Context: an optimization exercise on an open-source flow, tuned for small area. The choices shown serve that exercise and are no tape-out recipe.
Function was checked by simulation only, so behaviour that the tests miss may differ from the original.
Some runs may be left out. An edit can pass the tests and still lose a function that they never use.
Power is estimated from default activity; no workload was simulated.

**Run 1: floorplan with the power grid**

Scale: 2 px per micron. Pins as bars on the die edge. Tap cells in gray.
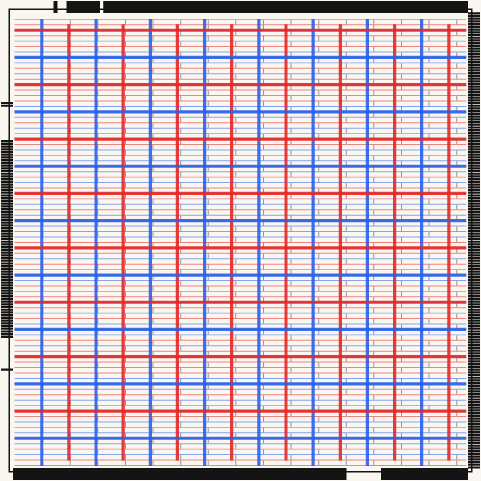
**Run 1: sequential cells colored by netlist name**

Scale: 2 px per micron.
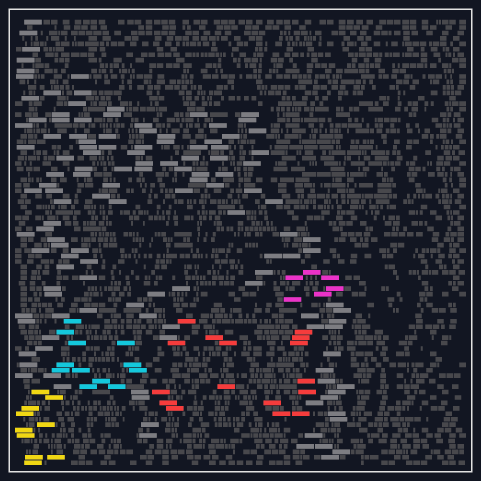
**Run 1: cell sizes after repair**

Scale: 2 px per micron.
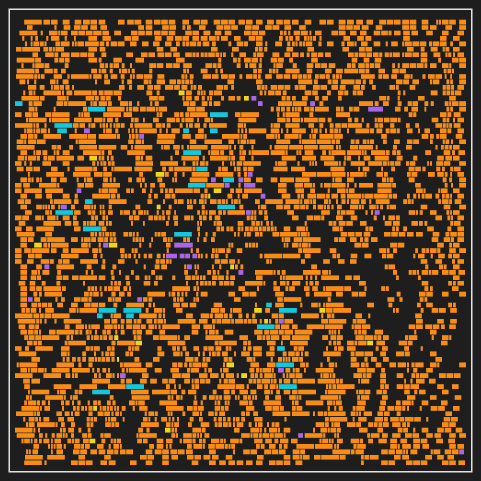
**Run 1: signal wires by layer**

Scale: 2 px per micron. Two of the layers only.
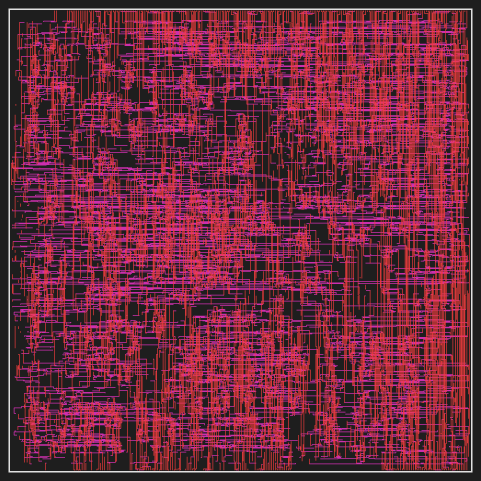
==> flow/design.v <==
module correlator(
clk_6M, rstz, p_1us,
psrxfhs_st_p,
ps_pagerespTO,
pk_encode, conns,
correWindow,
sync_in, ref_sync,
regi_correthreshold,
corre_threshold,
corre_tslotdly_endp, corre_halftslotdly_endp,
corre_trgp,
rx_trailer_st_p,
rxCAC, prerx_trans,
psrxfhs_corwin,
corre_nottrg_p
);
input clk_6M, rstz, p_1us;
input psrxfhs_st_p;
input ps_pagerespTO;
input pk_encode, conns;
input correWindow;
input [63:0] sync_in, ref_sync;
input [5:0] regi_correthreshold;
output corre_threshold;
output corre_tslotdly_endp, corre_halftslotdly_endp;
output corre_trgp;
output rx_trailer_st_p;
output rxCAC, prerx_trans;
output psrxfhs_corwin;
output corre_nottrg_p;
wire [63:0] corrbits = ref_sync!=64'b0 ? ~(sync_in ^ ref_sync) : 64'b0;
integer i;
reg [6:0] pscorres;
always @*
begin
  pscorres = 7'd0;
  for (i=0;i<64;i=i+1)
    begin
      pscorres = pscorres + corrbits[i];
    end
end
reg corre_threshold;
always @(posedge clk_6M or negedge rstz)
begin
  if (!rstz)
     corre_threshold <= 0;
  else if ((pscorres > regi_correthreshold) && correWindow & p_1us)
     corre_threshold <= 1'b1 ;
  else if (corre_tslotdly_endp)
     corre_threshold <= 1'b0 ;
end
reg corre_trgp_t;
always @(posedge clk_6M or negedge rstz)
begin
  if (!rstz)
     corre_trgp_t <= 1'b0;
  else if ((pscorres > regi_correthreshold) &&  correWindow & p_1us)
     corre_trgp_t <= 1'b1 ;
  else if (p_1us)
     corre_trgp_t <= 1'b0 ;
end
assign corre_trgp = corre_trgp_t & p_1us;
assign rx_trailer_st_p = (pscorres > regi_correthreshold) &&  correWindow & p_1us;
wire tslotdly_endp;
reg [9:0] counter_1us;
always @(posedge clk_6M or negedge rstz)
begin
  if (!rstz)
     counter_1us <= 0;
  else if (corre_trgp & p_1us)  
     counter_1us <= 10'h47;      
  else if (tslotdly_endp)  
     counter_1us <= 0;
  else if (p_1us)
     counter_1us <= counter_1us + 1'b1;
end
assign tslotdly_endp = (counter_1us == 10'd624) & p_1us;   
wire halftslotdly_endp = (counter_1us == 10'd312) & p_1us;   
assign corre_tslotdly_endp =  tslotdly_endp ;
assign corre_halftslotdly_endp = halftslotdly_endp ;   
reg rxCAC;
always @(posedge clk_6M or negedge rstz)
begin
  if (!rstz)
     rxCAC <= 1'b0;
  else if (corre_trgp & p_1us & !pk_encode & conns & correWindow)  
     rxCAC <= 1'b1;     
  else if (pk_encode)  
     rxCAC <= 1'b0;
end
reg prerx_trans;
always @(posedge clk_6M or negedge rstz)
begin
  if (!rstz)
     prerx_trans <= 1'b0;
  else if (rxCAC & p_1us & pk_encode & conns)  
     prerx_trans <= 1'b1;     
  else if (!pk_encode)  
     prerx_trans <= 1'b0;
end
reg psrxfhs_corwin;
always @(posedge clk_6M or negedge rstz)
begin
  if (!rstz)
     psrxfhs_corwin <= 1'b0;
  else if (psrxfhs_st_p)  
     psrxfhs_corwin <= 1'b1;     
  else if ((corre_trgp&p_1us) | ps_pagerespTO)
     psrxfhs_corwin <= 1'b0;
end
reg correWindow_d1;
always @(posedge clk_6M or negedge rstz)
begin
  if (!rstz)
     correWindow_d1 <= 1'b0;
  else if (p_1us)
     correWindow_d1 <= correWindow;     
end
wire correWindow_endp = !correWindow & correWindow_d1 & p_1us;
assign corre_nottrg_p = correWindow_endp & !corre_threshold;
endmodule
module ps_ctrl(
clk_6M, rstz, tslot_p, p_1us,
regi_Tpsinterval, regi_Tpswindow,
regi_psinterlace,
PageScanEnable,
ps, gips, spr,
pstxid, ps_corr_halftslotdly_endp,
PageScanWindow,
pagerespTO,
PageScanWindow1more,
PageScanWindow_endp
);
input clk_6M, rstz, tslot_p, p_1us;
input [15:0] regi_Tpsinterval, regi_Tpswindow;
input regi_psinterlace;
input PageScanEnable;
input ps, gips, spr;
input pstxid, ps_corr_halftslotdly_endp;
output PageScanWindow;
output pagerespTO;
output PageScanWindow1more;
output PageScanWindow_endp;
reg [15:0] pswindow_counter_tslot;
always @(posedge clk_6M or negedge rstz)
begin
  if (!rstz)
     pswindow_counter_tslot <= 0;
  else if (!PageScanEnable)
     pswindow_counter_tslot <= 0;
  else if (pswindow_counter_tslot==regi_Tpsinterval)
     pswindow_counter_tslot <= 0;
  else if (tslot_p)
     pswindow_counter_tslot <= pswindow_counter_tslot + 1'b1;
end
wire NorPageScanWindow = (pswindow_counter_tslot < regi_Tpswindow);
wire InterPageScanWindow = (pswindow_counter_tslot < {regi_Tpswindow,1'b0}) ;
assign PageScanWindow_raw =  regi_psinterlace & (regi_Tpsinterval >= {regi_Tpswindow,1'b0}) ? InterPageScanWindow : NorPageScanWindow;
wire PageScanWindow_t = PageScanWindow_raw & PageScanEnable;   
reg PageScanWindow_d1;
always @(posedge clk_6M or negedge rstz)
begin
  if (!rstz)
     PageScanWindow_d1 <= 0;
  else 
     PageScanWindow_d1 <= PageScanWindow_t;
end
assign PageScanWindow_endp = !PageScanWindow_t & PageScanWindow_d1;
assign PageScanWindow = PageScanWindow_d1;
reg [3:0] pagerespTO_count;
always @(posedge clk_6M or negedge rstz)
begin
  if (!rstz)
     pagerespTO_count <= 0;
  else if ((pstxid & ps_corr_halftslotdly_endp) | (!spr))
     pagerespTO_count <= 0;
  else if (tslot_p & spr)
     pagerespTO_count <= pagerespTO_count + 1'b1;
end
assign pagerespTO = (pagerespTO_count==4'h8) & tslot_p;
assign PageScanWindow1more = NorPageScanWindow;
endmodule
module page_ctrl(
clk_6M, rstz,
p_corre_threshold, mpr, CLKE,
page, Master_TX_tslot_endp, Master_RX_tslot_endp, m_tslot_p,
regi_Npage,
regi_slave_SRmode,
regi_Tsco,
regi_scolink_num,
regi_Page_Timeout,
pageAB_2Npage_count,
pageTO_status_p,
Atrain,
pagerespTO
);
input clk_6M, rstz;
input p_corre_threshold, mpr;
input [27:0] CLKE;
input page, Master_TX_tslot_endp, Master_RX_tslot_endp, m_tslot_p;
input [9:0] regi_Npage;
input [1:0] regi_slave_SRmode;
input [2:0] regi_Tsco;
input [1:0] regi_scolink_num;
input [15:0] regi_Page_Timeout;
output [3:0] pageAB_2Npage_count;
output pageTO_status_p;
output Atrain;
output pagerespTO;
reg [9:0] Npage;
always @*
begin
  if (regi_Tsco==3'd6)
    begin
      case(regi_scolink_num)
        2'd0:
          begin        
              Npage = (regi_slave_SRmode==2'd0) ? (regi_Npage>=10'd0 ? regi_Npage : 10'd0) :
                      (regi_slave_SRmode==2'd1) ? (regi_Npage>=10'd127 ? regi_Npage : 10'd127) :
                                             (regi_Npage>=10'd255 ? regi_Npage : 10'd255) ;
          end
        2'd1:
          begin        
              Npage = (regi_slave_SRmode==2'd0) ? (regi_Npage>=10'd1 ? regi_Npage : 10'd1) :
                      (regi_slave_SRmode==2'd1) ? (regi_Npage>=10'd255 ? regi_Npage : 10'd255) :
                                             (regi_Npage>=10'd511 ? regi_Npage : 10'd511) ;
          end
        default:
          begin        
              Npage = (regi_slave_SRmode==2'd0) ? (regi_Npage>=10'd2 ? regi_Npage : 10'd2) :
                      (regi_slave_SRmode==2'd1) ? (regi_Npage>=10'd383 ? regi_Npage : 10'd383) :
                                             (regi_Npage>=10'd767 ? regi_Npage : 10'd767) ;
          end
      endcase
    end
  else
    Npage = regi_Npage;
end
reg [2:0] p_count;
always @(posedge clk_6M or negedge rstz)
begin
  if (!rstz)
     p_count <= 0;
  else if (!page)
     p_count <= 0;
  else if (Master_RX_tslot_endp)
     p_count <= p_count + 1'b1 ;
end
reg [9:0] train_count;
always @(posedge clk_6M or negedge rstz)
begin
  if (!rstz)
     train_count <= 0;
  else if ((train_count==Npage & p_count==3'd7 & Master_RX_tslot_endp) | !page)
     train_count <= 0;
  else if (p_count==3'd7 & Master_RX_tslot_endp)
     train_count <= train_count + 1'b1 ;
end
reg AB_count;
always @(posedge clk_6M or negedge rstz)
begin
  if (!rstz)
     AB_count <= 0;
  else if (!page)
     AB_count <= 0;
  else if (train_count==Npage & p_count==3'd7 & Master_RX_tslot_endp)
     AB_count <= AB_count + 1'b1 ;
end
assign Atrain = !AB_count;
reg [3:0] pageAB_2Npage_count;
always @(posedge clk_6M or negedge rstz)
begin
  if (!rstz)
     pageAB_2Npage_count <= 0;
  else if (!page)
     pageAB_2Npage_count <= 0;
  else if (AB_count==1'b1 & train_count==Npage & p_count==3'd7 & Master_RX_tslot_endp)
     pageAB_2Npage_count <= pageAB_2Npage_count + 1'b1 ;
end
reg pageTO_status_p;
reg [15:0] pagetimeout_count;
always @(posedge clk_6M or negedge rstz)
begin
  if (!rstz)
     pagetimeout_count <= 0;
  else if (pageTO_status_p | !page)
     pagetimeout_count <= 0;
  else if (m_tslot_p)
     pagetimeout_count <= pagetimeout_count + 1'b1 ;
end
always @(posedge clk_6M or negedge rstz)
begin
  if (!rstz)
     pageTO_status_p <= 0;
  else if (pageTO_status_p & m_tslot_p)
     pageTO_status_p <= 0;
  else if (m_tslot_p)
     pageTO_status_p <= (pagetimeout_count > regi_Page_Timeout) ;
end
reg [2:0] pagerespTO_count;
always @(posedge clk_6M or negedge rstz)
begin
  if (!rstz)
     pagerespTO_count <= 0;
  else if ((page & p_corre_threshold & CLKE[1] & m_tslot_p) | (!mpr))
     pagerespTO_count <= 0;
  else if (m_tslot_p & mpr)
     pagerespTO_count <= pagerespTO_count + 1'b1;
end
assign pagerespTO = (pagerespTO_count==3'h7) & m_tslot_p;
endmodule
module is_ctrl(
clk_6M, rstz, tslot_p, p_1us,
is_randwin,
regi_Tsco,
regi_scolink_num,
regi_Tisinterval, regi_Tiswindow,
regi_isinterlace,
regi_InquiryScanEnable,
is, giis,
InquiryScanWindow,
InquiryScanWindow_endp
);
input clk_6M, rstz, tslot_p, p_1us;
input is_randwin;
input [2:0] regi_Tsco;
input [1:0] regi_scolink_num;
input [15:0] regi_Tisinterval, regi_Tiswindow;
input regi_isinterlace;
input regi_InquiryScanEnable;
input is, giis;
output InquiryScanWindow;
output InquiryScanWindow_endp;
wire [15:0] Tisinterval = regi_Tisinterval > 16'h1000 ? 16'h1000 : regi_Tisinterval;   
reg [15:0] Tiswindow;
always @*
begin
  if (regi_Tsco==3'd6)
    begin
      case(regi_scolink_num)
        2'd0:
          begin
            Tiswindow = regi_Tiswindow;
          end
        2'd1:
          begin
            Tiswindow = regi_Tiswindow > 16'd36 ? regi_Tiswindow : 16'd36 ;
          end
        default:  
          begin
            Tiswindow = regi_Tiswindow > 16'd54 ? regi_Tiswindow : 16'd54 ;
          end
      endcase
    end
  else
    Tiswindow = regi_Tiswindow;
end  
reg [15:0] pswindow_counter_tslot;
always @(posedge clk_6M or negedge rstz)
begin
  if (!rstz)
     pswindow_counter_tslot <= 0;
  else if (!regi_InquiryScanEnable)
     pswindow_counter_tslot <= 0;
  else if (is_randwin)
     pswindow_counter_tslot <= regi_isinterlace ? {Tiswindow,1'b0} : Tiswindow;
  else if (pswindow_counter_tslot==Tisinterval)
     pswindow_counter_tslot <= 0;
  else if (tslot_p)
     pswindow_counter_tslot <= pswindow_counter_tslot + 1'b1;
end
wire NorInquiryScanWindow = (pswindow_counter_tslot < Tiswindow);
wire InterInquiryScanWindow = (pswindow_counter_tslot < {Tiswindow,1'b0}) ;
assign InquiryScanWindow_raw =  regi_isinterlace & (Tisinterval >= {Tiswindow,1'b0}) ? InterInquiryScanWindow : NorInquiryScanWindow;
assign InquiryScanWindow_t = InquiryScanWindow_raw & regi_InquiryScanEnable & !is_randwin;   
reg InquiryScanWindow_d1;
always @(posedge clk_6M or negedge rstz)
begin
  if (!rstz)
     InquiryScanWindow_d1 <= 0;
  else 
     InquiryScanWindow_d1 <= InquiryScanWindow_t;
end
assign InquiryScanWindow_endp = !InquiryScanWindow_t & InquiryScanWindow_d1;
assign InquiryScanWindow = InquiryScanWindow_d1;
endmodule
module inquiry_ctrl(
clk_6M, rstz,
inquiry,  Master_RX_tslot_endp, m_tslot_p,
regi_Ninquiry,
regi_Inquiry_Length, regi_Extended_Inquiry_Length,
inquiryAB_2Ninquiry_count,
inquiryTO_status_p,
Atrain
);
input clk_6M, rstz;
input inquiry,  Master_RX_tslot_endp, m_tslot_p;
input [9:0] regi_Ninquiry;
input [15:0] regi_Inquiry_Length, regi_Extended_Inquiry_Length;
output [3:0] inquiryAB_2Ninquiry_count;
output inquiryTO_status_p;
output Atrain;
wire [9:0] Ninquiry = regi_Ninquiry >= 10'd256 ? regi_Ninquiry : 10'd256;
reg [2:0] p_count;
always @(posedge clk_6M or negedge rstz)
begin
  if (!rstz)
     p_count <= 0;
  else if (!inquiry)
     p_count <= 0;
  else if (Master_RX_tslot_endp)
     p_count <= p_count + 1'b1 ;
end
reg [9:0] train_count;
always @(posedge clk_6M or negedge rstz)
begin
  if (!rstz)
     train_count <= 0;
  else if ((train_count==Ninquiry & p_count==3'd7 & Master_RX_tslot_endp) | !inquiry)
     train_count <= 0;
  else if (p_count==3'd7 & Master_RX_tslot_endp)
     train_count <= train_count + 1'b1 ;
end
reg AB_count;
always @(posedge clk_6M or negedge rstz)
begin
  if (!rstz)
     AB_count <= 0;
  else if (!inquiry)
     AB_count <= 0;
  else if (train_count==Ninquiry & p_count==3'd7 & Master_RX_tslot_endp)
     AB_count <= AB_count + 1'b1 ;
end
assign Atrain = !AB_count;
reg [3:0] inquiryAB_2Ninquiry_count;
always @(posedge clk_6M or negedge rstz)
begin
  if (!rstz)
     inquiryAB_2Ninquiry_count <= 0;
  else if (!inquiry)
     inquiryAB_2Ninquiry_count <= 0;
  else if (AB_count==1'b1 & train_count==Ninquiry & p_count==3'd7 & Master_RX_tslot_endp)
     inquiryAB_2Ninquiry_count <= inquiryAB_2Ninquiry_count + 1'b1 ;
end
reg inquiryTO_status_p;
reg [15:0] inquirytimeout_count;
always @(posedge clk_6M or negedge rstz)
begin
  if (!rstz)
     inquirytimeout_count <= 0;
  else if (inquiryTO_status_p | !inquiry)
     inquirytimeout_count <= 0;
  else if (m_tslot_p)
     inquirytimeout_count <= inquirytimeout_count + 1'b1 ;
end
wire [15:0] inquiry_len = regi_Inquiry_Length + regi_Extended_Inquiry_Length;
always @(posedge clk_6M or negedge rstz)
begin
  if (!rstz)
     inquiryTO_status_p <= 0;
  else if (inquiryTO_status_p & m_tslot_p)
     inquiryTO_status_p <= 0;
  else if (m_tslot_p)
     inquiryTO_status_p <= (inquirytimeout_count > inquiry_len) ;
end
endmodule
module linkctrler(
clk_6M, rstz, p_1us, s_tslot_p,
conns_rx1stslot,
m_inquiry_uncerWindow,
mask_corre_win,
occpuy_slots,
sendoldpy,
rxextendslot,
py_endp,
ms_RXslot_endp,
ms_acltxcmd_p,
rxisfhs, dec_hecgood, dec_crcgood,
s_half_tslot_p,
regi_LMPcmdfg,
regi_pagetruncated,
regi_InquiryEnable_oneshot,  regi_PageEnable_oneshot, 
regi_ConnHold_oneshot, regi_ConnSniff_oneshot, regi_ConnPark_oneshot,
Master_TX_tslot_endp, Master_RX_tslot_endp, m_tslot_p, m_half_tslot_p, ms_tslot_p,
CLKE, CLK, CLKN,
Slave_TX_tslot_endp, Slave_RX_tslot_endp,
m_page_uncerWindow, m_conns_uncerWindow, s_conns_uncerWindow, spr_correWin,
regi_extendedInquiryResponse,
Inquiry_Complete_status,
regi_Tpsinterval, regi_Tpswindow,
regi_Tisinterval, regi_Tiswindow,
regi_correthreshold,
regi_psinterlace, regi_isinterlace,
regi_syncword_DAC,
regi_syncword_GIAC, regi_syncword_CAC,
regi_inquiryDIAC, regi_syncword_DIAC,
sync_in,
regi_Npage,
regi_slave_SRmode,
regi_Tsco,
regi_scolink_num,
regi_Page_Timeout,
regi_isMaxRand,
regi_PageScanEnable_oneshot, regi_PageScanCancel_oneshot, 
regi_InquiryScanEnable_oneshot, regi_InquiryScanCancel_oneshot,
rxispoll, lt_addressed,
regi_Ninquiry,
regi_Inquiry_Length, regi_Extended_Inquiry_Length,
dec_iscanEIR,
regi_isMaster,
txextendslot,
regi_txcmd_p,
ps, gips, is, giis, page, inquiry, mpr, spr, ir, conns,
ps_corre_sync_p, conns_corre_sync_p,
pageAB_2Npage_count,
counter_isFHS,
Atrain,
ps_N_incr_p,
prs_clock_frozen, prm_clock_frozen,
tx_packet_st_p,
psrxfhs, inquiryrxfhs,
rx_trailer_st_p,
pagetxfhs, istxfhs, connsnewmaster, connsnewslave,
pk_encode,
pssyncCLK_p,
conns_tx1stslot,
pk_encode_1stslot,
ms_txcmd_p,
rxCAC, prerx_trans,
LMP_c_slot,
pstxid,
psrxfhs_succ_p,
PageScanWindow_endp,
InquiryScanWindow_endp,
correWindow,
corre_nottrg_p,
counter_clkN1, counter_clkE1,
psackfhs, pagetmp, pagerxackfhs,
corre_threshold,
scancase,
fk_page,
ps_pagerespTO,
regi_txdatready,
m_2active_p, s_2active_p,
m_fail2active_p, s_fail2active_p,
connsactive,
regi_lc_cs,
corre_trgp,
istxextFHS,
extFHS_correwin
);
input clk_6M, rstz, p_1us, s_tslot_p;
input conns_rx1stslot;
input m_inquiry_uncerWindow;
input mask_corre_win;
input [2:0] occpuy_slots;
input sendoldpy;
input rxextendslot;
input py_endp;
input ms_RXslot_endp;
input ms_acltxcmd_p;
input rxisfhs, dec_hecgood, dec_crcgood;
input s_half_tslot_p;
input regi_LMPcmdfg;
input regi_pagetruncated;
input regi_InquiryEnable_oneshot,  regi_PageEnable_oneshot;
input regi_ConnHold_oneshot, regi_ConnSniff_oneshot, regi_ConnPark_oneshot;
input Master_TX_tslot_endp, Master_RX_tslot_endp, m_tslot_p, m_half_tslot_p, ms_tslot_p;
input [27:0] CLKE, CLK, CLKN;
input Slave_TX_tslot_endp, Slave_RX_tslot_endp;
input m_page_uncerWindow, m_conns_uncerWindow, s_conns_uncerWindow, spr_correWin;
input regi_extendedInquiryResponse;
input Inquiry_Complete_status;
input [15:0] regi_Tpsinterval, regi_Tpswindow;
input [15:0] regi_Tisinterval, regi_Tiswindow;
input [5:0] regi_correthreshold;
input regi_psinterlace, regi_isinterlace;
input [63:0] regi_syncword_DAC, regi_syncword_GIAC, regi_syncword_CAC, regi_syncword_DIAC;
input regi_inquiryDIAC;
input [63:0] sync_in;
input [9:0] regi_Npage;
input [1:0] regi_slave_SRmode;
input [2:0] regi_Tsco;
input [1:0] regi_scolink_num;
input [15:0] regi_Page_Timeout;
input [9:0] regi_isMaxRand;
input regi_PageScanEnable_oneshot, regi_PageScanCancel_oneshot;
input regi_InquiryScanEnable_oneshot, regi_InquiryScanCancel_oneshot;
input rxispoll, lt_addressed;
input [9:0] regi_Ninquiry;
input [15:0] regi_Inquiry_Length, regi_Extended_Inquiry_Length;
input dec_iscanEIR;
input regi_isMaster;
input txextendslot;
input regi_txcmd_p;
output ps, gips, is, giis, page, inquiry, mpr, spr, ir, conns;
output ps_corre_sync_p, conns_corre_sync_p;
output [3:0] pageAB_2Npage_count;
output [4:0] counter_isFHS;
output Atrain;
output ps_N_incr_p;
output prs_clock_frozen, prm_clock_frozen;
output tx_packet_st_p;
output psrxfhs, inquiryrxfhs;
output rx_trailer_st_p;
output pagetxfhs, istxfhs, connsnewmaster, connsnewslave;
output pk_encode;
output pssyncCLK_p;
output conns_tx1stslot;
output pk_encode_1stslot;
output ms_txcmd_p;
assign ms_txcmd_p = 1'b0;
output rxCAC, prerx_trans;
output LMP_c_slot;
output pstxid;
output psrxfhs_succ_p;
output PageScanWindow_endp;
output InquiryScanWindow_endp;
output correWindow;
output corre_nottrg_p;
output [5:0] counter_clkN1;
output [4:0] counter_clkE1;
output psackfhs, pagetmp, pagerxackfhs ;
output corre_threshold;
output scancase;
output fk_page;
output ps_pagerespTO;
output regi_txdatready;
output m_2active_p, s_2active_p;
output m_fail2active_p, s_fail2active_p;
output connsactive;
output [4:0] regi_lc_cs;
output corre_trgp;
output istxextFHS;
output extFHS_correwin;
wire is_randwin_endp;
wire PageScanWindow, InquiryScanWindow;
wire corre_threshold;
wire ps_corre_threshold    =  corre_threshold ; 
wire p_corre_threshold     =  corre_threshold ; 
wire is_corre_threshold    =  corre_threshold ; 
wire conns_corre_threshold =  corre_threshold ; 
wire corr_tslotdly_endp, corr_halftslotdly_endp;
wire ps_corr_halftslotdly_endp = corr_halftslotdly_endp;
wire pageTO_status, inquiryTO;
wire is_corr_4tslotdly_endp, is_corr_3tslotdly_endp, is_corr_2tslotdly_endp, is_corr_tslotdly_endp;
wire ps_pagerespTO, page_pagerespTO;
wire psrxfhs_corwin;
wire PageScanWindow1more;
wire psrxfhs;
wire istxfhs_tslotdly_endp, istxfhs_tslot2dly_endp, isextfhs_tslotdly_endp;
reg m_corre, s_corre;
wire newconnectionTO;
wire inqExt_tslotdly_endp, inqExt_tslot2dly_endp;
reg m_txcmd, s_txcmd;
reg m_conns_1stslot, s_conns_1stslot;
wire conns_tx_pac_st_p;
wire connsactive;
wire singleslot;
reg ms_enable;
parameter STANDBY_STATE=5'd0, Inquiry_STATE=5'd1, InquiryScan_STATE=5'd2, Page_STATE=5'd3, PageScan_STATE=5'd4,
          CONNECTIONActive_STATE=5'd5, CONNECTIONHold_STATE=5'd6, CONNECTIONSniff_STATE=5'd7, CONNECTIONPark_STATE=5'd8,
          PageMasterResp_STATE=5'd9, PageMasterResp_rxid_STATE=5'd10, PageMasterResp_txfhs_STATE=5'd11,
          PageMasterResp_rxackfhs_STATE=5'd12, PageScan1more_STATE=5'd13, PageSlaveResp_txid_STATE=5'd14,
          PageSlaveResp_rxfhs_STATE=5'd15, PageSlaveResp_ackfhs_STATE=5'd16, InquiryScanRand_STATE=5'd17,
          InquiryScantxFHS_STATE=5'd18, InquiryScantxExtIRP_STATE=5'd19, CONNECTIONnewslave_STATE=5'd20, CONNECTIONnewmaster_STATE=5'd21,
          InquiryEIR_STATE=5'd22, Inquiryintern_STATE=5'd23, Pagetmp_STATE=5'd24, PageSlaveResp_rxfhsdone_STATE=5'd25,
          CONNECTIONnewslave_ackpoll_STATE=5'd26, Inquiryrsp_STATE=5'd27, InquiryScanMatch_STATE=5'd28;
reg [4:0] cs, ns, pre_state_ff, pre_state;
assign regi_lc_cs = cs;
always @(posedge clk_6M or negedge rstz)
begin
  if (!rstz)
    begin
      cs <= 0;
      pre_state_ff <= 0;
    end 
  else if (p_1us)
    begin
      cs <= ns;
      pre_state_ff <= pre_state;
    end
end
always @*
begin
  ns = cs;
  pre_state = pre_state_ff;
  case(cs)
    STANDBY_STATE:
      begin
        pre_state = STANDBY_STATE;
        if (regi_InquiryEnable_oneshot)
          ns = Inquiry_STATE;
        else if (InquiryScanWindow)   
          ns = InquiryScan_STATE;
        else if (regi_PageEnable_oneshot)
          ns = Page_STATE;
        else if (PageScanWindow)   
          ns = PageScan_STATE;
      end  
    CONNECTIONnewslave_STATE:
      begin
        if (s_corre & rxispoll & s_tslot_p & lt_addressed)    
          ns = CONNECTIONnewslave_ackpoll_STATE;
        else if (newconnectionTO)
          ns = PageScan_STATE;
      end
    CONNECTIONnewslave_ackpoll_STATE:
      begin
        if (s_tslot_p)                  
          ns = CONNECTIONActive_STATE;
      end
    CONNECTIONnewmaster_STATE:
      begin
        if (m_corre & m_tslot_p)
          ns = CONNECTIONActive_STATE;         
        else if (newconnectionTO)
          ns = Page_STATE;
      end
    CONNECTIONActive_STATE:
      begin
        pre_state = CONNECTIONActive_STATE;
        if (regi_ConnHold_oneshot)
          ns = CONNECTIONHold_STATE;
        else if (regi_ConnSniff_oneshot)
          ns = CONNECTIONSniff_STATE;
        else if (regi_ConnPark_oneshot)
          ns = CONNECTIONPark_STATE;
        else if (regi_InquiryEnable_oneshot)
          ns = Inquiry_STATE;
        else if (InquiryScanWindow)   
          ns = InquiryScan_STATE;
        else if (regi_PageEnable_oneshot)
          ns = Page_STATE;
        else if (PageScanWindow)   
          ns = PageScan_STATE;
      end  
    CONNECTIONHold_STATE:
      begin
        pre_state = CONNECTIONHold_STATE;
        if (regi_InquiryEnable_oneshot)
          ns = Inquiry_STATE;
        else if (InquiryScanWindow)   
          ns = InquiryScan_STATE;
        else if (regi_PageEnable_oneshot)
          ns = Page_STATE;
        else if (PageScanWindow)   
          ns = PageScan_STATE;        
      end
    Page_STATE:    
      begin
        if (pageTO_status)
          ns = pre_state_ff;
        else if (p_corre_threshold & CLKE[1])
          ns = Pagetmp_STATE;  
      end  
    Pagetmp_STATE:    
      begin
        if (m_tslot_p)
          ns = PageMasterResp_txfhs_STATE;  
      end  
    PageMasterResp_txfhs_STATE:   
      begin        
        if (pageTO_status)
          ns = pre_state_ff;
        else if (!CLKE[1] & m_tslot_p)
          ns = PageMasterResp_rxackfhs_STATE;
      end  
    PageMasterResp_rxackfhs_STATE:   
      begin        
        if (pageTO_status)
          ns = pre_state_ff;
        else if (m_corre & CLKE[1] & m_tslot_p)
          ns = CONNECTIONnewmaster_STATE;
        else if (page_pagerespTO)
          ns = Page_STATE;
        else if (m_tslot_p)
          ns = PageMasterResp_txfhs_STATE;
      end  
    PageScan_STATE:
      begin
        if (!PageScanWindow)
          ns = pre_state_ff;
        else if (ps_corre_threshold & corr_tslotdly_endp)
          ns = PageSlaveResp_txid_STATE; 
      end  
    PageScan1more_STATE:
      begin        
        if (!PageScanWindow1more)
          ns = pre_state_ff;
        else if (ps_corre_threshold & corr_tslotdly_endp)   
          ns = PageSlaveResp_txid_STATE;
      end  
    PageSlaveResp_txid_STATE:    
      begin        
        if (ps_corr_halftslotdly_endp)   
          ns = PageSlaveResp_rxfhs_STATE;
      end  
    PageSlaveResp_rxfhs_STATE:    
      begin        
        if (ps_pagerespTO)
          ns = PageScan1more_STATE;
        else if (ps_corre_threshold & rxisfhs & dec_hecgood & dec_crcgood)  
          ns = PageSlaveResp_rxfhsdone_STATE;
      end  
    PageSlaveResp_rxfhsdone_STATE:    
      begin        
        if (s_tslot_p) 
          ns = PageSlaveResp_ackfhs_STATE;
      end  
    PageSlaveResp_ackfhs_STATE:   
      begin        
        if (s_tslot_p)       
          ns = CONNECTIONnewslave_STATE;
      end  
    InquiryScan_STATE:    
      begin
        if (!InquiryScanWindow)
          ns = pre_state_ff;
        else if (corre_trgp)  
          ns = InquiryScanMatch_STATE;  
      end  
    InquiryScanMatch_STATE:    
      begin
        if (is_corre_threshold & corr_tslotdly_endp)   
          ns = InquiryScantxFHS_STATE;
      end  
    InquiryScanRand_STATE:    
      begin
        if (is_randwin_endp)
          ns = pre_state_ff;
      end  
    InquiryScantxFHS_STATE:     
      begin
        if (regi_extendedInquiryResponse & istxfhs_tslot2dly_endp)
          ns = InquiryScantxExtIRP_STATE;
        else if (!regi_extendedInquiryResponse & istxfhs_tslotdly_endp)
          ns = pre_state_ff;  
      end  
    InquiryScantxExtIRP_STATE:    
      begin
        if (isextfhs_tslotdly_endp)
          ns = pre_state_ff;  
      end  
    Inquiry_STATE:
      begin
        if (inquiryTO)
          ns = pre_state_ff;
        else if (corre_threshold)
          ns = Inquiryrsp_STATE;
      end  
    Inquiryrsp_STATE:
      begin
        if ((!dec_iscanEIR) & corr_tslotdly_endp)
          ns = Inquiryintern_STATE;
        else if (dec_iscanEIR & corr_tslotdly_endp)
          ns = InquiryEIR_STATE;
      end  
    InquiryEIR_STATE:   
      begin
        if (inqExt_tslot2dly_endp)
          ns = Inquiryintern_STATE;
      end  
    Inquiryintern_STATE:
      begin
        if (m_tslot_p)
          ns = Inquiry_STATE;
      end  
  endcase
end
reg [11:0] is_counter_1us;
always @(posedge clk_6M or negedge rstz)
begin
  if (!rstz)
     is_counter_1us <= 0;
  else if (cs==InquiryScan_STATE)
     is_counter_1us <= 0;
  else if (cs==Inquiryrsp_STATE & dec_iscanEIR & corr_tslotdly_endp)
     is_counter_1us <= 0;
  else if (p_1us & (cs==InquiryEIR_STATE))
     is_counter_1us <= is_counter_1us + 1'b1;
  else if (regi_extendedInquiryResponse & istxfhs_tslot2dly_endp & (cs==InquiryScantxFHS_STATE))
     is_counter_1us <= 0;     
  else if (is_corre_threshold & corr_tslotdly_endp & (cs==InquiryScan_STATE))
     is_counter_1us <= 0;     
  else if (p_1us & (cs==InquiryScantxFHS_STATE || cs==InquiryScantxExtIRP_STATE))
     is_counter_1us <= is_counter_1us + 1'b1;
end
assign istxfhs_tslotdly_endp  = (is_counter_1us==12'd624)  & p_1us & (cs==InquiryScantxFHS_STATE);
assign istxfhs_tslot2dly_endp = (is_counter_1us==12'd1249) & p_1us & (cs==InquiryScantxFHS_STATE);
wire [11:0] extfhs_endcnt = occpuy_slots==3'd5 ? 12'd3124 :
                     occpuy_slots==3'd3 ? 12'd1874 :
                                          12'd624 ;
assign isextfhs_tslotdly_endp =  (is_counter_1us==extfhs_endcnt)  & p_1us & (cs==InquiryScantxExtIRP_STATE);
assign inqExt_tslotdly_endp   = (is_counter_1us==12'd624)  & p_1us & (cs==InquiryEIR_STATE) ;
assign extFHS_correwin = (is_counter_1us>=12'd614) & (is_counter_1us<=12'd702) & (cs==InquiryEIR_STATE) ;
assign inqExt_tslot2dly_endp  = (is_counter_1us==(extfhs_endcnt+12'd625)) & p_1us & (cs==InquiryEIR_STATE) ;
reg PageScanEnable;
always @(posedge clk_6M or negedge rstz)
begin
  if (!rstz)
     PageScanEnable <= 1'b0;
  else if (regi_PageScanEnable_oneshot)
     PageScanEnable <= 1'b1;
  else if ((cs==PageSlaveResp_ackfhs_STATE & s_tslot_p) || regi_PageScanCancel_oneshot)
     PageScanEnable <= 1'b0;
end
reg InquiryScanEnable;
always @(posedge clk_6M or negedge rstz)
begin
  if (!rstz)
     InquiryScanEnable <= 1'b0;
  else if (regi_InquiryScanEnable_oneshot)
     InquiryScanEnable <= 1'b1;
  else if (regi_InquiryScanCancel_oneshot)
     InquiryScanEnable <= 1'b0;
end
wire enter_rand_p = ((cs==InquiryScantxFHS_STATE) & (!regi_extendedInquiryResponse & istxfhs_tslotdly_endp)) |
                       ((cs==InquiryScantxExtIRP_STATE) & isextfhs_tslotdly_endp );
reg is_randwin;
always @(posedge clk_6M or negedge rstz)
begin
  if (!rstz)
     is_randwin <= 1'b0;
  else if (is_randwin_endp)
     is_randwin <= 1'b0;
  else if (enter_rand_p)   
     is_randwin <=  1'b1;
end
reg [9:0] randcnt;
always @(posedge clk_6M or negedge rstz)
begin
  if (!rstz)
     randcnt <= 10'b0;
  else if (!is_randwin)
     randcnt <=  10'b0;
  else if (is_randwin & ms_tslot_p)
     randcnt <= randcnt+1'b1;
end
assign is_randwin_endp = (randcnt == regi_isMaxRand) & is_randwin & ms_tslot_p;
reg [4:0] counter_isFHS;
wire isFHS_en = regi_isMaster ? ( dec_iscanEIR ? (cs==InquiryEIR_STATE) & inqExt_tslot2dly_endp : 
                                                                 (cs==Inquiryrsp_STATE) & corr_tslotdly_endp ) : 
                regi_extendedInquiryResponse ? (cs==InquiryScantxExtIRP_STATE) & isextfhs_tslotdly_endp :
                                               (cs==InquiryScantxFHS_STATE) & istxfhs_tslotdly_endp;
always @(posedge clk_6M or negedge rstz)
begin
  if (!rstz)
    begin
     counter_isFHS <= 0;
    end 
  else if (isFHS_en)
    begin
     counter_isFHS <= counter_isFHS+1'b1;
    end 
end
reg [5:0] counter_clkN1;
always @(posedge clk_6M or negedge rstz)
begin
  if (!rstz)
    begin
     counter_clkN1 <= 0;
    end 
  else if (!spr)   
    begin
     counter_clkN1 <= 6'h1;
    end 
  else if (psrxfhs_succ_p)
     counter_clkN1 <= {counter_clkN1[5:1],1'b0};
  else if (ps_N_incr_p)
    begin
     counter_clkN1 <= counter_clkN1+1'b1;
    end 
end
reg [4:0] counter_clkE1;
always @(posedge clk_6M or negedge rstz)
begin
  if (!rstz)
    begin
     counter_clkE1 <= 0;
    end 
  else if (!mpr)   
    begin
     counter_clkE1 <= 5'd1;
    end 
  else if (CLKE[1] & m_tslot_p)
    begin
     counter_clkE1 <= counter_clkE1+1'b1;
    end 
end
wire corre_trgp;
assign ps_corre_sync_p = corre_trgp & (ps|spr);
assign conns_corre_sync_p = corre_trgp & conns;
reg prs_clock_frozen;
always @(posedge clk_6M or negedge rstz)
begin
  if (!rstz)
    begin
     prs_clock_frozen <= 0;
    end 
  else if (!PageScanWindow)
    begin
     prs_clock_frozen <= 0;
    end     
  else if (cs==PageSlaveResp_ackfhs_STATE && s_tslot_p)
    begin
     prs_clock_frozen <= 1'b0;
    end 
  else if (ps & ps_corre_sync_p) 
    begin
     prs_clock_frozen <= 1'b1;
    end 
end
reg prm_clock_frozen;
always @(posedge clk_6M or negedge rstz)
begin
  if (!rstz)
    begin
     prm_clock_frozen <= 0;
    end 
  else if (pageTO_status)
    begin
     prm_clock_frozen <= 0;
    end        
  else if (cs==PageMasterResp_rxackfhs_STATE && m_corre & CLKE[1] & m_tslot_p)
    begin
     prm_clock_frozen <= 1'b0;
    end 
  else if (page && p_corre_threshold )  
    begin
     prm_clock_frozen <= 1'b1;
    end 
end
reg [10:0] ps_FHS_count_1us;
always @(posedge clk_6M or negedge rstz)
begin
  if (!rstz)
    begin
     ps_FHS_count_1us <= 0;
    end 
  else if ( cs==PageSlaveResp_txid_STATE && ps_corr_halftslotdly_endp)
     ps_FHS_count_1us <= 0;
  else if ( cs==PageSlaveResp_rxfhs_STATE && (ps_FHS_count_1us==11'd1249) && p_1us)
     ps_FHS_count_1us <= 0;  
  else if ( cs==PageSlaveResp_ackfhs_STATE && (ps_FHS_count_1us==11'd1249) && p_1us)
     ps_FHS_count_1us <= 0;  
  else if ((cs==PageSlaveResp_rxfhs_STATE | cs==PageSlaveResp_ackfhs_STATE) & p_1us)
    begin
     ps_FHS_count_1us <= ps_FHS_count_1us + 1'b1;
    end 
  else if (p_1us)
     ps_FHS_count_1us <= 0;
end
assign ps_N_incr_p = pstxid ? ps_corr_halftslotdly_endp : (s_tslot_p & spr);  
wire s_wpoll = cs == CONNECTIONnewslave_STATE;
wire newc_p = regi_isMaster ? connsnewmaster & (!m_corre) & m_tslot_p & CLK[1] : s_wpoll & CLK[1] & s_tslot_p;
reg [4:0] newconnectionTO_count;
always @(posedge clk_6M or negedge rstz)
begin
  if (!rstz)
     newconnectionTO_count <= 0;
  else if (regi_isMaster & (!connsnewmaster))
     newconnectionTO_count <= 0;
  else if ((!regi_isMaster) & (!s_wpoll))
     newconnectionTO_count <= 0;
  else if (newc_p)
     newconnectionTO_count <= newconnectionTO_count + 1'b1;
end
assign newconnectionTO = newconnectionTO_count > 5'd15;
ps_ctrl ps_ctrl_u(
.clk_6M                   (clk_6M                   ), 
.rstz                     (rstz                     ), 
.tslot_p                  (s_tslot_p                ), 
.p_1us                    (p_1us                    ),
.regi_Tpsinterval         (regi_Tpsinterval         ), 
.regi_Tpswindow           (regi_Tpswindow           ),
.regi_psinterlace         (regi_psinterlace         ),
.PageScanEnable           (PageScanEnable           ),
.ps                       (ps                       ),
.gips                     (gips                     ),
.spr                      (spr                      ),
.pstxid                   (pstxid                   ), 
.ps_corr_halftslotdly_endp(ps_corr_halftslotdly_endp),
.PageScanWindow           (PageScanWindow           ),
.pagerespTO               (ps_pagerespTO            ),
.PageScanWindow1more      (PageScanWindow1more      ),
.PageScanWindow_endp      (PageScanWindow_endp      )
);
page_ctrl page_ctrl_u(
.clk_6M              (clk_6M              ), 
.rstz                (rstz                ),
.p_corre_threshold   (m_corre             ), 
.mpr                 (mpr                 ),
.CLKE                (CLKE                ),
.page                (page                ), 
.Master_TX_tslot_endp(Master_TX_tslot_endp),
.Master_RX_tslot_endp(Master_RX_tslot_endp),
.m_tslot_p           (m_tslot_p           ),
.regi_Npage          (regi_Npage          ),
.regi_slave_SRmode   (regi_slave_SRmode   ),
.regi_Tsco           (regi_Tsco           ),
.regi_scolink_num    (regi_scolink_num    ),
.regi_Page_Timeout   (regi_Page_Timeout   ),
.pageAB_2Npage_count (pageAB_2Npage_count ),
.pageTO_status_p     (pageTO_status       ),
.Atrain              (Atrain              ),
.pagerespTO          (page_pagerespTO     )
);
wire p_correWin = m_page_uncerWindow ;
wire mpr_correWin = m_page_uncerWindow ;
wire page_rx_endp = CLKE[1] & m_tslot_p;
is_ctrl is_ctrl_u(
.clk_6M                (clk_6M                ), 
.rstz                  (rstz                  ), 
.tslot_p               (s_tslot_p             ), 
.p_1us                 (p_1us                 ),
.is_randwin            (is_randwin            ),
.regi_Tsco             (regi_Tsco             ),
.regi_scolink_num      (regi_scolink_num      ),
.regi_Tisinterval      (regi_Tisinterval      ), 
.regi_Tiswindow        (regi_Tiswindow        ),
.regi_isinterlace      (regi_isinterlace      ),
.regi_InquiryScanEnable(InquiryScanEnable     ),
.is                    (is                    ), 
.giis                  (giis                  ),
.InquiryScanWindow     (InquiryScanWindow     ),
.InquiryScanWindow_endp(InquiryScanWindow_endp)
);
inquiry_ctrl inquiry_ctrl_u(
.clk_6M                      (clk_6M                      ), 
.rstz                        (rstz                        ),
.inquiry                     (inquiry                     ),  
.Master_RX_tslot_endp        (Master_RX_tslot_endp        ), 
.m_tslot_p                   (m_tslot_p                   ),
.regi_Ninquiry               (regi_Ninquiry               ),
.regi_Inquiry_Length         (regi_Inquiry_Length         ), 
.regi_Extended_Inquiry_Length(regi_Extended_Inquiry_Length),
.inquiryTO_status_p          (inquiryTO                   ),
.Atrain                      (inquiryAtrain               )
);
wire ConnsWindow_t = regi_isMaster ? m_conns_uncerWindow : s_conns_uncerWindow;  
wire ConnsWindow = ConnsWindow_t & (!ms_enable) & (!mask_corre_win) & (!rxextendslot);
wire [63:0] ref_sync = PageScanWindow | page | mpr | spr | ps ? regi_syncword_DAC :
                       InquiryScanWindow | inquiry | ir ? (regi_inquiryDIAC ? regi_syncword_DIAC : regi_syncword_GIAC) :
                       conns ? regi_syncword_CAC : 64'b0 ;
wire correWindow = inquiry ? m_inquiry_uncerWindow :
                   ir ? extFHS_correwin :
                   page    ? p_correWin :
                   ps ? PageScanWindow :
                   spr ? spr_correWin | psrxfhs_corwin :
                   mpr ? mpr_correWin :
                   is ? InquiryScanWindow :
                   conns ? ConnsWindow : 1'b0;
correlator correlator_u(
.clk_6M                 (clk_6M                   ), 
.rstz                   (rstz                     ), 
.psrxfhs_st_p           (psrxfhs_st_p             ),
.ps_pagerespTO          (ps_pagerespTO            ),
.p_1us                  (p_1us                    ),
.pk_encode              (pk_encode                ), 
.conns                  (conns                    ),
.correWindow            (correWindow              ),
.sync_in                (sync_in                  ), 
.ref_sync               (ref_sync                 ),
.regi_correthreshold    (regi_correthreshold      ),
.corre_threshold        (corre_threshold          ),
.corre_tslotdly_endp    (corr_tslotdly_endp       ), 
.corre_halftslotdly_endp(corr_halftslotdly_endp   ),
.corre_trgp             (corre_trgp               ),
.rx_trailer_st_p        (raw_rx_trailer_st_p      ),
.rxCAC                  (rxCAC                    ), 
.prerx_trans            (prerx_trans              ),
.psrxfhs_corwin         (psrxfhs_corwin           ),
.corre_nottrg_p         (corre_nottrg_p           )
);
always @(posedge clk_6M or negedge rstz)
begin
  if (!rstz)
    begin
     m_corre <= 0;
    end 
  else if (corre_trgp)
    begin
     m_corre <= 1'b1;
    end 
  else if (m_tslot_p)
    begin
     m_corre <= 1'b0;
    end 
end
always @(posedge clk_6M or negedge rstz)
begin
  if (!rstz)
    begin
     s_corre <= 0;
    end 
  else if (corre_trgp)
    begin
     s_corre <= 1'b1;
    end 
  else if (s_tslot_p)
    begin
     s_corre <= 1'b0;
    end 
end
assign rx_trailer_st_p = raw_rx_trailer_st_p & (spr | conns | inquiry | ir);
assign fk_page = (cs == Page_STATE);
assign page = (cs == Page_STATE) | (cs == Pagetmp_STATE) ;
assign ps =  (cs==PageScan_STATE) | (cs==PageScan1more_STATE);
assign inquiry =  (cs==Inquiry_STATE);
assign is = (cs==InquiryScan_STATE);
assign gips = ps & regi_psinterlace & (regi_Tpsinterval >= {regi_Tpswindow,1'b0});
assign giis = is & regi_isinterlace & (regi_Tisinterval >= {regi_Tiswindow,1'b0});
assign mpr = (cs==PageMasterResp_txfhs_STATE) | (cs==PageMasterResp_rxackfhs_STATE) ;
assign spr = (cs==PageSlaveResp_txid_STATE) | (cs==PageSlaveResp_rxfhs_STATE) | (cs==PageSlaveResp_rxfhsdone_STATE) | (cs==PageSlaveResp_ackfhs_STATE);
assign ir = (cs==InquiryScanMatch_STATE) | (cs==InquiryScantxFHS_STATE) | (cs==InquiryScantxExtIRP_STATE) | (cs==Inquiryrsp_STATE) | (cs==InquiryEIR_STATE);
assign istxextFHS = (cs==InquiryScantxExtIRP_STATE);
assign pagetmp = (cs==Pagetmp_STATE);
assign pagetxfhs = (cs==PageMasterResp_txfhs_STATE);
assign pagerxackfhs = (cs==PageMasterResp_rxackfhs_STATE);
assign istxfhs = (cs==InquiryScantxFHS_STATE);
assign connsnewmaster = (cs==CONNECTIONnewmaster_STATE);
assign connsnewslave = (cs==CONNECTIONnewslave_STATE) | (cs==CONNECTIONnewslave_ackpoll_STATE);
assign s_2active_p = (cs==CONNECTIONnewslave_ackpoll_STATE) & s_tslot_p;
assign m_2active_p = (cs==CONNECTIONnewmaster_STATE) & m_corre & m_tslot_p;
assign s_fail2active_p = (cs==CONNECTIONnewslave_STATE) & newconnectionTO;
assign m_fail2active_p = (cs==CONNECTIONnewmaster_STATE) & newconnectionTO;
assign conns = (cs==CONNECTIONActive_STATE) | connsnewslave | connsnewmaster;
assign connsactive = (cs==CONNECTIONActive_STATE);
assign pstxid = (cs==PageSlaveResp_txid_STATE);
assign psackfhs = (cs==PageSlaveResp_ackfhs_STATE);
assign psrxfhs = (cs==PageSlaveResp_rxfhs_STATE) | (cs==PageSlaveResp_rxfhsdone_STATE);
assign inquiryrxfhs = (cs==Inquiryrsp_STATE);
assign pssyncCLK_p = (cs==PageSlaveResp_ackfhs_STATE) & s_half_tslot_p; 
assign psrxfhs_succ_p = (cs==PageSlaveResp_rxfhs_STATE) & corre_trgp;
assign psrxfhs_st_p = pstxid & ps_corr_halftslotdly_endp;
assign tx_packet_st_p = 
                       page & m_corre    ?  CLKE[1] & m_tslot_p & (!regi_pagetruncated)  :    
                       page & (!m_corre) ? (!CLKE[1] & m_half_tslot_p) | (CLKE[1] & m_tslot_p ) :    
                     inquiry ? (!CLK[1]  & m_half_tslot_p) | (CLK[1]  & m_tslot_p ) :    
                     ps  ? ps_corre_threshold & corr_tslotdly_endp :   
                     cs==PageSlaveResp_rxfhsdone_STATE ? s_tslot_p :    
                     cs==InquiryScanMatch_STATE ? is_corre_threshold & corr_tslotdly_endp :   
                     cs==InquiryScantxFHS_STATE ? regi_extendedInquiryResponse & istxfhs_tslot2dly_endp :  
                     cs==PageMasterResp_rxackfhs_STATE & m_corre    ?  CLKE[1] & m_tslot_p :   
                     cs==PageMasterResp_rxackfhs_STATE & (!m_corre) ?  CLKE[1] & m_tslot_p & (!regi_pagetruncated) :   
                     cs==CONNECTIONnewmaster_STATE ? (!m_corre) & CLKE[1] & m_tslot_p :    
                     cs==CONNECTIONnewslave_STATE  ? s_corre & rxispoll & s_tslot_p & lt_addressed :    
                     conns ? conns_tx_pac_st_p :   
                     1'b0;
wire pk_encode_1stslot = page | mpr ? !CLKE[1] :
                   spr ? (cs==PageSlaveResp_txid_STATE) | (cs==PageSlaveResp_ackfhs_STATE) :
                   connsnewmaster | connsnewslave ? (regi_isMaster ? !CLK[1] : CLK[1]) :
                   conns ? conns_tx1stslot :  
                   inquiry ? !CLKN[1] :
                   cs==InquiryScantxFHS_STATE ? 1'b1 :
                   cs==InquiryScantxExtIRP_STATE ? 1'b1 : 
                   1'b0;
wire m_scotxcmd_p = 1'b0;  
wire s_scotxcmd_p = 1'b0;  
wire s_1st_resp_p_t = connsnewslave & s_corre & rxispoll & s_tslot_p & lt_addressed;
wire s1_resp_p_t    = connsactive & s_corre & s_tslot_p & lt_addressed;
wire s_1st_resp_p = s_1st_resp_p_t & (!regi_isMaster);
wire s1_resp_p    = s1_resp_p_t    & (!regi_isMaster);
reg [2:0] s_slotcnt;
always @(posedge clk_6M or negedge rstz)
begin
  if (!rstz)
     ms_enable <= 0;
  else if (s1_resp_p & !singleslot)
     ms_enable <= 1'b1;
  else if (s_slotcnt==occpuy_slots & s_tslot_p)
     ms_enable <= 1'b0;
end
always @(posedge clk_6M or negedge rstz)
begin
  if (!rstz)
     s_slotcnt <= 0;
  else if (s1_resp_p & !singleslot)
     s_slotcnt <= 3'd2;
  else if (s_tslot_p & ms_enable)
     s_slotcnt <= s_slotcnt+1'b1;
end
wire sm_resp_p = s_slotcnt==occpuy_slots & s_tslot_p & ms_enable;
wire s_resp_p = singleslot ? s1_resp_p : sm_resp_p;
wire m_txcmd_p;
wire m_1st_resp_p_t =  connsnewmaster & m_corre & m_tslot_p;
reg m_1stcmdperiod;
always @(posedge clk_6M or negedge rstz)
begin
  if (!rstz)
     m_1stcmdperiod <= 0;
  else if (m_1st_resp_p_t)
     m_1stcmdperiod <= 1'b1;
  else if (m_txcmd_p)   
     m_1stcmdperiod <= 1'b0;
end
assign singleslot = occpuy_slots==3'd1;
always @(posedge clk_6M or negedge rstz)
begin
  if (!rstz)
     m_txcmd <= 0;
  else if (regi_txcmd_p)
     m_txcmd <= 1'b1;
  else if (m_1stcmdperiod & m_tslot_p & CLK[1])
     m_txcmd <= 1'b0;
  else if (m_tslot_p & CLK[1] & singleslot)    
     m_txcmd <= 1'b0;
  else if (ms_RXslot_endp)  
     m_txcmd <= 1'b0;
  else if (!conns_rx1stslot & m_tslot_p & CLK[1] & !singleslot)
     m_txcmd <= 1'b0;
end
assign m_txcmd_p = singleslot | m_1stcmdperiod ? m_txcmd & m_tslot_p & CLK[1] : 
                                                 m_txcmd & (ms_RXslot_endp | (!conns_rx1stslot & m_tslot_p & CLK[1] & !singleslot));
reg ms_conns_tx1stslot;
always @(posedge clk_6M or negedge rstz)
begin
  if (!rstz)
     ms_conns_tx1stslot <= 0;
  else if (conns_tx_pac_st_p)
     ms_conns_tx1stslot <= 1'b1;
  else if (ms_tslot_p)
     ms_conns_tx1stslot <= 1'b0;
end
wire regw_txdatready_p;
assign regw_txdatready_p = 1'b0;
reg regi_txdatready;
always @(posedge clk_6M or negedge rstz)
begin
  if (!rstz)
     regi_txdatready <= 0;
  else if (regw_txdatready_p)
     regi_txdatready <= 1'b1;
  else if (pk_encode & py_endp)  
     regi_txdatready <= 1'b0;
end
wire ms_isoacl_p = 1'b0;  
wire m_re_tx_p = ms_RXslot_endp & sendoldpy & regi_isMaster;
assign conns_tx_pac_st_p = ms_isoacl_p | m_txcmd_p | m_re_tx_p | s_1st_resp_p | s_resp_p;  
assign conns_tx1stslot = conns & ms_conns_tx1stslot; 
assign pk_encode = pk_encode_1stslot | txextendslot;
reg LMPcmd;
always @(posedge clk_6M or negedge rstz)
begin
  if (!rstz)
     LMPcmd <= 0;
  else if (ms_txcmd_p & regi_LMPcmdfg)
     LMPcmd <= 1'b1;
  else if (ms_tslot_p & !pk_encode)
     LMPcmd <= 1'b0;
end
reg LMP_c_slot;
always @(posedge clk_6M or negedge rstz)
begin
  if (!rstz)
     LMP_c_slot <= 1'b0;
  else if (LMPcmd & ms_tslot_p)
     LMP_c_slot <= 1'b1;
  else if (ms_tslot_p)
     LMP_c_slot <= 1'b0 ;
end
assign scancase = ps | is | gips | giis;
reg [1:0] scancase_ff;
always @(posedge clk_6M or negedge rstz)
begin
  if (!rstz)
     scancase_ff <= 0;
  else 
     scancase_ff <= {scancase_ff[0],scancase};
end
wire scancase_fk_chg_p = scancase_ff[0] & (!scancase_ff[1]);
endmodule
==> flow/run.sh <==
#!/bin/bash
# synth_recipe.tcl (not shown) runs the flow's synth.tcl, then flattens the netlist and writes it again
# the make line also repeats each setting of config.mk as NAME=value (left out here)
make -C /OpenROAD-flow-scripts/flow DESIGN_CONFIG=/design/flow/config.mk WORK_HOME=/design/flow/orfs CLKGATE_MAP_FILE= SYNTH_SCRIPT=/design/flow/synth_recipe.tcl finish
==> flow/config.mk <==
export PLATFORM = sky130hd
export DESIGN_NAME = linkctrler
export DESIGN_NICKNAME = linkctrler
export VERILOG_FILES = /design/flow/design.v
export SDC_FILE = /design/flow/constraint.sdc
export NUM_CORES = 4
export LEC_CHECK = 0
export CAP_MARGIN = 20
export CORE_MARGIN = 2
export CORE_UTILIZATION = 40
export PLACE_DENSITY = 0.6
export SLEW_MARGIN = 20
==> flow/constraint.sdc <==
create_clock -name core_clock -period 25.0 [get_ports {clk_6M}]
set_input_delay 5.0000 -clock core_clock [delete_from_list [all_inputs] [get_ports {clk_6M}]]
set_output_delay 5.0000 -clock core_clock [all_outputs]
set_load 0.01 [all_outputs]
==> results.toml, run 1 <==
[timing]
relSlewSlack_pct = 29.8
max_slew.worst_pin.slew_ns = 1.05
setup_violations = 0

[logic_synthesis]
synthDominantCellAreaShare_pct = 21.2
synth_edf_count = 0
synth_adder_area_share_pct = 17.4
netlist_top_cells_count = "223 x nand2_1, 219 x nor2_1, 197 x ha_1, 186 x inv_1, 174 x dfrtp_1"
ys_types = 77

[power]
pg_clk_mw = 0.270
clkPwrFrac_pct = 6.5
leakage_nw = 12.2
seq_power_mw = 0.333
finalPower_mw = 4.13
irDropWorstVdd_mv = 0.864
powerDensity_mw_per_mm2 = 150
internal_power_mw = 2.10

[setup_path]
regToRegEndpoint = "correlator_u.corre_trgp_t"
cp_common_cell = "fa_1"
required_ns = 20.00
r2r.worst_path.cells = 38
start_kind = "input pin"

[flow_run]
max-cap-violations = 0

[cts]
tritoncts = "done"
insertion_delay_ns = 0.46
cts-root-to-sink-buffers = 2
cts_buffers = 17
path_clk_slew_ns = 0.07

[run_status]
status = "complete, no violations"

[cells_and_area]
final_common_cell = "clkdlybuf4s50_1"
multi_input_area_sq_mm = 0.0150
nNetsFinal = 3978
num-multi-input-gates = 2122

[route]
wl_per_cell_microns = 23.3
About 'floorplan with the power grid':
Red marks VDD. Blue marks VSS.
The core has 82 rows. 690 signal pins sit on the boundary. 16 straps on met4. 83 met1 rails follow the rows. 672 tap cells.
Die Y: 230 microns
core area: 0.0504 sq mm
Die Wd: 230 microns

About 'sequential cells colored by netlist name':
Red marks is_ctrl_u.pswindow_counter_tslot, sequential cells 16, where bottom middle. Cyan marks is_counter_1us, sequential cells 12, where bottom left. Yellow marks page_ctrl_u.train_count, sequential cells 10, where bottom left. Magenta marks counter_clkN1, sequential cells 6.
Another 130 sequential cells are not colored.
Reg area: 0.00435 sq mm
post-layout util: 54.8%
Seq/total area: 15.8%

About 'cell sizes after repair':
Purple marks x3 and x4, cells 32, most used buf_4. Yellow marks x2, cells 22. Cyan marks x6 and larger, cells 28, most used clkbuf_16. Orange marks x1 and smaller, cells 3046, most used clkdlybuf4s50_1.
Non-clock buffers: 610
Final Cell Area: 0.0276 sq mm
Layout Area Growth over Synthesis: 34.6%
post-route setup slack: 2.93 ns

About 'signal wires by layer':
Red marks M2, wire length 43.3 mm. Magenta marks M1, wire length 35.0 mm.
routed wire length: 89100 microns
vias: 21641

-- run 1: layer usage --
| layer | global-route usage [%] | vias up | part of all wire (%) |
|---|---|---|---|
| li1 | - | 10224 | - |
| met1 | 38.8 | 10419 | 39 |
| met2 | 55.7 | 833 | 49 |
| met3 | 6.79 | 157 | 7.2 |
| met4 | 16.2 | 8 | 4.9 |
| met5 | 0 | - | 0.061 |
-- run 1: metrics by stage --
stage / instances / setup slack [ns]
detailed placement: 3768 / 3.18
floorplan: 2601 / 5.80
global placement: 3768 / 3.29
CTS: 3800 / 3.16
global route: 3816 / 2.26
finish: 3820 / 2.93
-- run 1: worst max path at each step --
stage,slack (ns),endpoint,cells past startpoint
after floorplan,5.80,rx_trailer_st_p,36
after global placement,3.29,rx_trailer_st_p,37
after detailed placement,3.18,rx_trailer_st_p,37
after CTS,3.16,rx_trailer_st_p,37
after global routing,2.26,rx_trailer_st_p,39
final,2.93,rx_trailer_st_p,37
## Run 2: what changed since run 1
==> flow/flow/run.sh (new file) <==
#!/bin/bash
# Standard ORFS layout, but the port buffers use the smallest buffer cell.
set -euo pipefail
export BUFFER_PORTS_ARGS="-buffer_cell sky130_fd_sc_hd__buf_1"
bash standard.sh > standard_make.log 2>&1
==> flow/standard.sh (new file) <==
#!/bin/bash
# synth_recipe.tcl (not shown) runs the flow's synth.tcl, then flattens the netlist and writes it again
# the make line also repeats each setting of config.mk as NAME=value (left out here)
make -C /OpenROAD-flow-scripts/flow DESIGN_CONFIG=/design/flow/config.mk WORK_HOME=/design/flow/orfs CLKGATE_MAP_FILE= SYNTH_SCRIPT=/design/flow/synth_recipe.tcl "${@:-finish}"
removed: flow/run.sh
==> run 2 against run 1 <==
  * Wire length grew 0.44%
  * First-iteration DRC count shrank 19%
  * Clock skew grew 0.0036 ns
  * Critical path depth is the same
  * Critical endpoint unchanged
  * Highest routed layer unchanged
==> results.toml, run 2 <==
[logic_synthesis]
synthDominantCellAreaShare_pct = 21.2
ys_types = 77

[placement]
dp.cells = 3769
preCtsSetupSlack_ns = 3.77

[floorplanning]
die_h_microns = 230
die_w_microns = 230

[power]
leakage_nw = 10.7
internal_power_mw = 2.06
powerDensity_mw_per_mm2 = 168
finalPower_mw = 4.03

[setup_path]
cp-endpoint = "rx_trailer_st_p"
cp_common_cell = "fa_1"
regToRegEndpoint = "correlator_u.corre_trgp_t"
r2r.worst_path.cells = 38

[cts]
cts_buffers = 17
insertion_delay_ns = 0.46
tritoncts = "done"

[route]
wl_met1_microns = 35700
routed-wl-met2_microns = 43500

[cells_and_area]
register_area_sq_mm = 0.00435
postLayoutCoreUtil_pct = 47.6
multi_input_area_sq_mm = 0.0150
nNetsFinal = 3979
final_common_cell = "buf_1"

[global_routing]
use_met3_pct = 6.92
use_met2_pct = 56.6

[flow_run]
max-cap-violations = 0

[timing]
max_slew.worst_pin.slew_ns = 0.973
setup_violations = 0

[run_status]
status = "complete, no violations"
## run 2: critical path, delay by kind of cell
kind	cells	cell delay, ns
fa+ha+maj	12	5.44
buf+inv	8	1.97
simple gates	7	1.87
compound gates	8	1.70
mux	1	0.26
xor+xnor	1	0.09
## run 2: power groups by stage
stage	sequential (mW)	clock (mW)	combinational (mW)
2_1_floorplan	0.329	0	2.67
3_3_place_gp	0.338	0	3.29
3_5_place_dp	0.339	0	3.39
4_1_cts	0.334	0.304	3.41
5_1_grt	0.338	0.315	4.04
6_report	0.335	0.298	3.40
## run 2: area by class of cell
cell class / instances / area share, %
diodes: 13 / 0.136
clock inverters: 14 / 0.845
well taps: 672 / 3.51
inverters: 190 / 2.97
flip-flops and latches: 174 / 18.2
repair buffers: 611 / 9.97
multi-input cells: 2122 / 62.6
clock buffers: 17 / 1.77
## run 2: cell families (layout without fill, tap and decap cells)
logic type / count (synthesis) / count (layout) / synth area share, %
simple gates: 915 / 915 / 22.4
compound gates: 617 / 617 / 18.3
flops: 174 / 174 / 21.2
mux: 100 / 100 / 4.90
fa+ha+maj: 252 / 252 / 17.4
buf+inv: 305 / 832 / 5.86
other cells: 1 / 19 / 0.0183
xor+xnor: 232 / 232 / 9.91
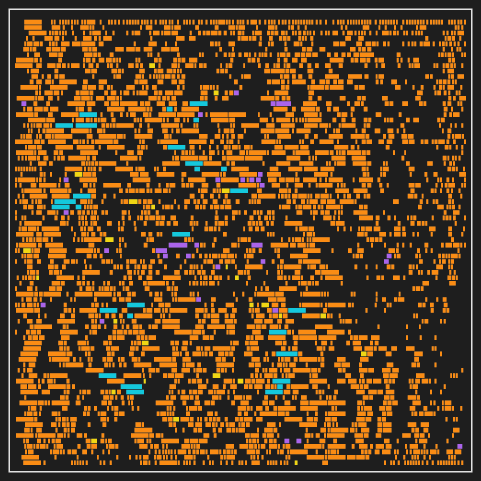
**Above:** run 2 (cell sizes after repair).
Scale: 2 px per micron.
Cyan marks x6 and larger, cells 28, most used clkbuf_16. Purple marks x3 and x4, cells 31, most used buf_4. Yellow marks x2, cells 25. Orange marks x1 and smaller, cells 3044, most used buf_1.
Layout Area Growth over Synthesis: 16.9%
Non-clock buffers: 611
Final Cell Area: 0.0240 sq mm
post-route setup slack: 3.58 ns

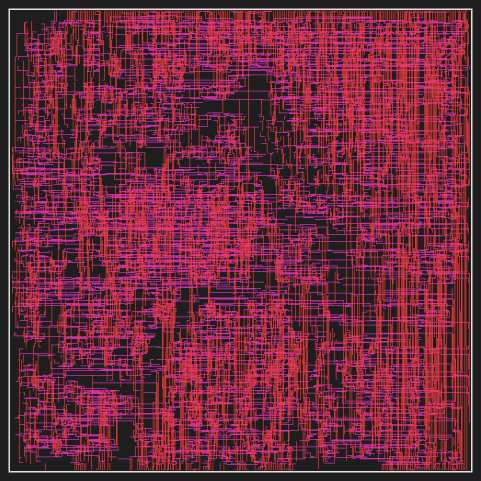
**Above:** run 2 (signal wires by layer).
Scale: 2 px per micron. Two of the layers only.
Red marks M2, wire length 43.5 mm. Magenta marks M1, wire length 35.7 mm.
routed wire length: 89500 microns
vias: 21640

## Run 3: what changed since run 2
--- a/flow/config.mk
+++ b/flow/config.mk
@@ -7,6 +7,6 @@
 export LEC_CHECK = 0
 export CAP_MARGIN = 20
 export CORE_MARGIN = 2
-export CORE_UTILIZATION = 40
-export PLACE_DENSITY = 0.6
+export CORE_UTILIZATION = 70
+export PLACE_DENSITY = 0.8
 export SLEW_MARGIN = 20
==> run 3 against run 2 <==
  * The flow now stops in I/O pin placement
  * Synthesized cell count did not move
  * Synthesized area did not move
==> results.toml, run 3 <==
[logic_synthesis]
ys_top_cells_by_area = "dfrtp_1 21%, ha_1 12%, fa_1 5.4%"
avgSynthCellArea_sq_um = 7.90
netlist_top_cells_count = "223 x nand2_1, 219 x nor2_1, 197 x ha_1, 186 x inv_1, 174 x dfrtp_1"
synth_seq_cells = 174
post-synth-top-count-cell = "nand2_1"
synth_edf_count = 0
netlist_area_sq_mm = 0.0205
synth.yosys.warnings = 12
yosysSeqAreaShare_pct = 21.2
ys_types = 77
ys_async_sr_fraction_pct = 100
synthDominantCellAreaShare_pct = 21.2
post-synth-top-area-cell = "dfrtp_1"
syn_inst = 2596
synthFlopType = "dfrtp_1"

[floorplanning]
placement_rows = 62
die_w_microns = 175
die_h_microns = 175
start_util_pct = 71.3

[run_status]
stop_stage = "I/O pin placement"
status = "stopped before the end"
stop_error = "[ERROR PPL-0024] Number of IO pins (690) exceeds maximum number of available positions (628). Increase the die perimeter from 700.70um to 938.40um."
## run 3: cell counts after synthesis
No cell type changed its count.
## run 3: kinds of logic after synthesis
family	after synthesis	synth area share (%)
AND/OR/NAND/NOR	915	22.4
AO/OA/AOI/OAI	617	18.3
buffers and inverters	305	5.86
adder cells (fa/ha/maj)	252	17.4
XOR/XNOR	232	9.91
flip-flops	174	21.2
multiplexers	100	4.90
other	1	0.0183
## Run 4: what changed since run 3
--- a/flow/config.mk
+++ b/flow/config.mk
@@ -6,7 +6,8 @@
 export NUM_CORES = 4
 export LEC_CHECK = 0
 export CAP_MARGIN = 20
+export CORE_ASPECT_RATIO = 0.3
 export CORE_MARGIN = 2
-export CORE_UTILIZATION = 70
-export PLACE_DENSITY = 0.8
+export CORE_UTILIZATION = 60
+export PLACE_DENSITY = 0.75
 export SLEW_MARGIN = 20
==> run 4 against run 3 <==
  * Now clean on timing, DRC and antenna
  * Synthesized cell count unchanged
  * Synthesized area is the same
==> results.toml, run 4 <==
[logic_synthesis]
ys_async_sr_fraction_pct = 100
synthMuxAreaShare_pct = 4.90
synth_top_family_by_area = "simple AND/OR/NAND/NOR gates"
ys_top_cells_by_area = "dfrtp_1 21%, ha_1 12%, fa_1 5.4%"
syn_inst = 2596
synthDominantCellAreaShare_pct = 21.2
avgSynthCellArea_sq_um = 7.90
synth-simple-area-share_pct = 22.4
netlist_area_sq_mm = 0.0205
netlist_top_cells_count = "223 x nand2_1, 219 x nor2_1, 197 x ha_1, 186 x inv_1, 174 x dfrtp_1"
post-synth-top-count-cell = "nand2_1"
yosysSeqAreaShare_pct = 21.2
synthFlopType = "dfrtp_1"
ys_types = 77
synth_adder_area_share_pct = 17.4
synth.yosys.warnings = 12
synthXorXnorAreaFrac_pct = 9.91
synth-compound-area-share_pct = 18.3
post-synth-top-area-cell = "dfrtp_1"

[floorplanning]
placement_rows = 36
taps = 456

[timing]
relSlewSlack_pct = 29.7
fin_worst_hold_slack_ns = 0.475

[route]
dr.pass1.iters = 8

[run_status]
status = "complete, no violations"

[cells_and_area]
clock_buffers = 28
## run 4: cell counts after synthesis
No cell type changed its count.
## run 4: path summary, 6_finish.rpt
kind	startpoint	to	slack (ns)	cells after the start
setup / recovery	regi_inquiryDIAC	rx_trailer_st_p	3.34	37
hold / removal	counter_isFHS[4]	counter_isFHS[4]	0.48	1
setup reg to reg	cs[1]	correlator_u.corre_trgp_t	12.36	37
hold reg to reg	counter_isFHS[4]	counter_isFHS[4]	0.48	1
max in group asynchronous	rstz	is_ctrl_u.pswindow_counter_tslot[5]	19.32	2
min in group asynchronous	rstz	page_ctrl_u.pageAB_2Npage_count[1]	4.43	1
## run 4: power breakdown
part           switching [mW]  internal (mW)
combinational            1.91           1.61
clock                   0.126          0.185
sequential             0.0317          0.302
total                    2.07           2.10
## run 4: cells by family after synthesis
group                    count (synthesis)
AND/OR/NAND/NOR                        915
buffers and inverters                  305
XOR/XNOR                               232
multiplexers                           100
AO/OA/AOI/OAI                          617
other                                    1
flip-flops                             174
adder cells (fa/ha/maj)                252
## run 4: metal layers
layer  up-vias  share of wire [%]
li1      10244                  -
met1     10320                 43
met2      1237                 42
met3       178                 12
met4         0                3.1
met5         -                  0
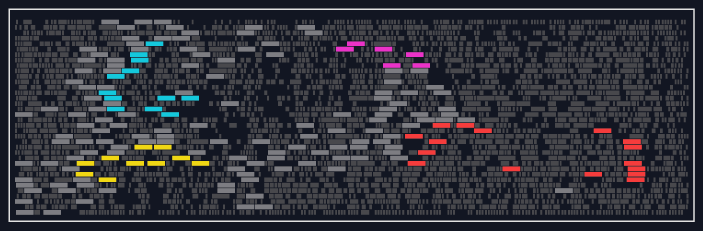
**Above:** run 4 (sequential cells colored by netlist name).
Scale: 2 px per micron.
Red marks is_ctrl_u.pswindow_counter_tslot, sequential cells 16. Yellow marks page_ctrl_u.train_count, sequential cells 10, where bottom left. Magenta marks counter_clkN1, sequential cells 6, where top middle. Cyan marks is_counter_1us, sequential cells 12, where left middle.
Seq/total area: 18.3%
post-layout util: 71.9%

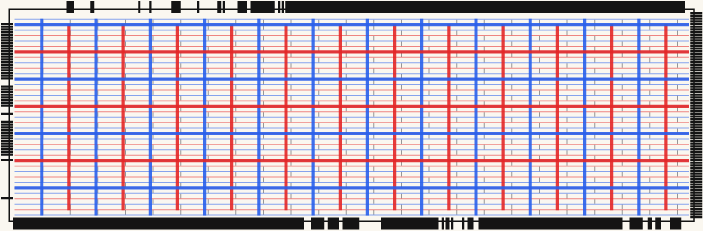
**Above:** run 4 (floorplan with the power grid).
Scale: 2 px per micron. Pins as bars on the die edge. Tap cells in gray.
Blue marks VSS. Red marks VDD.
690 signal pins sit on the boundary. 7 straps on met5. 37 met1 rails follow the rows. 24 straps on met4. 456 tap cells.
core area: 0.0330 sq mm
Die Y: 105 microns
worst vdd ir: 0.925 mV
Die Wd: 342 microns

[what the ideal ports hide]
How much do the figures lean on ideal ports? The routed layouts below were timed once more, with nothing changed but the port constraints.
Step 1, drivers: a clkbuf_16 drives clk_6M and a buf_2 each remaining input, both assumed.
Step 2 moves the port delays by t, midway between the first and last clock arrival at a register: inputs arrive t later, outputs are due t later. That takes back most of the time a late clock gives input paths.
Three values: ideal, step 1, step 2; two values: the first two.
| run | t (ns) | setup WS [ns] | worst setup path at the end | clock arrival spread, ns |
|---|---|---|---|---|
| run 1 | 0.506 | 2.932 / 2.905 / 2.905 | input to output | 0.015 / 0.015 |
| run 2 | 0.498 | 3.582 / 3.554 / 3.554 | input to output | 0.019 / 0.018 |
| run 4 | 0.566 | 3.341 / 3.313 / 3.313 | input to output | 0.033 / 0.033 |
After both steps every run listed still meets setup and hold.
